Context: an optimization exercise on an open-source flow, tuned for small area, a short achievable clock period and few clock cycles. The choices shown serve that exercise and are no tape-out recipe. Only simulation tests tie the RTL to the original design; equivalence was not proved. The series may have gaps, and a smaller design here may also do less where the tests do not look.

Fig. 1: run 1, full-chip view from the flow's report step
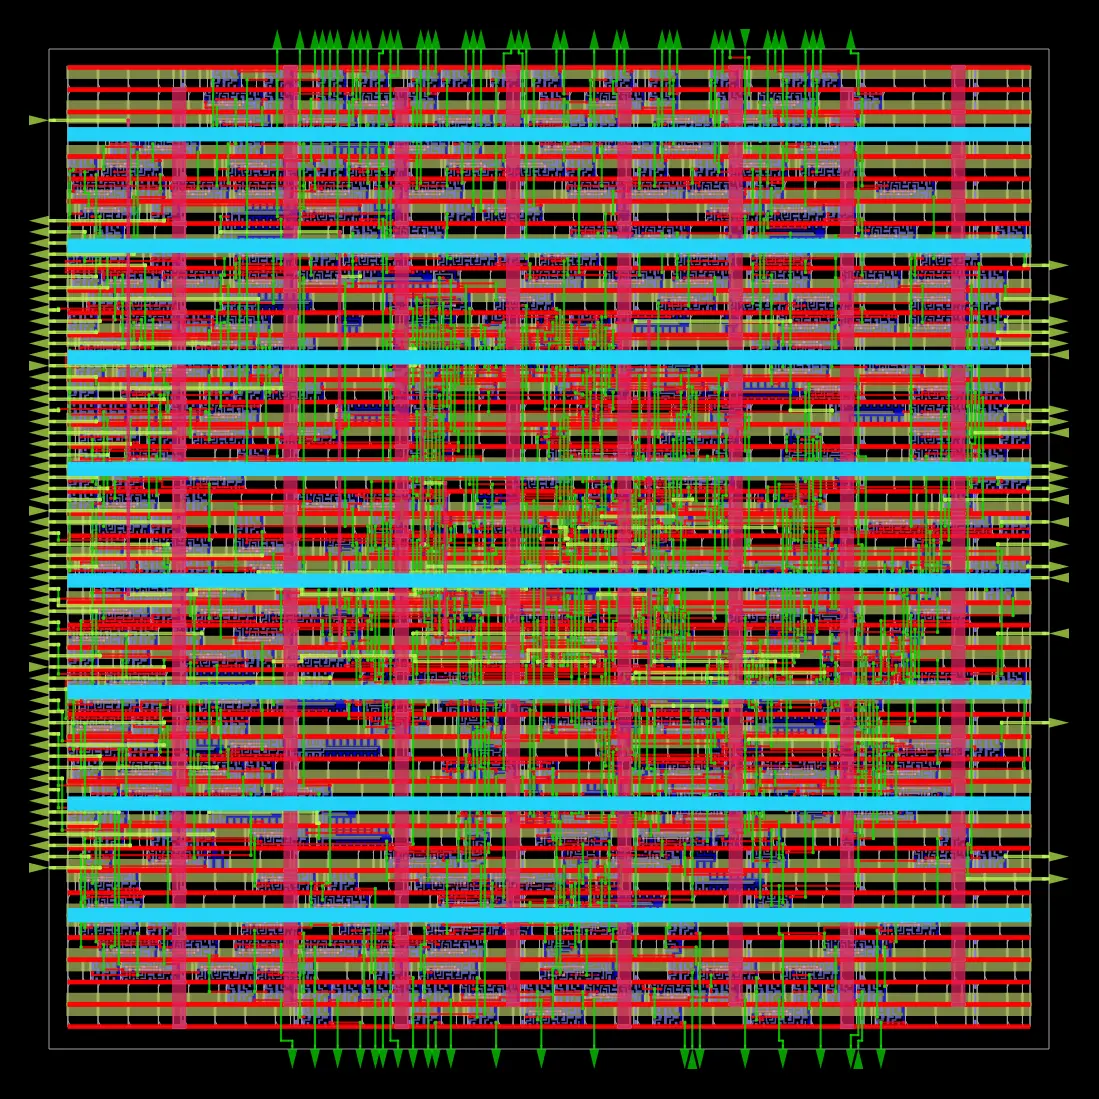
Fig. 2: run 1, clock routing
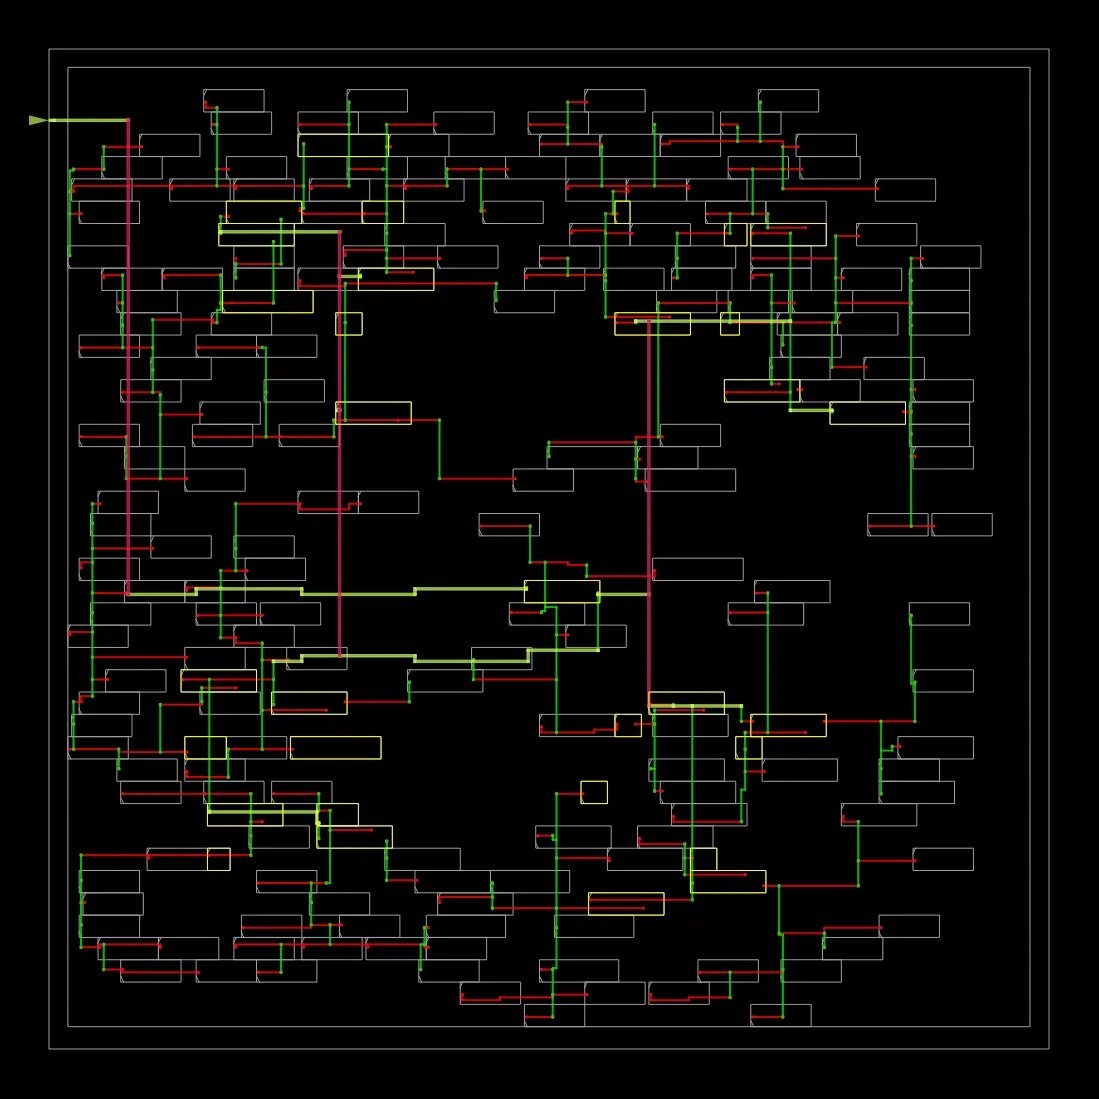
Fig. 3: run 1, wiring by layer
Drawn at 4 px/um.
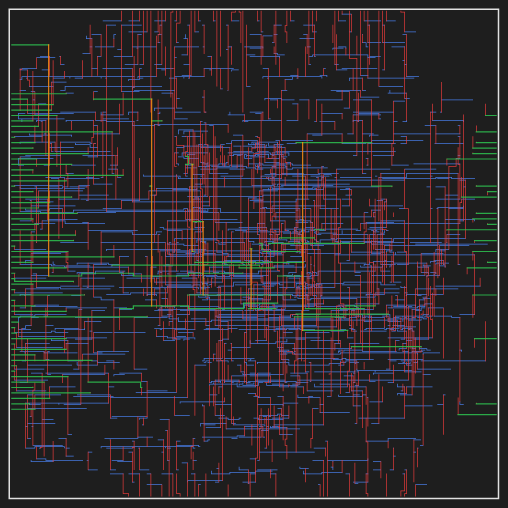
Fig. 4: run 1, sequential cells coloured by netlist name
Drawn at 3 px/um. Other sequential cells in the stronger grey, the rest of the logic in the fainter grey.
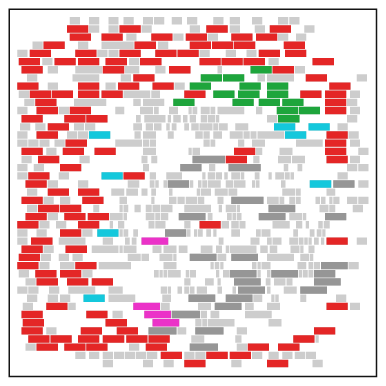
===== flow/design.v =====
module IOTDF( clk, rst, in_en, iot_in, fn_sel, busy, valid, iot_out);
input          clk;
input          rst;
input          in_en;
input  [7:0]   iot_in;
input  [2:0]   fn_sel;
output         busy;
output         valid;
output [127:0] iot_out;
reg [2:0] fs;
always @(posedge clk) fs <= fn_sel;
wire m_max  = fs == 3'd1;
wire m_min  = fs == 3'd2;
wire m_avg  = fs == 3'd3;
wire m_ext  = fs == 3'd4;
wire m_exc  = fs == 3'd5;
wire m_pmax = fs == 3'd6;
wire m_pmin = fs == 3'd7;
wire m_ex   = m_ext | m_exc;
wire m_peak = m_pmax | m_pmin;
wire m_hi   = m_max | m_pmax;    
reg       in_v;
reg [7:0] in_b;
reg       busy_r;
always @(posedge clk or posedge rst)
	if (rst) in_v <= 1'b0;
	else     in_v <= in_en & ~busy_r;
always @(posedge clk) in_b <= iot_in;
reg  [127:0] R;
reg  [15:0]  cs;         
reg  [3:0]   off;        
reg          pb;         
reg  [2:0]   T;          
reg  [2:0]   sv;         
reg  [3:0]   bcnt;       
reg  [2:0]   dcnt;       
reg          pass;       
reg          fin;        
reg          gen;        
reg  [1:0]   st;         
reg          mark;       
reg          have_p;     
reg          ones;       
reg          valid_r;
wire step  = in_v | pass;
wire p15   = bcnt == 4'd0;
wire p0    = bcnt == 4'd15;
wire first = dcnt == 3'd0;
wire [7:0] h = R[127:120];
wire       a_clr = first & in_v;
wire [7:0] A  = a_clr ? 8'd0 : h;
wire [7:0] B  = in_v ? in_b : 8'd0;
wire       ci = ~a_clr & cs[14];
wire [8:0] v  = A + B + ci;
wire [2:0] Tn = (a_clr ? 3'd0 : T) + v[8];
wire gen_now  = v[8] & (R[7:0] == 8'hff) & (bcnt > 4'd1);
wire gen_all  = gen | gen_now;
wire       forced = m_peak ? ~have_p : first;
wire [7:0] opnd   = (m_peak & ~have_p) ? {8{m_pmin}} : h;
wire       bgt    = in_b > opnd;
wire       blt    = in_b < opnd;
wire       sgt    = st[0] | (~st[1] & bgt);
wire       slt    = st[1] | (~st[0] & blt);
wire       wr     = forced | (m_hi ? sgt : slt);
wire       upd    = m_pmax ? ~slt : slt;
wire [3:0] t = R[119:116];       
wire ones_all = ones & (in_b == 8'hff);
wire ext_ok = (t >= 4'h7) & ((t < 4'ha) | ((t == 4'ha) & ~ones_all));
wire exc_ok = (t < 4'h7) | ((t == 4'h7) & ~ones_all) | (t >= 4'hc);
wire ex_ok  = m_ext ? ext_ok : exc_ok;
wire [7:0] nh = ~step ? h :
                m_avg ? ((pass & fin) ? {p15 ? Tn : sv, v[7:3]} : v[7:0]) :
                ((m_ex | wr) ? in_b : h);
always @(posedge clk) begin
	R  <= {R[119:0], nh};
	cs <= {cs[14:0], step ? ~p15 & v[8] : cs[15]};
	sv <= v[2:0];
	if (step & p15) T <= Tn;
end
wire [6:0] cnt = {dcnt, bcnt};
wire acc      = in_en & ~busy_r;
wire acc_last = acc & m_avg & (in_v ? cnt == 7'd126 : cnt == 7'd127);
wire pb_n     = acc_last | (pb & ~(pass & fin & bcnt == 4'd14));
wire [3:0] off_n = off + {3'd0, ~acc};
wire dlast = in_v & p0;
always @(posedge clk or posedge rst) begin
	if (rst) begin
		busy_r  <= 1'b0;
		pb      <= 1'b0;
		off     <= 4'd15;
		bcnt    <= 4'd0;
		dcnt    <= 3'd0;
		pass    <= 1'b0;
		fin     <= 1'b0;
		gen     <= 1'b0;
		st      <= 2'b00;
		mark    <= 1'b0;
		have_p  <= 1'b0;
		ones    <= 1'b0;
		valid_r <= 1'b0;
	end
	else begin
		pb     <= pb_n;
		off    <= off_n;
		busy_r <= pb_n | (off_n != 4'd15);
		if (step) begin
			bcnt <= bcnt + 4'd1;
			gen  <= ~p15 & gen_all;
		end
		if (dlast) dcnt <= dcnt + 3'd1;
		if (dlast & m_avg & dcnt == 3'd7) begin
			pass <= 1'b1;
			fin  <= ~gen_all;
		end
		else if (pass & p0) begin
			pass <= ~fin;
			fin  <= ~gen_all;
		end
		if (in_v) begin
			st   <= p0 ? 2'b00 : {slt, sgt};
			ones <= p15 ? (in_b[3:0] == 4'hf) : ones_all;
		end
		if (dlast) begin
			mark   <= (~first & mark) | upd;
			have_p <= 1'b1;
		end
		valid_r <= (dlast & (m_ex ? ex_ok :
		                     (m_max | m_min) ? dcnt == 3'd7 :
		                     m_peak & (dcnt == 3'd7) & (mark | upd))) |
		           (pass & fin & p0);
	end
end
assign busy    = busy_r;
assign valid   = valid_r;
assign iot_out = R;
endmodule

===== flow/run.sh =====
#!/bin/bash
# synth_recipe.tcl (not shown) runs the flow's synth.tcl, then flattens the netlist and writes it again
# the make line also repeats each setting of config.mk as NAME=value (left out here)
make -C /OpenROAD-flow-scripts/flow DESIGN_CONFIG=/design/flow/config.mk WORK_HOME=/design/flow/orfs CLKGATE_MAP_FILE= SYNTH_SCRIPT=/design/flow/synth_recipe.tcl finish

===== flow/config.mk =====
export PLATFORM = sky130hd
export DESIGN_NAME = IOTDF
export DESIGN_NICKNAME = IOTDF
export VERILOG_FILES = /design/flow/design.v
export SDC_FILE = /design/flow/constraint.sdc
export NUM_CORES = 4
export LEC_CHECK = 0
export CAP_MARGIN = 20
export CORE_MARGIN = 2
export CORE_UTILIZATION = 40
export PLACE_DENSITY = 0.6
export SLEW_MARGIN = 20

===== flow/constraint.sdc =====
create_clock -name core_clock -period 10.0 [get_ports {clk}]
set_input_delay 2.0000 -clock core_clock [delete_from_list [all_inputs] [get_ports {clk}]]
set_output_delay 2.0000 -clock core_clock [all_outputs]
set_load 0.01 [all_outputs]

==> summary.md, run 1 <==
| Metric | Value |
|---|---|
| Die Y | `121.9 um` |
| Buf+Inv Stages, Crit Path | `2` |
| Post-cts gate resize count | `0` |
| Xor-xnor portion of the synthesized cell area | `2.520%` |
| Vias per std cell | `4.788` |
| Synth Register Bits | `184` |
| Largest cell class | `registers` |
| Met3 routed WL | `1.098 mm` |
| CP Data Required Time | `10.29 ns` |
| CP startpoint kind | `register` |
| Status | `finished clean` |
| Final Max Tran Viols | `0` |
| WHS Path Cells | `0` |
| GRT met3 Usage | `slightly above 8%` |
| Clock Latency Late Sink | `0.42 ns` |
| Crit end category | `register` |
| Dpl cells | `755` |
| Hold WC Path Type | `reg2reg` |
| Clock root buffer | `clkbuf_16` |
| Top flop regs | `R: 128 flops, cs: 16 flops, in_b: 8 flops` |
| Clock network area share | `8.017%` |
| Max Clock Skew | `0.007123 ns` |
| WHS | `0.3277 ns` |
| Area contributors post-synth | `dfxtp_1 57%, dfrtp_1 8.5%, ha_1 5.8%` |
| Overflow after GRT | `0` |
| Antenna-violating nets left | `0` |
| Seq/Total Area, Yosys | `68.93%` |
| Slew HR | `slightly above 40%` |
| Delay-heaviest family, CP | `adder cells` |
| Postcts setup bufs | `0` |
| CP max stage delay | `0.48 ns` |
| DR WL/cell | `15.81 um` |
| Initial Utilization | `40.54%` |
| Core Box Area | `around 14000 um^2` |
| N_taps | `180` |
| Bufs w/o clock | `143` |
| Critical path cell sequence | `inv_1 -> ha_1 -> nor2b_1 -> nand2_1 -> and2_1 -> fa_1 -> fa_1 -> a211oi_1 -> o21ai_1 -> a21o_1 -> a21oi_1 -> inv_1 -> ha_1 -> ha_1 -> xnor2_1 -> o21ba_2 -> o21ai_0 -> o211ai_1` |
| Slowest CP cell | `fa_1` |
| Worst-margin pin slew | `a little under 0.9 ns` |
| Multi-input logic area | `1642 um^2` |
Testbench counts for the RTL of run 1, summed over its fixed seeds: cycles 87,649.
Notes on Fig. 1 above:
post-route cell area: 7819 um^2
fin util: 56.99%
row cnt: 43

Notes on Fig. 2 above:
Seq cells: 184
TritonCTS Sinks: 184
total CTS buffers: 17
clkbuf count: 20

Notes on Fig. 3 above:
colour	layer	wire length
red	M2	5570 um
orange	M4	212 um
green	M3	1100 um
blue	M1	5570 um

Notes on Fig. 4 above:
colour	signal	placed flops
green	`cs`	16
red	`R`	128
cyan	`in_b`	8
magenta	`bcnt`	4
not coloured	28
fraction of area in registers: 49.03%

## Run 2: files that changed since run 1, shown whole
removed: flow/run.sh
==> flow/design.v <==
module IOTDF( clk, rst, in_en, iot_in, fn_sel, busy, valid, iot_out);
input          clk;
input          rst;
input          in_en;
input  [7:0]   iot_in;
input  [2:0]   fn_sel;
output         busy;
output         valid;
output [127:0] iot_out;
function [8:0] add8;
	input [7:0] a, b;
	input       c;
	reg   [7:0] g, p;
	reg   [8:0] cy;
	reg         t;
	integer i, j, k;
	begin
		g = a & b;
		p = a ^ b;
		for (i = 0; i <= 8; i = i + 1) begin
			cy[i] = c;
			for (j = 0; j < i; j = j + 1) cy[i] = cy[i] & p[j];
			for (j = 0; j < i; j = j + 1) begin
				t = g[j];
				for (k = j + 1; k < i; k = k + 1) t = t & p[k];
				cy[i] = cy[i] | t;
			end
		end
		add8 = {cy[8], p ^ cy[7:0]};
	end
endfunction
function gt8;
	input [7:0] a, b;
	reg         e;
	integer i;
	begin
		gt8 = 1'b0;
		e   = 1'b1;
		for (i = 7; i >= 0; i = i - 1) begin
			gt8 = gt8 | (e & a[i] & ~b[i]);
			e   = e & ~(a[i] ^ b[i]);
		end
	end
endfunction
reg [2:0] fs;
reg       m_avg, m_ex, m_hi;
always @(posedge clk) begin
	fs    <= fn_sel;
	m_avg <= fn_sel == 3'd3;
	m_ex  <= fn_sel == 3'd4 || fn_sel == 3'd5;
	m_hi  <= fn_sel == 3'd1 || fn_sel == 3'd6;    
end
wire m_mm   = fs == 3'd1 || fs == 3'd2;
wire m_ext  = fs == 3'd4;
wire m_pmax = fs == 3'd6;
wire m_pmin = fs == 3'd7;
wire m_peak = m_pmax | m_pmin;
reg       in_v;
reg [7:0] in_b;
reg       busy_r;
wire      acc = in_en & ~busy_r;
always @(posedge clk or posedge rst)
	if (rst) in_v <= 1'b0;
	else     in_v <= acc;
always @(posedge clk) in_b <= iot_in & {8{acc}};    
reg  [127:0] R;
reg  [15:0]  cs;         
reg  [2:0]   T;          
reg  [2:0]   sv;         
reg  [3:0]   off;        
reg          pb;         
reg  [3:0]   bcnt;       
reg  [2:0]   dcnt;       
reg          pf, pl;     
reg          first;      
reg          pass;       
reg          fin;        
reg          gen;        
reg  [1:0]   st;         
reg          mark;       
reg          have_p;     
reg          ones;       
reg          valid_r;
wire step = in_v | pass;
wire shp  = pass & fin;
wire [7:0] h = R[127:120];
wire       clr = first & in_v;
wire [7:0] A   = h & {8{~clr}};
wire       ci  = step & ~clr & cs[14];
wire [8:0] v   = add8(A, in_b, ci);
wire [2:0] T0  = T & {3{~clr}};
wire [2:0] Tn  = v[8] ? T0 + 3'd1 : T0;
wire gen_now   = v[8] & (R[7:0] == 8'hff) & ~pf & (bcnt != 4'd1);
wire gen_all   = gen | gen_now;
wire [7:0] av  = shp ? {pf ? Tn : sv, v[7:3]} : v[7:0];
wire       vc     = m_peak & ~have_p;     
wire       forced = m_peak ? ~have_p : first;
wire [7:0] opnd   = vc ? {8{m_pmin}} : h;
wire       bgt    = gt8(in_b, opnd);
wire       blt    = gt8(opnd, in_b);
wire       sgt    = st[0] | (~st[1] & bgt);
wire       slt    = st[1] | (~st[0] & blt);
wire       wr     = m_ex | forced | (m_hi ? sgt : slt);
wire       upd    = m_pmax ? ~slt : slt;
wire [3:0] t = R[119:116];       
wire ones_all = ones & (in_b == 8'hff);
wire ext_ok = (t >= 4'h7) & ((t < 4'ha) | ((t == 4'ha) & ~ones_all));
wire exc_ok = (t < 4'h7) | ((t == 4'h7) & ~ones_all) | (t >= 4'hc);
wire ex_ok  = m_ext ? ext_ok : exc_ok;
wire [7:0] nh = m_avg ? av : ((in_v & wr) ? in_b : h);
always @(posedge clk) begin
	R  <= {R[119:0], nh};
	cs <= {cs[14:0], step ? ~pf & v[8] : cs[15]};
	sv <= v[2:0];
	if (step & pf) T <= Tn;
end
wire [6:0] cnt = {dcnt, bcnt};
wire acc_last = acc & m_avg & (in_v ? cnt == 7'd126 : cnt == 7'd127);
wire pb_n     = acc_last | (pb & ~(shp & bcnt == 4'd14));
wire [3:0] off_n = off + {3'd0, ~acc};
wire dlast = in_v & pl;
always @(posedge clk or posedge rst) begin
	if (rst) begin
		busy_r  <= 1'b0;
		pb      <= 1'b0;
		off     <= 4'd15;
		bcnt    <= 4'd0;
		dcnt    <= 3'd0;
		pf      <= 1'b1;
		pl      <= 1'b0;
		first   <= 1'b1;
		pass    <= 1'b0;
		fin     <= 1'b0;
		gen     <= 1'b0;
		st      <= 2'b00;
		mark    <= 1'b0;
		have_p  <= 1'b0;
		ones    <= 1'b0;
		valid_r <= 1'b0;
	end
	else begin
		pb     <= pb_n;
		off    <= off_n;
		busy_r <= pb_n | (off_n != 4'd15);
		if (step) begin
			bcnt <= bcnt + 4'd1;
			pf   <= pl;
			pl   <= bcnt == 4'd14;
			gen  <= ~pf & gen_all;
		end
		if (dlast) begin
			dcnt  <= dcnt + 3'd1;
			first <= dcnt == 3'd7;
		end
		if (dlast & m_avg & dcnt == 3'd7) begin
			pass <= 1'b1;
			fin  <= ~gen_all;
		end
		else if (pass & pl) begin
			pass <= ~fin;
			fin  <= ~gen_all;
		end
		if (in_v) begin
			st   <= pl ? 2'b00 : {slt, sgt};
			ones <= pf ? (in_b[3:0] == 4'hf) : ones_all;
		end
		if (dlast) begin
			mark   <= (~first & mark) | upd;
			have_p <= 1'b1;
		end
		valid_r <= (dlast & (m_ex ? ex_ok :
		                     m_mm ? dcnt == 3'd7 :
		                     m_peak & (dcnt == 3'd7) & (mark | upd))) |
		           (shp & pl);
	end
end
assign busy    = busy_r;
assign valid   = valid_r;
assign iot_out = R;
endmodule
==> flow/flow/run.sh <==
#!/bin/bash
# The standard layout (standard.sh: the standard flow's synthesis and ORFS flow, unchanged), with two
# make settings added:
#  - the port buffers are sky130_fd_sc_hd__buf_2 cells (buffer_ports' default pick here
#    is a slow, large delay buffer);
#  - timing repair aims for 7 ns of setup slack, so that it sizes the design for the
#    shortest period it can reach, not only for the 10 ns clock.
# The full make output goes to flow_make.log in this folder.
set -euo pipefail
bash standard.sh "BUFFER_PORTS_ARGS=-buffer_cell sky130_fd_sc_hd__buf_2" \
  SETUP_SLACK_MARGIN=7 finish > flow_make.log 2>&1
==> flow/standard.sh <==
#!/bin/bash
# synth_recipe.tcl (not shown) runs the flow's synth.tcl, then flattens the netlist and writes it again
# the make line also repeats each setting of config.mk as NAME=value (left out here)
make -C /OpenROAD-flow-scripts/flow DESIGN_CONFIG=/design/flow/config.mk WORK_HOME=/design/flow/orfs CLKGATE_MAP_FILE= SYNTH_SCRIPT=/design/flow/synth_recipe.tcl "${@:-finish}"
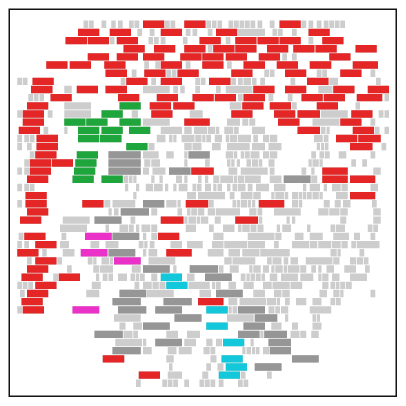
Fig. 5. Sequential cells coloured by netlist name (run 2).
Drawn at 3 px/um. Other sequential cells in the stronger grey, the rest of the logic in the fainter grey.
colour	signal	placed flops
magenta	`bcnt`	4
red	`R`	128
cyan	`in_b`	8
green	`cs`	16
not coloured	34

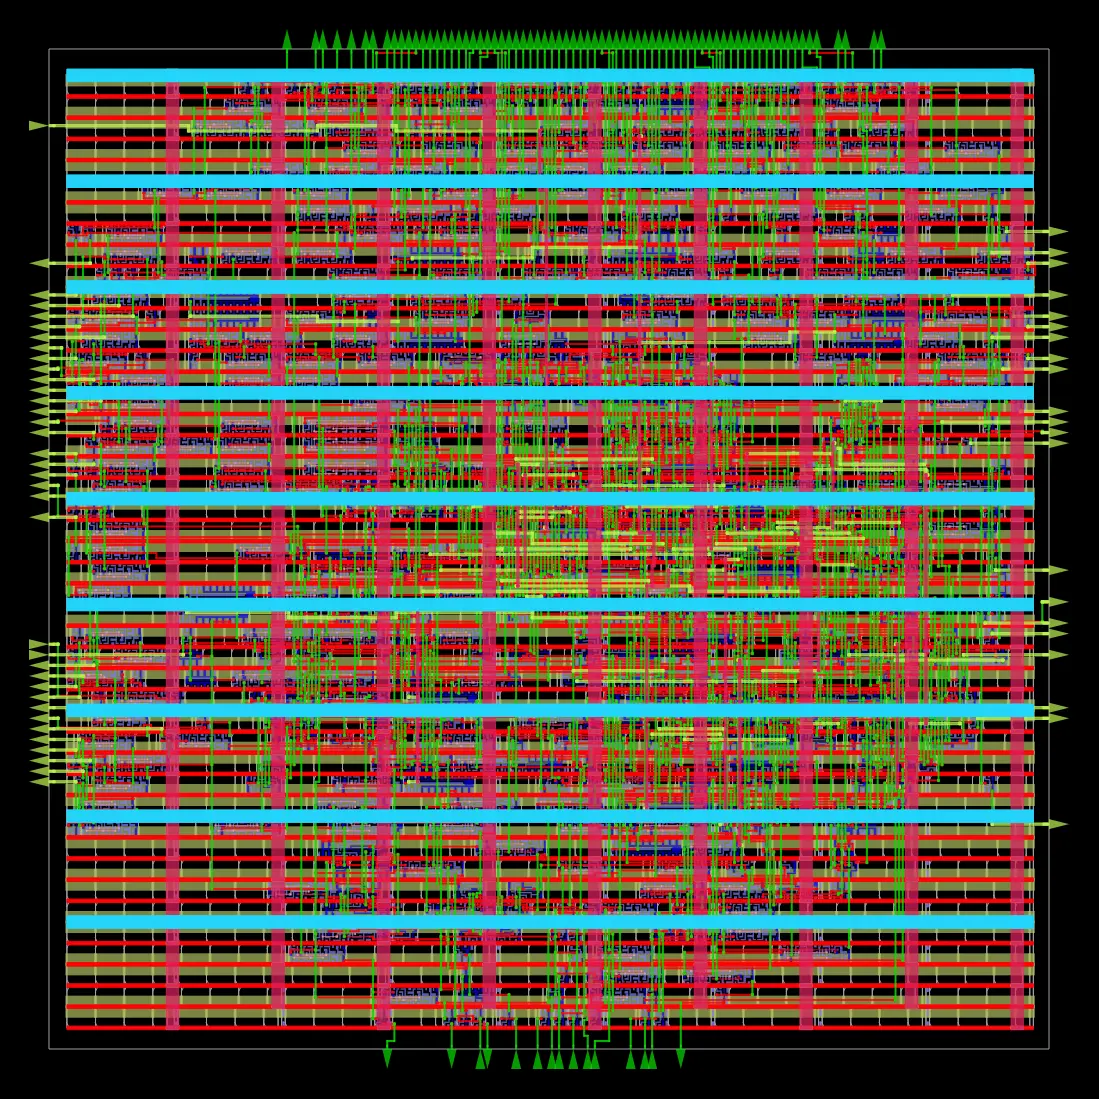
Fig. 6. Full-chip view from the flow's report step (run 2).
WL final: 15.14 mm
die area: 16510 um^2
Finished Layout Cells: 902

==> run 2 against run 1 <==
  * Global-route usage up 0.92 points
  * Via count grew 20%
  * Critical path type unchanged
  * Die area rose by 11%
  * Routed wire length is 22% higher
  * Critical path depth shrank 6
  * Critical endpoint is now R[6]
  * Utilization down 3.6 points
  * Highest routed layer unchanged
==> summary.md, run 2 <==
| Metric | Value |
|---|---|
| Mux contribution to synthesized area | `approximately 2.5%` |
| Clkbuf count | `19` |
| Initial Utilization | `about two fifths` |
| Seq cells | `190` |
| Most flops, register | `R` |
| DR WL/cell | `16.78 um` |
| Bufs w/o clock | `170` |
| Synth Flop Type | `dfxtp_1` |
| Clock network area share | `6.956%` |
| Post-cts gate resize count | `31` |
| FF+latch area | `4024 um^2` |
| CP startpoint kind | `register` |
| Xor-xnor portion of the synthesized cell area | `2.663%` |
| Seq/Total Area, Yosys | `~64%` |
| Fillcell total | `1358` |
| Synthesized netlist cell count | `526` |
| Layout cell share with drive strength beyond 1 | `38.52%` |
| Synth Area in Adders | `between 4 and 5%` |
| Top flop regs | `R: 128 flops, cs: 16 flops, in_b: 8 flops` |
| WHS Path Cells | `0` |
| Multi-input gate share of total cell area | `between 20 and 30%` |
| Slew HR | `44.60%` |
| Die Y | `128.5 um` |
| Fin util | `53.37%` |
| Largest cell class | `registers` |
| Synthesized Nets | `560` |
| Synth cell count leaders | `161 x dfxtp_1, 39 x nor2_1, 37 x nand2_1` |
| Max Clock Skew | `0.008535 ns` |
| Crit path setup slack, layout | `between 6 and 7 ns` |
| Buf+Inv Stages, Crit Path | `0` |
| Met2 usage | `30.16%` |
| Clock root buffer | `clkbuf_16` |
| Met3 routed WL | `~1000 um` |
| Levels on crit path | `12` |
| Final Max Tran Viols | `0` |
| Post-DP HPWL | `approximately 11 mm` |
| Fraction of area in registers | `49.60%` |
| WP data arrival | `3.34 ns` |
| Fin. Hold Viols | `0` |
| GRT met3 Usage | `~5.0%` |
| Worst setup endpoint | `R[6]` |
| Unrepaired setup endpoints after global routing | `true` |
| Status | `finished clean` |
| Crit end category | `register` |
| Vias per std cell | `5.018` |
| TritonCTS Sinks | `190` |
| Overflow after GRT | `0` |
| Initial antenna violation count | `0` |
| Post-route cell area | `8113 um^2` |
| Metal2 WL | `7.389 mm` |
| Critical path cell sequence | `nand2_4 -> and2_4 -> ha_1 -> ha_1 -> o21a_1 -> o211ai_1 -> a21o_1 -> a31oi_4 -> mux2_4 -> mux2i_1 -> o21ai_1 -> mux2_2` |
| Num ports | `144` |
| Initial DRC Count | `340` |
| DRT Pass-1 Iters | `5` |
| H-Tree Depth | `4` |
| Postcts setup bufs | `8` |
| Synth Register Bits | `between 150 and 200` |
| WHS | `0.3257 ns` |
| Area post-placement | `just over 7000 um^2` |
| Area contributors post-synth | `dfxtp_1 52%, dfrtp_1 8.1%, ha_1 3.8%` |
| CP Data Required Time | `10.31 ns` |
| Delay-heaviest family, CP | `compound AO/OA/AOI/OAI gates` |
| Core Box Area | `15200 um^2` |
| Clock Tree Buf Depth | `2` |
| Die W | `128.5 um` |
| Slowest CP cell | `dfstp_2` |
| GPL Wtd Cong | `between 0.8 and 0.9` |
| Worst-margin pin slew | `0.8298 ns` |
| YS warnings | `1` |
| Yosys cell types | `76` |
| Worst hold path endpoint | `cs[7]` |
| Total CTS buffers | `17` |
| Row cnt | `45` |
| Antenna-violating nets left | `0` |
| N_taps | `188` |
| Dpl cells | `roughly 840` |
| Largest net degree at the start of global routing | `27` |
| Mapped Area | `6201 um^2` |
| Fmax | `330.3 MHz` |
| Inverters | `19` |
| Hold WC Path Type | `reg2reg` |
| Non-clk buf share | `roughly an eighth` |
| Clock Latency Late Sink | `between 0.4 and 0.5 ns` |
| Setup CP Type | `reg2reg` |
| Multi-input logic area | `about 2300 um^2` |
| DRC errors left | `0` |
| Largest register FFs | `128` |
| Via count | `4526` |
| Hold Path Origin | `cs[6]` |
| Most common cell after layout, fill and taps aside | `buf_2` |
| M1 WL | `roughly 6.4 mm` |
| Commonest non-fill, non-tap cells in the layout | `143 x buf_2, 140 x dfxtp_1, 39 x nor2_1` |
| CP max stage delay | `between 0.5 and 0.6 ns` |
Testbench counts for the RTL of run 2, summed over its fixed seeds: cycles 87,649.
--- run 3 (changed files replaced; the others as in run 2) ---
==> flow/design.v <==
module IOTDF( clk, rst, in_en, iot_in, fn_sel, busy, valid, iot_out);
input          clk;
input          rst;
input          in_en;
input  [7:0]   iot_in;
input  [2:0]   fn_sel;
output         busy;
output         valid;
output [127:0] iot_out;
function [8:0] add8;
	input [7:0] a, b;
	input       c;
	reg   [8:0] g, p, g1, p1, g2, p2, g3;
	integer i;
	begin
		g = {a & b, c};
		p = {a ^ b, 1'b0};
		for (i = 0; i <= 8; i = i + 1) begin
			g1[i] = (i >= 1) ? g[i] | (p[i] & g[i-1]) : g[i];
			p1[i] = (i >= 1) ? p[i] & p[i-1] : p[i];
		end
		for (i = 0; i <= 8; i = i + 1) begin
			g2[i] = (i >= 2) ? g1[i] | (p1[i] & g1[i-2]) : g1[i];
			p2[i] = (i >= 2) ? p1[i] & p1[i-2] : p1[i];
		end
		for (i = 0; i <= 8; i = i + 1)
			g3[i] = (i >= 4) ? g2[i] | (p2[i] & g2[i-4]) : g2[i];
		add8 = {g3[8] | (p2[8] & p2[4] & g[0]), p[8:1] ^ g3[7:0]};
	end
endfunction
function gt8;
	input [7:0] a, b;
	reg         e;
	integer i;
	begin
		gt8 = 1'b0;
		e   = 1'b1;
		for (i = 7; i >= 0; i = i - 1) begin
			gt8 = gt8 | (e & a[i] & ~b[i]);
			e   = e & ~(a[i] ^ b[i]);
		end
	end
endfunction
reg [2:0] fs;
always @(posedge clk) fs <= fn_sel;
wire m_avg  = fs == 3'd3;
wire m_ex   = fs == 3'd4 || fs == 3'd5;
wire m_hi   = fs == 3'd1 || fs == 3'd6;    
wire m_mm   = fs == 3'd1 || fs == 3'd2;
wire m_ext  = fs == 3'd4;
wire m_pmax = fs == 3'd6;
wire m_pmin = fs == 3'd7;
wire m_peak = m_pmax | m_pmin;
reg       in_v;
reg [7:0] in_b;
reg       busy_r;
wire      acc = in_en & ~busy_r;
always @(posedge clk or posedge rst)
	if (rst) in_v <= 1'b0;
	else     in_v <= acc;
always @(posedge clk) in_b <= iot_in & {8{acc}};    
reg  [127:0] R;
reg  [15:0]  cs;         
reg  [2:0]   X;          
reg  [2:0]   sv;         
reg  [3:0]   off;        
reg          pb;         
reg  [3:0]   bcnt;       
reg  [2:0]   dcnt;       
reg          first;      
reg          pass;       
reg          fin;        
reg          gen;        
reg  [1:0]   st;         
reg          mark;       
reg          have_p;     
reg          ones;       
reg          valid_r;
wire step = in_v | pass;
wire pf   = bcnt == 4'd0;
wire pl   = bcnt == 4'd15;
wire shp  = pass & fin;
wire [7:0] h = R[127:120];
wire       clr = first & in_v;
wire [7:0] A   = h & {8{~clr}};
wire [3:0] xs  = {1'b0, X & {3{~clr}}} + {1'b0, in_b[2:0]};
wire       ci  = step & ~clr & (pl ? xs[3] : cs[14]);
wire [8:0] v   = add8(A, {sv & {3{in_v & ~pf}}, in_b[7:3]}, ci);
wire gen_now   = v[8] & (R[7:0] == 8'hff) & ~pf & (bcnt != 4'd1);
wire gen_all   = gen | gen_now;
wire       vc     = m_peak & ~have_p;     
wire       forced = m_peak ? ~have_p : first;
wire [7:0] opnd   = vc ? {8{m_pmin}} : h;
wire       bgt    = gt8(in_b, opnd);
wire       blt    = ~bgt & (in_b != opnd);
wire       sgt    = st[0] | (~st[1] & bgt);
wire       slt    = st[1] | (~st[0] & blt);
wire       wr     = m_ex | forced | (m_hi ? sgt : slt);
wire       upd    = m_pmax ? ~slt : slt;
wire [3:0] t = R[119:116];       
wire ones_all = ones & (in_b == 8'hff);
wire ext_ok = (t >= 4'h7) & ((t < 4'ha) | ((t == 4'ha) & ~ones_all));
wire exc_ok = (t < 4'h7) | ((t == 4'h7) & ~ones_all) | (t >= 4'hc);
wire ex_ok  = m_ext ? ext_ok : exc_ok;
wire [7:0] nh = m_avg ? v[7:0] : ((in_v & wr) ? in_b : h);
always @(posedge clk) begin
	R  <= {R[119:0], nh};
	cs <= {cs[14:0], step ? ~pf & v[8] : cs[15]};
	if (in_v) sv <= in_b[2:0];
	if (in_v & pl) X <= xs[2:0];
end
wire [6:0] cnt = {dcnt, bcnt};
wire acc_last = acc & m_avg & (in_v ? cnt == 7'd126 : cnt == 7'd127);
wire pb_n     = acc_last | (pb & ~(shp & bcnt == 4'd14));
wire [3:0] off_n = off + {3'd0, ~acc};
wire dlast = in_v & pl;
always @(posedge clk or posedge rst) begin
	if (rst) begin
		busy_r  <= 1'b0;
		pb      <= 1'b0;
		off     <= 4'd15;
		bcnt    <= 4'd0;
		dcnt    <= 3'd0;
		first   <= 1'b1;
		pass    <= 1'b0;
		fin     <= 1'b0;
		gen     <= 1'b0;
		st      <= 2'b00;
		mark    <= 1'b0;
		have_p  <= 1'b0;
		ones    <= 1'b0;
		valid_r <= 1'b0;
	end
	else begin
		pb     <= pb_n;
		off    <= off_n;
		busy_r <= pb_n | (off_n != 4'd15);
		if (step) begin
			bcnt <= bcnt + 4'd1;
			gen  <= ~pf & gen_all;
		end
		if (dlast) begin
			dcnt  <= dcnt + 3'd1;
			first <= dcnt == 3'd7;
		end
		if (dlast & m_avg & dcnt == 3'd7) begin
			pass <= 1'b1;
			fin  <= ~gen_all;
		end
		else if (pass & pl) begin
			pass <= ~fin;
			fin  <= ~gen_all;
		end
		if (in_v) begin
			st   <= pl ? 2'b00 : {slt, sgt};
			ones <= pf ? (in_b[3:0] == 4'hf) : ones_all;
		end
		if (dlast) begin
			mark   <= (~first & mark) | upd;
			have_p <= 1'b1;
		end
		valid_r <= (dlast & (m_ex ? ex_ok :
		                     m_mm ? dcnt == 3'd7 :
		                     m_peak & (dcnt == 3'd7) & (mark | upd))) |
		           (shp & pl);
	end
end
assign busy    = busy_r;
assign valid   = valid_r;
assign iot_out = R;
endmodule
==> flow/flow/run.sh <==
#!/bin/bash
# The standard layout (standard.sh: the standard flow's synthesis and ORFS flow, unchanged), with two
# make settings added:
#  - the port buffers are sky130_fd_sc_hd__buf_1 cells (buffer_ports' default pick here
#    is a slower, larger delay buffer);
#  - timing repair aims for 7 ns of setup slack, so that it sizes the design for the
#    shortest period it can reach, not only for the 10 ns clock.
# The full make output goes to flow_make.log in this folder.
set -euo pipefail
bash standard.sh "BUFFER_PORTS_ARGS=-buffer_cell sky130_fd_sc_hd__buf_1" \
  SETUP_SLACK_MARGIN=7 finish > flow_make.log 2>&1
==> flow/config.mk <==
export PLATFORM = sky130hd
export DESIGN_NAME = IOTDF
export DESIGN_NICKNAME = IOTDF
export VERILOG_FILES = /design/flow/design.v
export SDC_FILE = /design/flow/constraint.sdc
export NUM_CORES = 4
export LEC_CHECK = 0
export CAP_MARGIN = 20
export CORE_MARGIN = 2
export CORE_UTILIZATION = 50
export PLACE_DENSITY = 0.6
export SLEW_MARGIN = 20
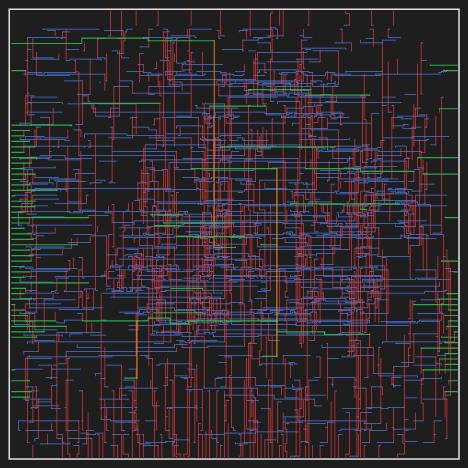
Fig. 7. Wiring by layer (run 3).
Drawn at 4 px/um.
colour	layer	wire length
blue	M1	5610 um
red	M2	5720 um
green	M3	753 um
orange	M4	113 um
DR WL/cell: 15.45 um
WL final: 12.19 mm
via count: 3962
total track usage: 20.18%

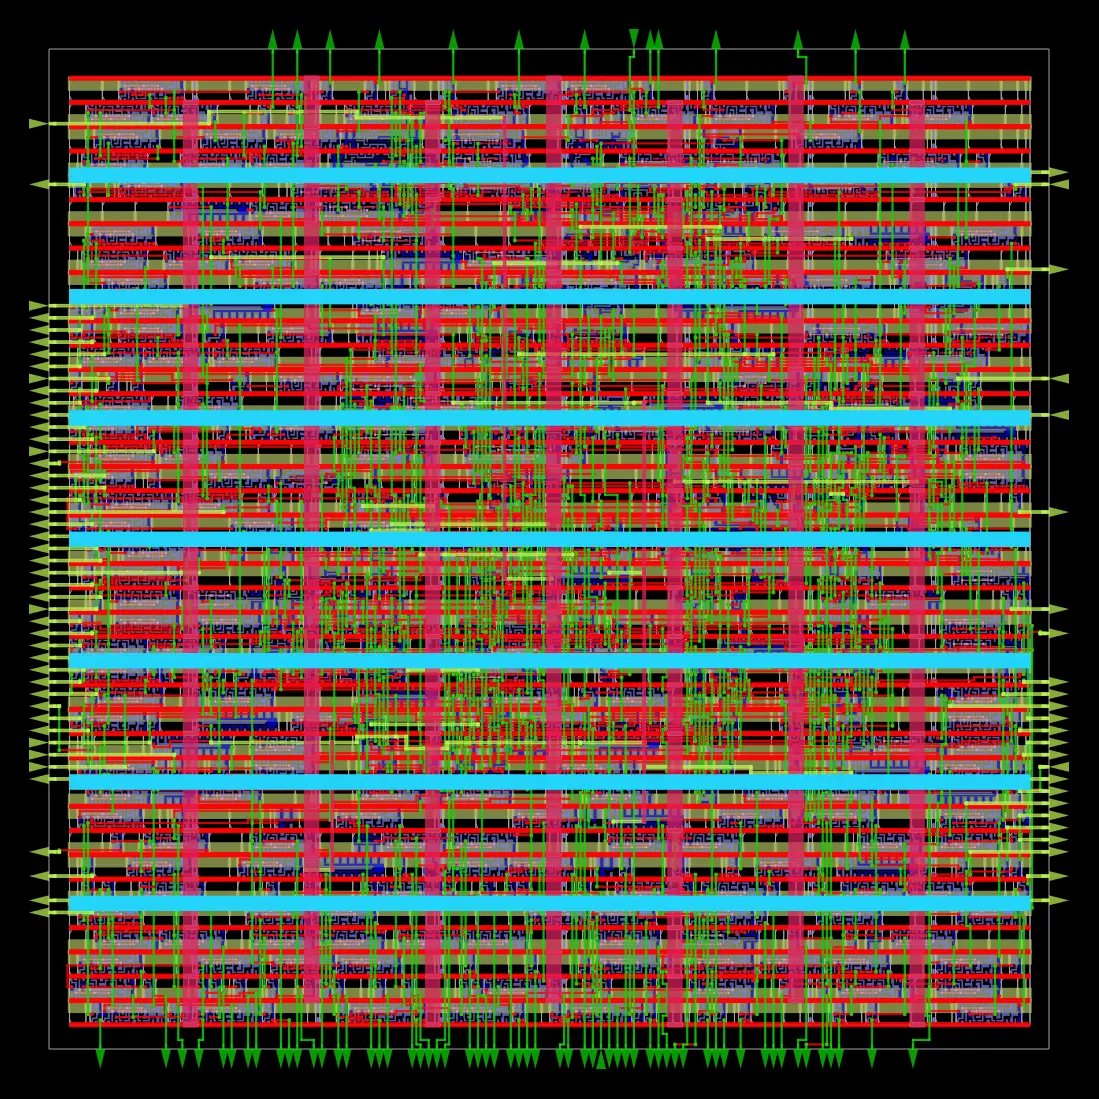
Fig. 8. Full-chip view from the flow's report step (run 3).
Finished Layout Cells: 789
post-route cell area: 7305 um^2
row cnt: 39
Die Y: 112.1 um
die area: 12560 um^2

==> run 3 against run 2 <==
  * Still clean
  * Clock skew down 0.0026 ns
  * Register-to-register slack about the same
  * Maximum frequency up 0.46%
  * Die area down 24%
  * Largest cell class unchanged
  * Highest routed layer unchanged
==> summary.md, run 3 <==
| Metric | Value |
|---|---|
| Max Clock Skew | `slightly below 0.006 ns` |
| Worst-margin pin slew | `0.8982 ns` |
| Seq/Total Area, Yosys | `about two thirds` |
| Largest net degree at the start of global routing | `25` |
| Num ports | `~140` |
| DRC errors left | `0` |
| Die W | `112.1 um` |
| Hold WC Path Type | `reg2reg` |
| H-Tree Depth | `4` |
| Core Box Area | `11420 um^2` |
| Layout cell share with drive strength beyond 1 | `17.34%` |
| Area contributors post-synth | `dfxtp_1 53%, dfrtp_1 8.1%, ha_1 4.3%` |
| Synth Flop Type | `dfxtp_1` |
| WHS Path Cells | `0` |
| DRT Pass-1 Iters | `4` |
| Xor-xnor portion of the synthesized cell area | `2.550%` |
| Inverters | `19` |
| Multi-input logic area | `roughly 1900 um^2` |
| Fillcell total | `roughly 950` |
| GRT met3 Usage | `6.479%` |
| Buf+Inv Stages, Crit Path | `2` |
| Post-DP HPWL | `8.609 mm` |
| Clkbuf count | `20` |
| Critical path cell sequence | `and4b_2 -> a21oi_1 -> ha_1 -> or3b_1 -> a21oi_2 -> o22ai_2 -> o311ai_4 -> a211oi_2 -> o32ai_4 -> buf_12 -> buf_4 -> o21ai_2 -> a22oi_1` |
| Fmax | `about 330 MHz` |
| Initial Utilization | `51.14%` |
| Fin util | `between 60% and 70%` |
| Met2 usage | `30.95%` |
| Overflow after GRT | `0` |
| CP max stage delay | `between 0.4 and 0.5 ns` |
| Crit path setup slack, layout | `6.987 ns` |
| Antenna-violating nets left | `0` |
| Delay-heaviest family, CP | `compound AO/OA/AOI/OAI gates` |
| Worst setup endpoint | `R[7]` |
| Most flops, register | `R` |
| WHS | `0.3268 ns` |
| Commonest non-fill, non-tap cells in the layout | `136 x dfxtp_1, 131 x buf_1, 29 x nand2_1` |
| Synthesized Nets | `between 500 and 600` |
| Dpl cells | `743` |
| Setup CP Type | `reg2reg` |
| N_taps | `143` |
| Status | `finished clean` |
| Slew HR | `40.05%` |
| Total CTS buffers | `17` |
| Met3 routed WL | `753 um` |
| Final Max Tran Viols | `0` |
| Post-cts gate resize count | `36` |
| Fin. Hold Viols | `0` |
| M1 WL | `5.605 mm` |
| CP startpoint kind | `register` |
| Synthesized netlist cell count | `469` |
| FF+latch area | `3933 um^2` |
| Metal2 WL | `5.720 mm` |
| Clock root buffer | `clkbuf_16` |
Testbench counts for the RTL of run 3, summed over its fixed seeds: cycles 87,665.
## Run 4: what changed since run 3
--- a/flow/design.v
+++ b/flow/design.v
@@ -70,2 +70,3 @@
 reg          first;      
+reg          clr;        
 reg          pass;       
@@ -75,3 +76,3 @@
 reg          mark;       
-reg          have_p;     
+reg          vc;         
 reg          ones;       
@@ -83,3 +84,2 @@
 wire [7:0] h = R[127:120];
-wire       clr = first & in_v;
 wire [7:0] A   = h & {8{~clr}};
@@ -90,7 +90,6 @@
 wire gen_all   = gen | gen_now;
-wire       vc     = m_peak & ~have_p;     
-wire       forced = m_peak ? ~have_p : first;
-wire [7:0] opnd   = vc ? {8{m_pmin}} : h;
-wire       bgt    = gt8(in_b, opnd);
-wire       blt    = ~bgt & (in_b != opnd);
+wire       forced = vc | (~m_peak & first);
+wire       bgt_h  = gt8(in_b, h);
+wire       bgt    = vc ? ~m_pmin & (in_b != 8'h00) : bgt_h;
+wire       blt    = vc ? m_pmin & (in_b != 8'hff) : ~bgt_h & (in_b != h);
 wire       sgt    = st[0] | (~st[1] & bgt);
@@ -124,2 +123,3 @@
 		first   <= 1'b1;
+		clr     <= 1'b0;
 		pass    <= 1'b0;
@@ -129,3 +129,3 @@
 		mark    <= 1'b0;
-		have_p  <= 1'b0;
+		vc      <= 1'b1;
 		ones    <= 1'b0;
@@ -145,2 +145,3 @@
 		end
+		clr <= acc & (dlast ? dcnt == 3'd7 : first);
 		if (dlast & m_avg & dcnt == 3'd7) begin
@@ -159,4 +160,4 @@
 			mark   <= (~first & mark) | upd;
-			have_p <= 1'b1;
 		end
+		vc      <= vc & m_peak & ~dlast;
 		valid_r <= (dlast & (m_ex ? ex_ok :
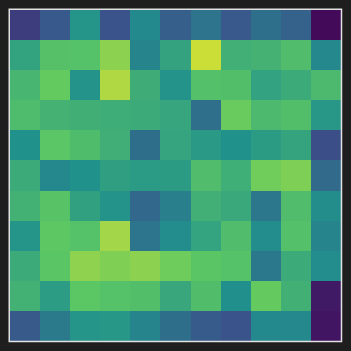
Fig. 9. Placement density heat map (run 4).
Drawn at 3 px/um. 11 x 11 tiles, from dark purple (low) to yellow (high), 0 to 100% covered.
tiles over 75% full	11%
fullest tile	92%
mean over tiles	56%
fin util: 63.98%
Core Box Area: 10940 um^2

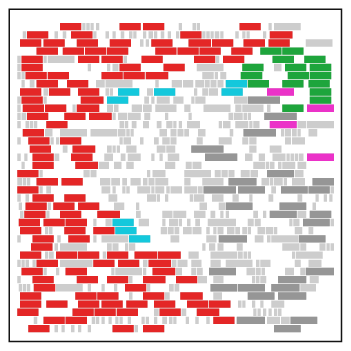
Fig. 10. Sequential cells coloured by netlist name (run 4).
Drawn at 3 px/um. Other sequential cells in the stronger grey, the rest of the logic in the fainter grey.
colour	signal	placed flops
cyan	`in_b`	8
green	`cs`	16
magenta	`bcnt`	4
red	`R`	128

==> run 4 against run 3 <==
  * Still clean
  * Clock skew grew 0.0019 ns
  * Worst setup slack better by 0.043 ns
==> summary.md, run 4 <==
| Metric | Value |
|---|---|
| Clock Latency Late Sink | `0.43 ns` |
| Largest net degree at the start of global routing | `26` |
| Num ports | `approximately 140` |
| Slew HR | `35.62%` |
| Clock root buffer | `clkbuf_16` |
| Total CTS buffers | `17` |
| CP Data Required Time | `~8 ns` |
| Non-clk buf share | `under 10%` |
| Most flops, register | `R` |
| H-Tree Depth | `4` |
| WP data arrival | `slightly below 1 ns` |
| WHS Path Cells | `0` |
| Area contributors post-synth | `dfxtp_1 55%, dfrtp_1 8.4%, ha_1 4.4%` |
| Vias per std cell | `just under 5` |
| Layout cell share with drive strength beyond 1 | `13.21%` |
| Crit path setup slack, layout | `7.030 ns` |
| Worst hold path endpoint | `cs[7]` |
| TritonCTS Sinks | `186` |
| Clock network area share | `8.405%` |
| Slowest CP cell | `dfxtp_1` |
| Setup CP Type | `reg2out` |
| DRT Pass-1 Iters | `4` |
| WHS | `about 0.33 ns` |
| Multi-input gate share of total cell area | `23.12%` |
| Fillcell total | `approximately 910` |
| Worst-margin pin slew | `0.9647 ns` |
| DR WL/cell | `14.98 um` |
| Postcts setup bufs | `0` |
| Unrepaired setup endpoints after global routing | `true` |
| M1 WL | `5.169 mm` |
| Status | `finished clean` |
| Fraction of area in registers | `56.28%` |
| Initial antenna violation count | `0` |
| DRC errors left | `0` |
| Initial Utilization | `51.65%` |
| Yosys cell types | `53` |
| Initial DRC Count | `171` |
| GRT met3 Usage | `8.760%` |
| Bufs w/o clock | `146` |
| Largest register FFs | `128` |
| Row cnt | `38` |
| Fin. Hold Viols | `0` |
| Via count | `between 3000 and 4000` |
| Synth Register Bits | `approximately 190` |
| WL final | `11.28 mm` |
| Inverters | `23` |
| Largest cell class | `registers` |
| Top flop regs | `R: 128 flops, cs: 16 flops, in_b: 8 flops` |
| FF+latch area | `3938 um^2` |
| Commonest non-fill, non-tap cells in the layout | `139 x dfxtp_1, 127 x buf_1, 28 x nand2_1` |
| Total track usage | `19.48%` |
| Seq/Total Area, Yosys | `69.34%` |
| Max Clock Skew | `0.007873 ns` |
| Mapped Area | `roughly 5600 um^2` |
| Synth Flop Type | `dfxtp_1` |
| Die W | `110.3 um` |
| Critical path cell sequence | `buf_1` |
| Die Y | `110.3 um` |
| Post-route cell area | `6997 um^2` |
| Synthesized Nets | `approximately 480` |
| Synth cell count leaders | `155 x dfxtp_1, 28 x nand2_1, 23 x nor2_1` |
| Hold WC Path Type | `reg2reg` |
| Fmax | `336.7 MHz` |
Testbench counts for the RTL of run 4, summed over its fixed seeds: cycles 87,665.
## Run 5: what changed since run 4
--- a/flow/design.v
+++ b/flow/design.v
@@ -28,2 +28,10 @@
 		add8 = {g3[8] | (p2[8] & p2[4] & g[0]), p[8:1] ^ g3[7:0]};
+	end
+endfunction
+function sum_ff;
+	input [7:0] a, b;
+	input       c;
+	begin
+		sum_ff = (c == ~(a[0] ^ b[0])) &
+		         (((a[6:0] & b[6:0]) ^ ~(a[7:1] ^ b[7:1])) == 7'd0);
 	end
@@ -73,3 +81,3 @@
 reg          fin;        
-reg          gen;        
+reg          pend;       
 reg  [1:0]   st;         
@@ -82,10 +90,19 @@
 wire pl   = bcnt == 4'd15;
-wire shp  = pass & fin;
 wire [7:0] h = R[127:120];
-wire [7:0] A   = h & {8{~clr}};
 wire [3:0] xs  = {1'b0, X & {3{~clr}}} + {1'b0, in_b[2:0]};
-wire       ci  = step & ~clr & (pl ? xs[3] : cs[14]);
-wire [8:0] v   = add8(A, {sv & {3{in_v & ~pf}}, in_b[7:3]}, ci);
-wire gen_now   = v[8] & (R[7:0] == 8'hff) & ~pf & (bcnt != 4'd1);
-wire gen_all   = gen | gen_now;
+wire       ci  = step & (pl ? xs[3] : cs[14]);
+wire [7:0] B   = {sv & {3{in_v & ~pf}}, in_b[7:3]};
+wire [8:0] vs  = add8(h, B, ci);
+wire [8:0] v   = clr ? {1'b0, B} : vs;
+wire       c1  = m_avg & step & v[8];          
+wire [8:0] r0p;                                 
+genvar gi;
+assign r0p[0] = 1'b1;
+generate for (gi = 0; gi < 8; gi = gi + 1) begin : inc
+	assign r0p[gi + 1] = r0p[gi] & R[gi];
+end endgenerate
+wire [7:0] r0i = R[7:0] ^ ({8{c1}} & r0p[7:0]);
+wire       ovf = c1 & r0p[8];
+wire       pend_c = (step ? ~pf & pend : pend) | ovf;
+wire       pred = pend_c | (~pass & (clr ? B == 8'hff : sum_ff(h, B, ci)));
 wire       forced = vc | (~m_peak & first);
@@ -105,4 +122,4 @@
 always @(posedge clk) begin
-	R  <= {R[119:0], nh};
-	cs <= {cs[14:0], step ? ~pf & v[8] : cs[15]};
+	R  <= {R[119:8], r0i, nh};
+	cs <= {cs[14:1], cs[0] | ovf, ~step & cs[15]};
 	if (in_v) sv <= in_b[2:0];
@@ -112,3 +129,4 @@
 wire acc_last = acc & m_avg & (in_v ? cnt == 7'd126 : cnt == 7'd127);
-wire pb_n     = acc_last | (pb & ~(shp & bcnt == 4'd14));
+wire last_pass = pass & bcnt == 4'd14 & ~pred;
+wire pb_n     = (acc_last & pred) | (pb & ~last_pass);
 wire [3:0] off_n = off + {3'd0, ~acc};
@@ -126,3 +144,3 @@
 		fin     <= 1'b0;
-		gen     <= 1'b0;
+		pend    <= 1'b0;
 		st      <= 2'b00;
@@ -139,3 +157,3 @@
 			bcnt <= bcnt + 4'd1;
-			gen  <= ~pf & gen_all;
+			pend <= pend_c;
 		end
@@ -146,10 +164,5 @@
 		clr <= acc & (dlast ? dcnt == 3'd7 : first);
-		if (dlast & m_avg & dcnt == 3'd7) begin
-			pass <= 1'b1;
-			fin  <= ~gen_all;
-		end
-		else if (pass & pl) begin
-			pass <= ~fin;
-			fin  <= ~gen_all;
-		end
+		if (dlast & m_avg & dcnt == 3'd7) pass <= pb;
+		else if (pass & pl) pass <= ~fin;
+		if (step & bcnt == 4'd14) fin <= pass & ~pred;
 		if (in_v) begin
@@ -164,4 +177,5 @@
 		                     m_mm ? dcnt == 3'd7 :
+		                     m_avg ? (dcnt == 3'd7) & ~pb :
 		                     m_peak & (dcnt == 3'd7) & (mark | upd))) |
-		           (shp & pl);
+		           (pass & fin & pl);
 	end
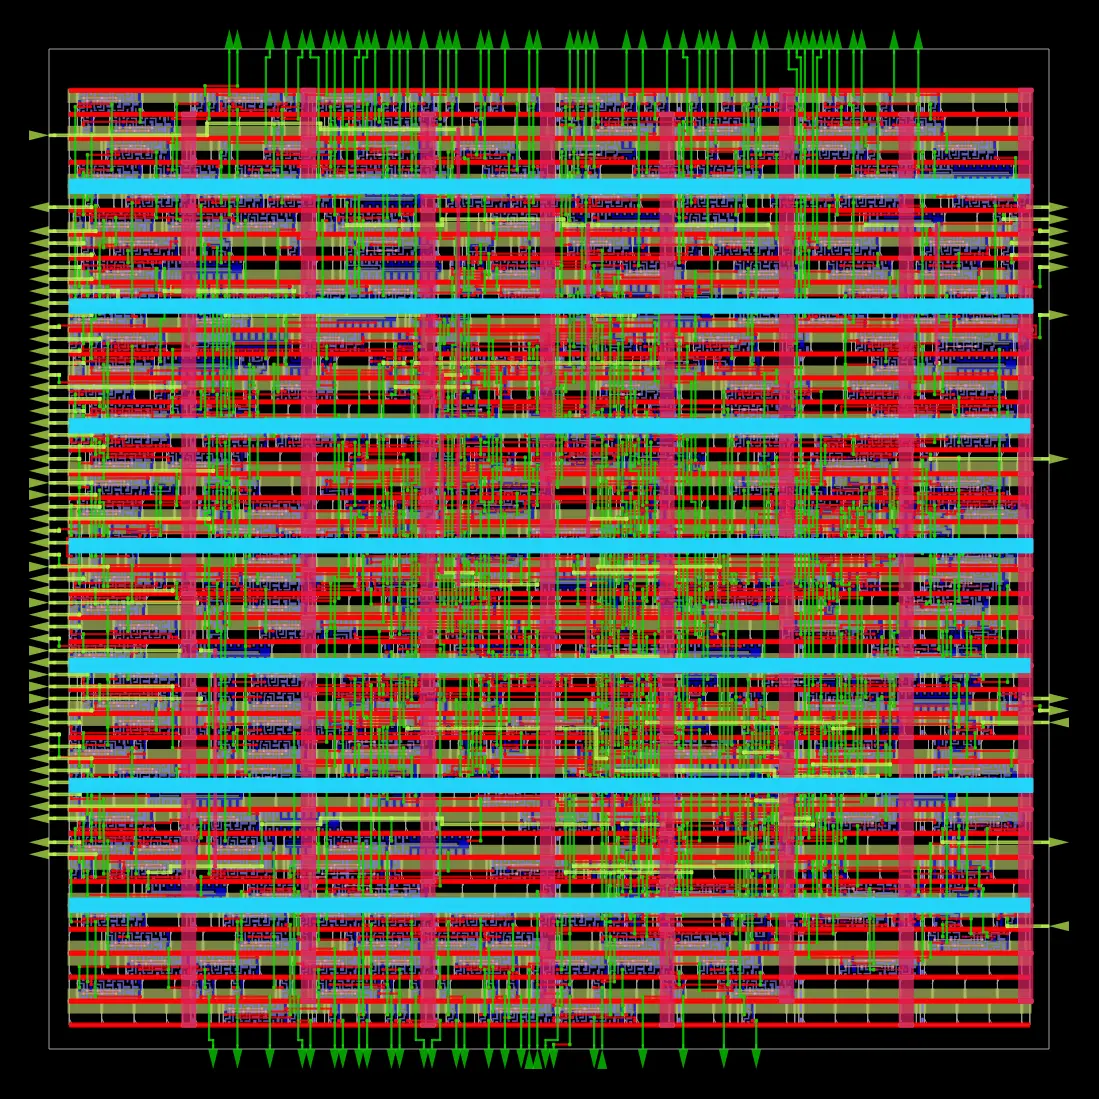
Fig. 11. Full-chip view from the flow's report step (run 5).
Die W: 113.5 um
num ports: 144
WL final: 12.55 mm
Finished Layout Cells: 799
fin util: 64.38%

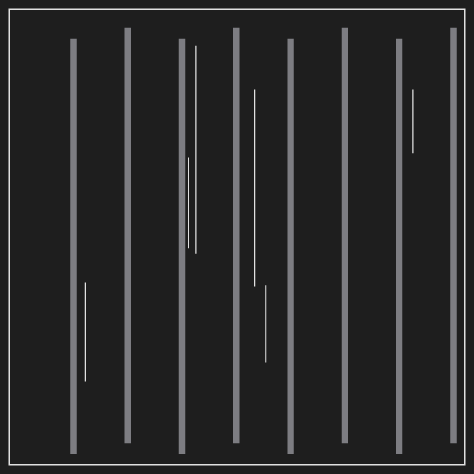
Fig. 12. Signal wires on met4 (run 5).
Drawn at 4 px/um. Supply wires on this layer in grey.
share of all routed wire	1.5%
wire length on this layer	182 um

==> run 5 against run 4 <==
  * Utilization is 0.40 points higher
  * Die area grew 5.9%
  * Clock-buffer cell count stayed put
  * Worst setup slack gained 0.0048 ns
  * Critical endpoint unchanged
  * First-iteration DRC count is 2.3% lower
  * Largest cell class unchanged
  * Still clean on timing, DRC and antenna
  * Clock skew barely moved
  * Register-to-register slack lost 0.08 ns
  * Critical path depth did not move
  * Hold slack worse by 0.00061 ns
==> summary.md, run 5 <==
| Metric | Value |
|---|---|
| Fillcell total | `945` |
| Fin. Hold Viols | `0` |
| Fmax | `337.3 MHz` |
| Layout cell share with drive strength beyond 1 | `16.01%` |
| Largest register FFs | `around 130` |
| Clkbuf count | `19` |
| Metal2 WL | `5.951 mm` |
| FF+latch area | `3969 um^2` |
| Status | `finished clean` |
| Dpl cells | `760` |
| TritonCTS Sinks | `~190` |
| Postcts setup bufs | `6` |
| Seq cells | `186` |
| Total track usage | `20.33%` |
| Clock network area share | `8.318%` |
| M1 WL | `5.588 mm` |
| Post-DP HPWL | `8.778 mm` |
| Synth Area in Adders | `7.347%` |
| Synth Register Bits | `between 150 and 200` |
| Crit end category | `output pin` |
| Most flops, register | `R` |
| Largest net degree at the start of global routing | `26` |
| Critical path cell sequence | `buf_2` |
| WHS | `0.3277 ns` |
| Met2 usage | `32.02%` |
| DR WL/cell | `~16 um` |
| Seq/Total Area, Yosys | `65.33%` |
| CP max stage delay | `0.38 ns` |
| Xor-xnor portion of the synthesized cell area | `3.799%` |
| Mapped Area | `5994 um^2` |
| Inverters | `29` |
| Row cnt | `39` |
| DRC errors left | `0` |
| Multi-input logic area | `1951 um^2` |
| GRT met3 Usage | `slightly below 8%` |
| Core Box Area | `11560 um^2` |
| Synth Flop Type | `dfxtp_1` |
| Most common cell after layout, fill and taps aside | `dfxtp_1` |
| Largest cell class | `registers` |
| Top flop regs | `R: 128 flops, cs: 16 flops, in_b: 8 flops` |
| Synthesized netlist cell count | `roughly 490` |
| Area post-placement | `around 6700 um^2` |
| Multi-input gate share of total cell area | `26.20%` |
| YS warnings | `1` |
| Final Max Tran Viols | `0` |
| N_taps | `approximately 140` |
Testbench counts for the RTL of run 5, summed over its fixed seeds: cycles 86,129.
## Run 6: what changed since run 5
--- a/flow/design.v
+++ b/flow/design.v
@@ -84,3 +84,3 @@
 reg          mark;       
-reg          vc;         
+reg          have_p;     
 reg          ones;       
@@ -107,6 +107,7 @@
 wire       pred = pend_c | (~pass & (clr ? B == 8'hff : sum_ff(h, B, ci)));
-wire       forced = vc | (~m_peak & first);
-wire       bgt_h  = gt8(in_b, h);
-wire       bgt    = vc ? ~m_pmin & (in_b != 8'h00) : bgt_h;
-wire       blt    = vc ? m_pmin & (in_b != 8'hff) : ~bgt_h & (in_b != h);
+wire       vc     = m_peak & ~have_p;     
+wire       forced = m_peak ? ~have_p : first;
+wire [7:0] opnd   = vc ? {8{m_pmin}} : h;
+wire       bgt    = gt8(in_b, opnd);
+wire       blt    = ~bgt & (in_b != opnd);
 wire       sgt    = st[0] | (~st[1] & bgt);
@@ -147,3 +148,3 @@
 		mark    <= 1'b0;
-		vc      <= 1'b1;
+		have_p  <= 1'b0;
 		ones    <= 1'b0;
@@ -173,4 +174,4 @@
 			mark   <= (~first & mark) | upd;
+			have_p <= 1'b1;
 		end
-		vc      <= vc & m_peak & ~dlast;
 		valid_r <= (dlast & (m_ex ? ex_ok :
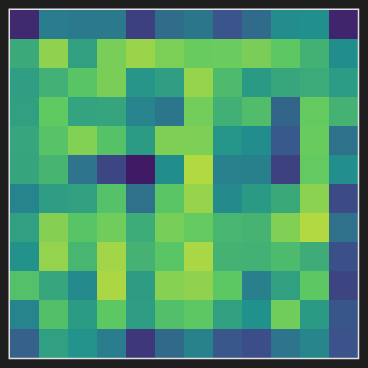
Fig. 13. Placement density heat map (run 6).
Drawn at 3 px/um. 12 x 12 tiles, from dark purple (low) to yellow (high), 0 to 100% covered.
fullest tile	88%
mean over tiles	57%
tiles over 75% full	23%
emptiest ninth of the die	lower right
fin util: 65.38%
Initial Utilization: 51.68%
Core Box Area: 12110 um^2

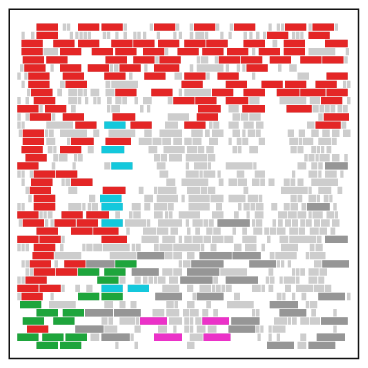
Fig. 14. Sequential cells coloured by netlist name (run 6).
Drawn at 3 px/um. Other sequential cells in the stronger grey, the rest of the logic in the fainter grey.
colour	signal	placed flops
cyan	`in_b`	8
magenta	`bcnt`	4
green	`cs`	16
red	`R`	128
not coloured	30
FF+latch area: 3966 um^2
fraction of area in registers: 50.09%

==> run 6 against run 5 <==
  * Sequential cell count unchanged
  * Die area increased by 4.3%
  * Synthesized cell count increased by 8.9%
  * Critical endpoint is now busy_r
  * Hold slack got worse by 0.00065 ns
  * Register-to-register slack got worse by 0.21 ns
  * Critical path depth increased by 13
  * Clock skew increased by 0.0076 ns
  * Non-clock buffer count increased by 16
  * Utilization increased by 1.0 points
  * Sequential share of layout area decreased by 3.2 points
  * Maximum frequency decreased by 5.0%
==> summary.md, run 6 <==
| Metric | Value |
|---|---|
| Num ports | `144` |
| Unrepaired setup endpoints after global routing | `true` |
| Largest net degree at the start of global routing | `27` |
| Die area | `13430 um^2` |
| Clock root buffer | `clkbuf_16` |
| Total CTS buffers | `17` |
| YS warnings | `1` |
| Levels on crit path | `14` |
| Most flops, register | `R` |
| Metal2 WL | `6.678 mm` |
| Crit path setup slack, layout | `approximately 6.9 ns` |
| Setup CP Type | `reg2reg` |
| Postcts setup bufs | `10` |
| Critical path cell sequence | `buf_6 -> nor2b_4 -> ha_4 -> a21o_1 -> a211oi_2 -> or3_4 -> fa_2 -> inv_2 -> a41o_1 -> a31oi_2 -> o21ai_2 -> nor3_2 -> o41ai_2 -> or2_1` |
| Area contributors post-synth | `dfxtp_1 50%, dfrtp_1 8.0%, ha_1 4.0%` |
| Seq cells | `186` |
| DRT Pass-1 Iters | `6` |
| Max Clock Skew | `0.01522 ns` |
| Crit end category | `register` |
| N_taps | `168` |
| Initial DRC Count | `318` |
| Largest register FFs | `128` |
| Non-clk buf share | `9.449%` |
| Die W | `115.9 um` |
| Commonest non-fill, non-tap cells in the layout | `134 x dfxtp_1, 121 x buf_1, 38 x nand2_1` |
| WL final | `14.74 mm` |
| Clock Latency Late Sink | `0.43 ns` |
| Met3 routed WL | `roughly 1.2 mm` |
| Fmax | `320.6 MHz` |
| CP startpoint kind | `register` |
| Bufs w/o clock | `167` |
| Clkbuf count | `18` |
| GRT met3 Usage | `7.950%` |
| Initial antenna violation count | `0` |
| WHS Path Cells | `0` |
| Met2 usage | `32.94%` |
| Synth Register Bits | `186` |
| Overflow after GRT | `0` |
| WP data arrival | `3.44 ns` |
| Worst-margin pin slew | `0.9112 ns` |
| Top flop regs | `R: 128 flops, cs: 16 flops, in_b: 8 flops` |
| Status | `finished clean` |
| CP Data Required Time | `10.32 ns` |
| M1 WL | `6.528 mm` |
| GPL Wtd Cong | `0.8091` |
| Largest cell class | `registers` |
| Multi-input gate share of total cell area | `29.40%` |
| Post-DP HPWL | `10.11 mm` |
| Total track usage | `22.57%` |
| Hold WC Path Type | `reg2reg` |
| Dpl cells | `just over 800` |
| Finished Layout Cells | `879` |
| H-Tree Depth | `4` |
| Fin. Hold Viols | `0` |
| Die Y | `115.9 um` |
| Area post-placement | `6935 um^2` |
| Vias per std cell | `5.157` |
| Worst hold path endpoint | `cs[8]` |
Testbench counts for the RTL of run 6, summed over its fixed seeds: cycles 86,129.

==> afterwards: timing with drivers on the ports <==
Ports are ideal in the flow. The routed layouts listed here were re-timed in OpenROAD. Step 1 sets driving cells, clkbuf_16 on the clock port and buf_2 on the other inputs (assumed; they add their load-dependent delay and slew). Step 2 also shifts input and output timing later by t, the mid clock arrival at the registers, as if the neighbouring blocks saw the same clock. Three values: ideal, step 1, step 2; two values: the first two.
run | t, ns | slack for setup (ns) | hold slack, ns | slew at the worst register clock pin (ns)
run 1 | 0.460 | 5.453 / 5.453 / 5.453 | 0.328 / 0.328 / 0.328 | 0.07 / 0.07
run 2 | 0.462 | 6.973 / 6.973 / 6.653 | 0.326 / 0.326 / 0.326 | 0.07 / 0.07
run 3 | 0.459 | 6.987 / 6.987 / 6.731 | 0.327 / 0.327 / 0.327 | 0.07 / 0.07
run 4 | 0.464 | 7.030 / 6.990 / 6.804 | 0.328 / 0.328 / 0.328 | 0.07 / 0.07
run 5 | 0.463 | 7.035 / 6.993 / 6.799 | 0.328 / 0.328 / 0.328 | 0.07 / 0.07
run 6 | 0.462 | 6.880 / 6.880 / 6.781 | 0.327 / 0.327 / 0.327 | 0.08 / 0.08
After both steps every run listed still meets setup and hold. The setup slack of run 2, which loses most, moves by 0.000 ns with the drivers and by -0.320 ns with both steps.
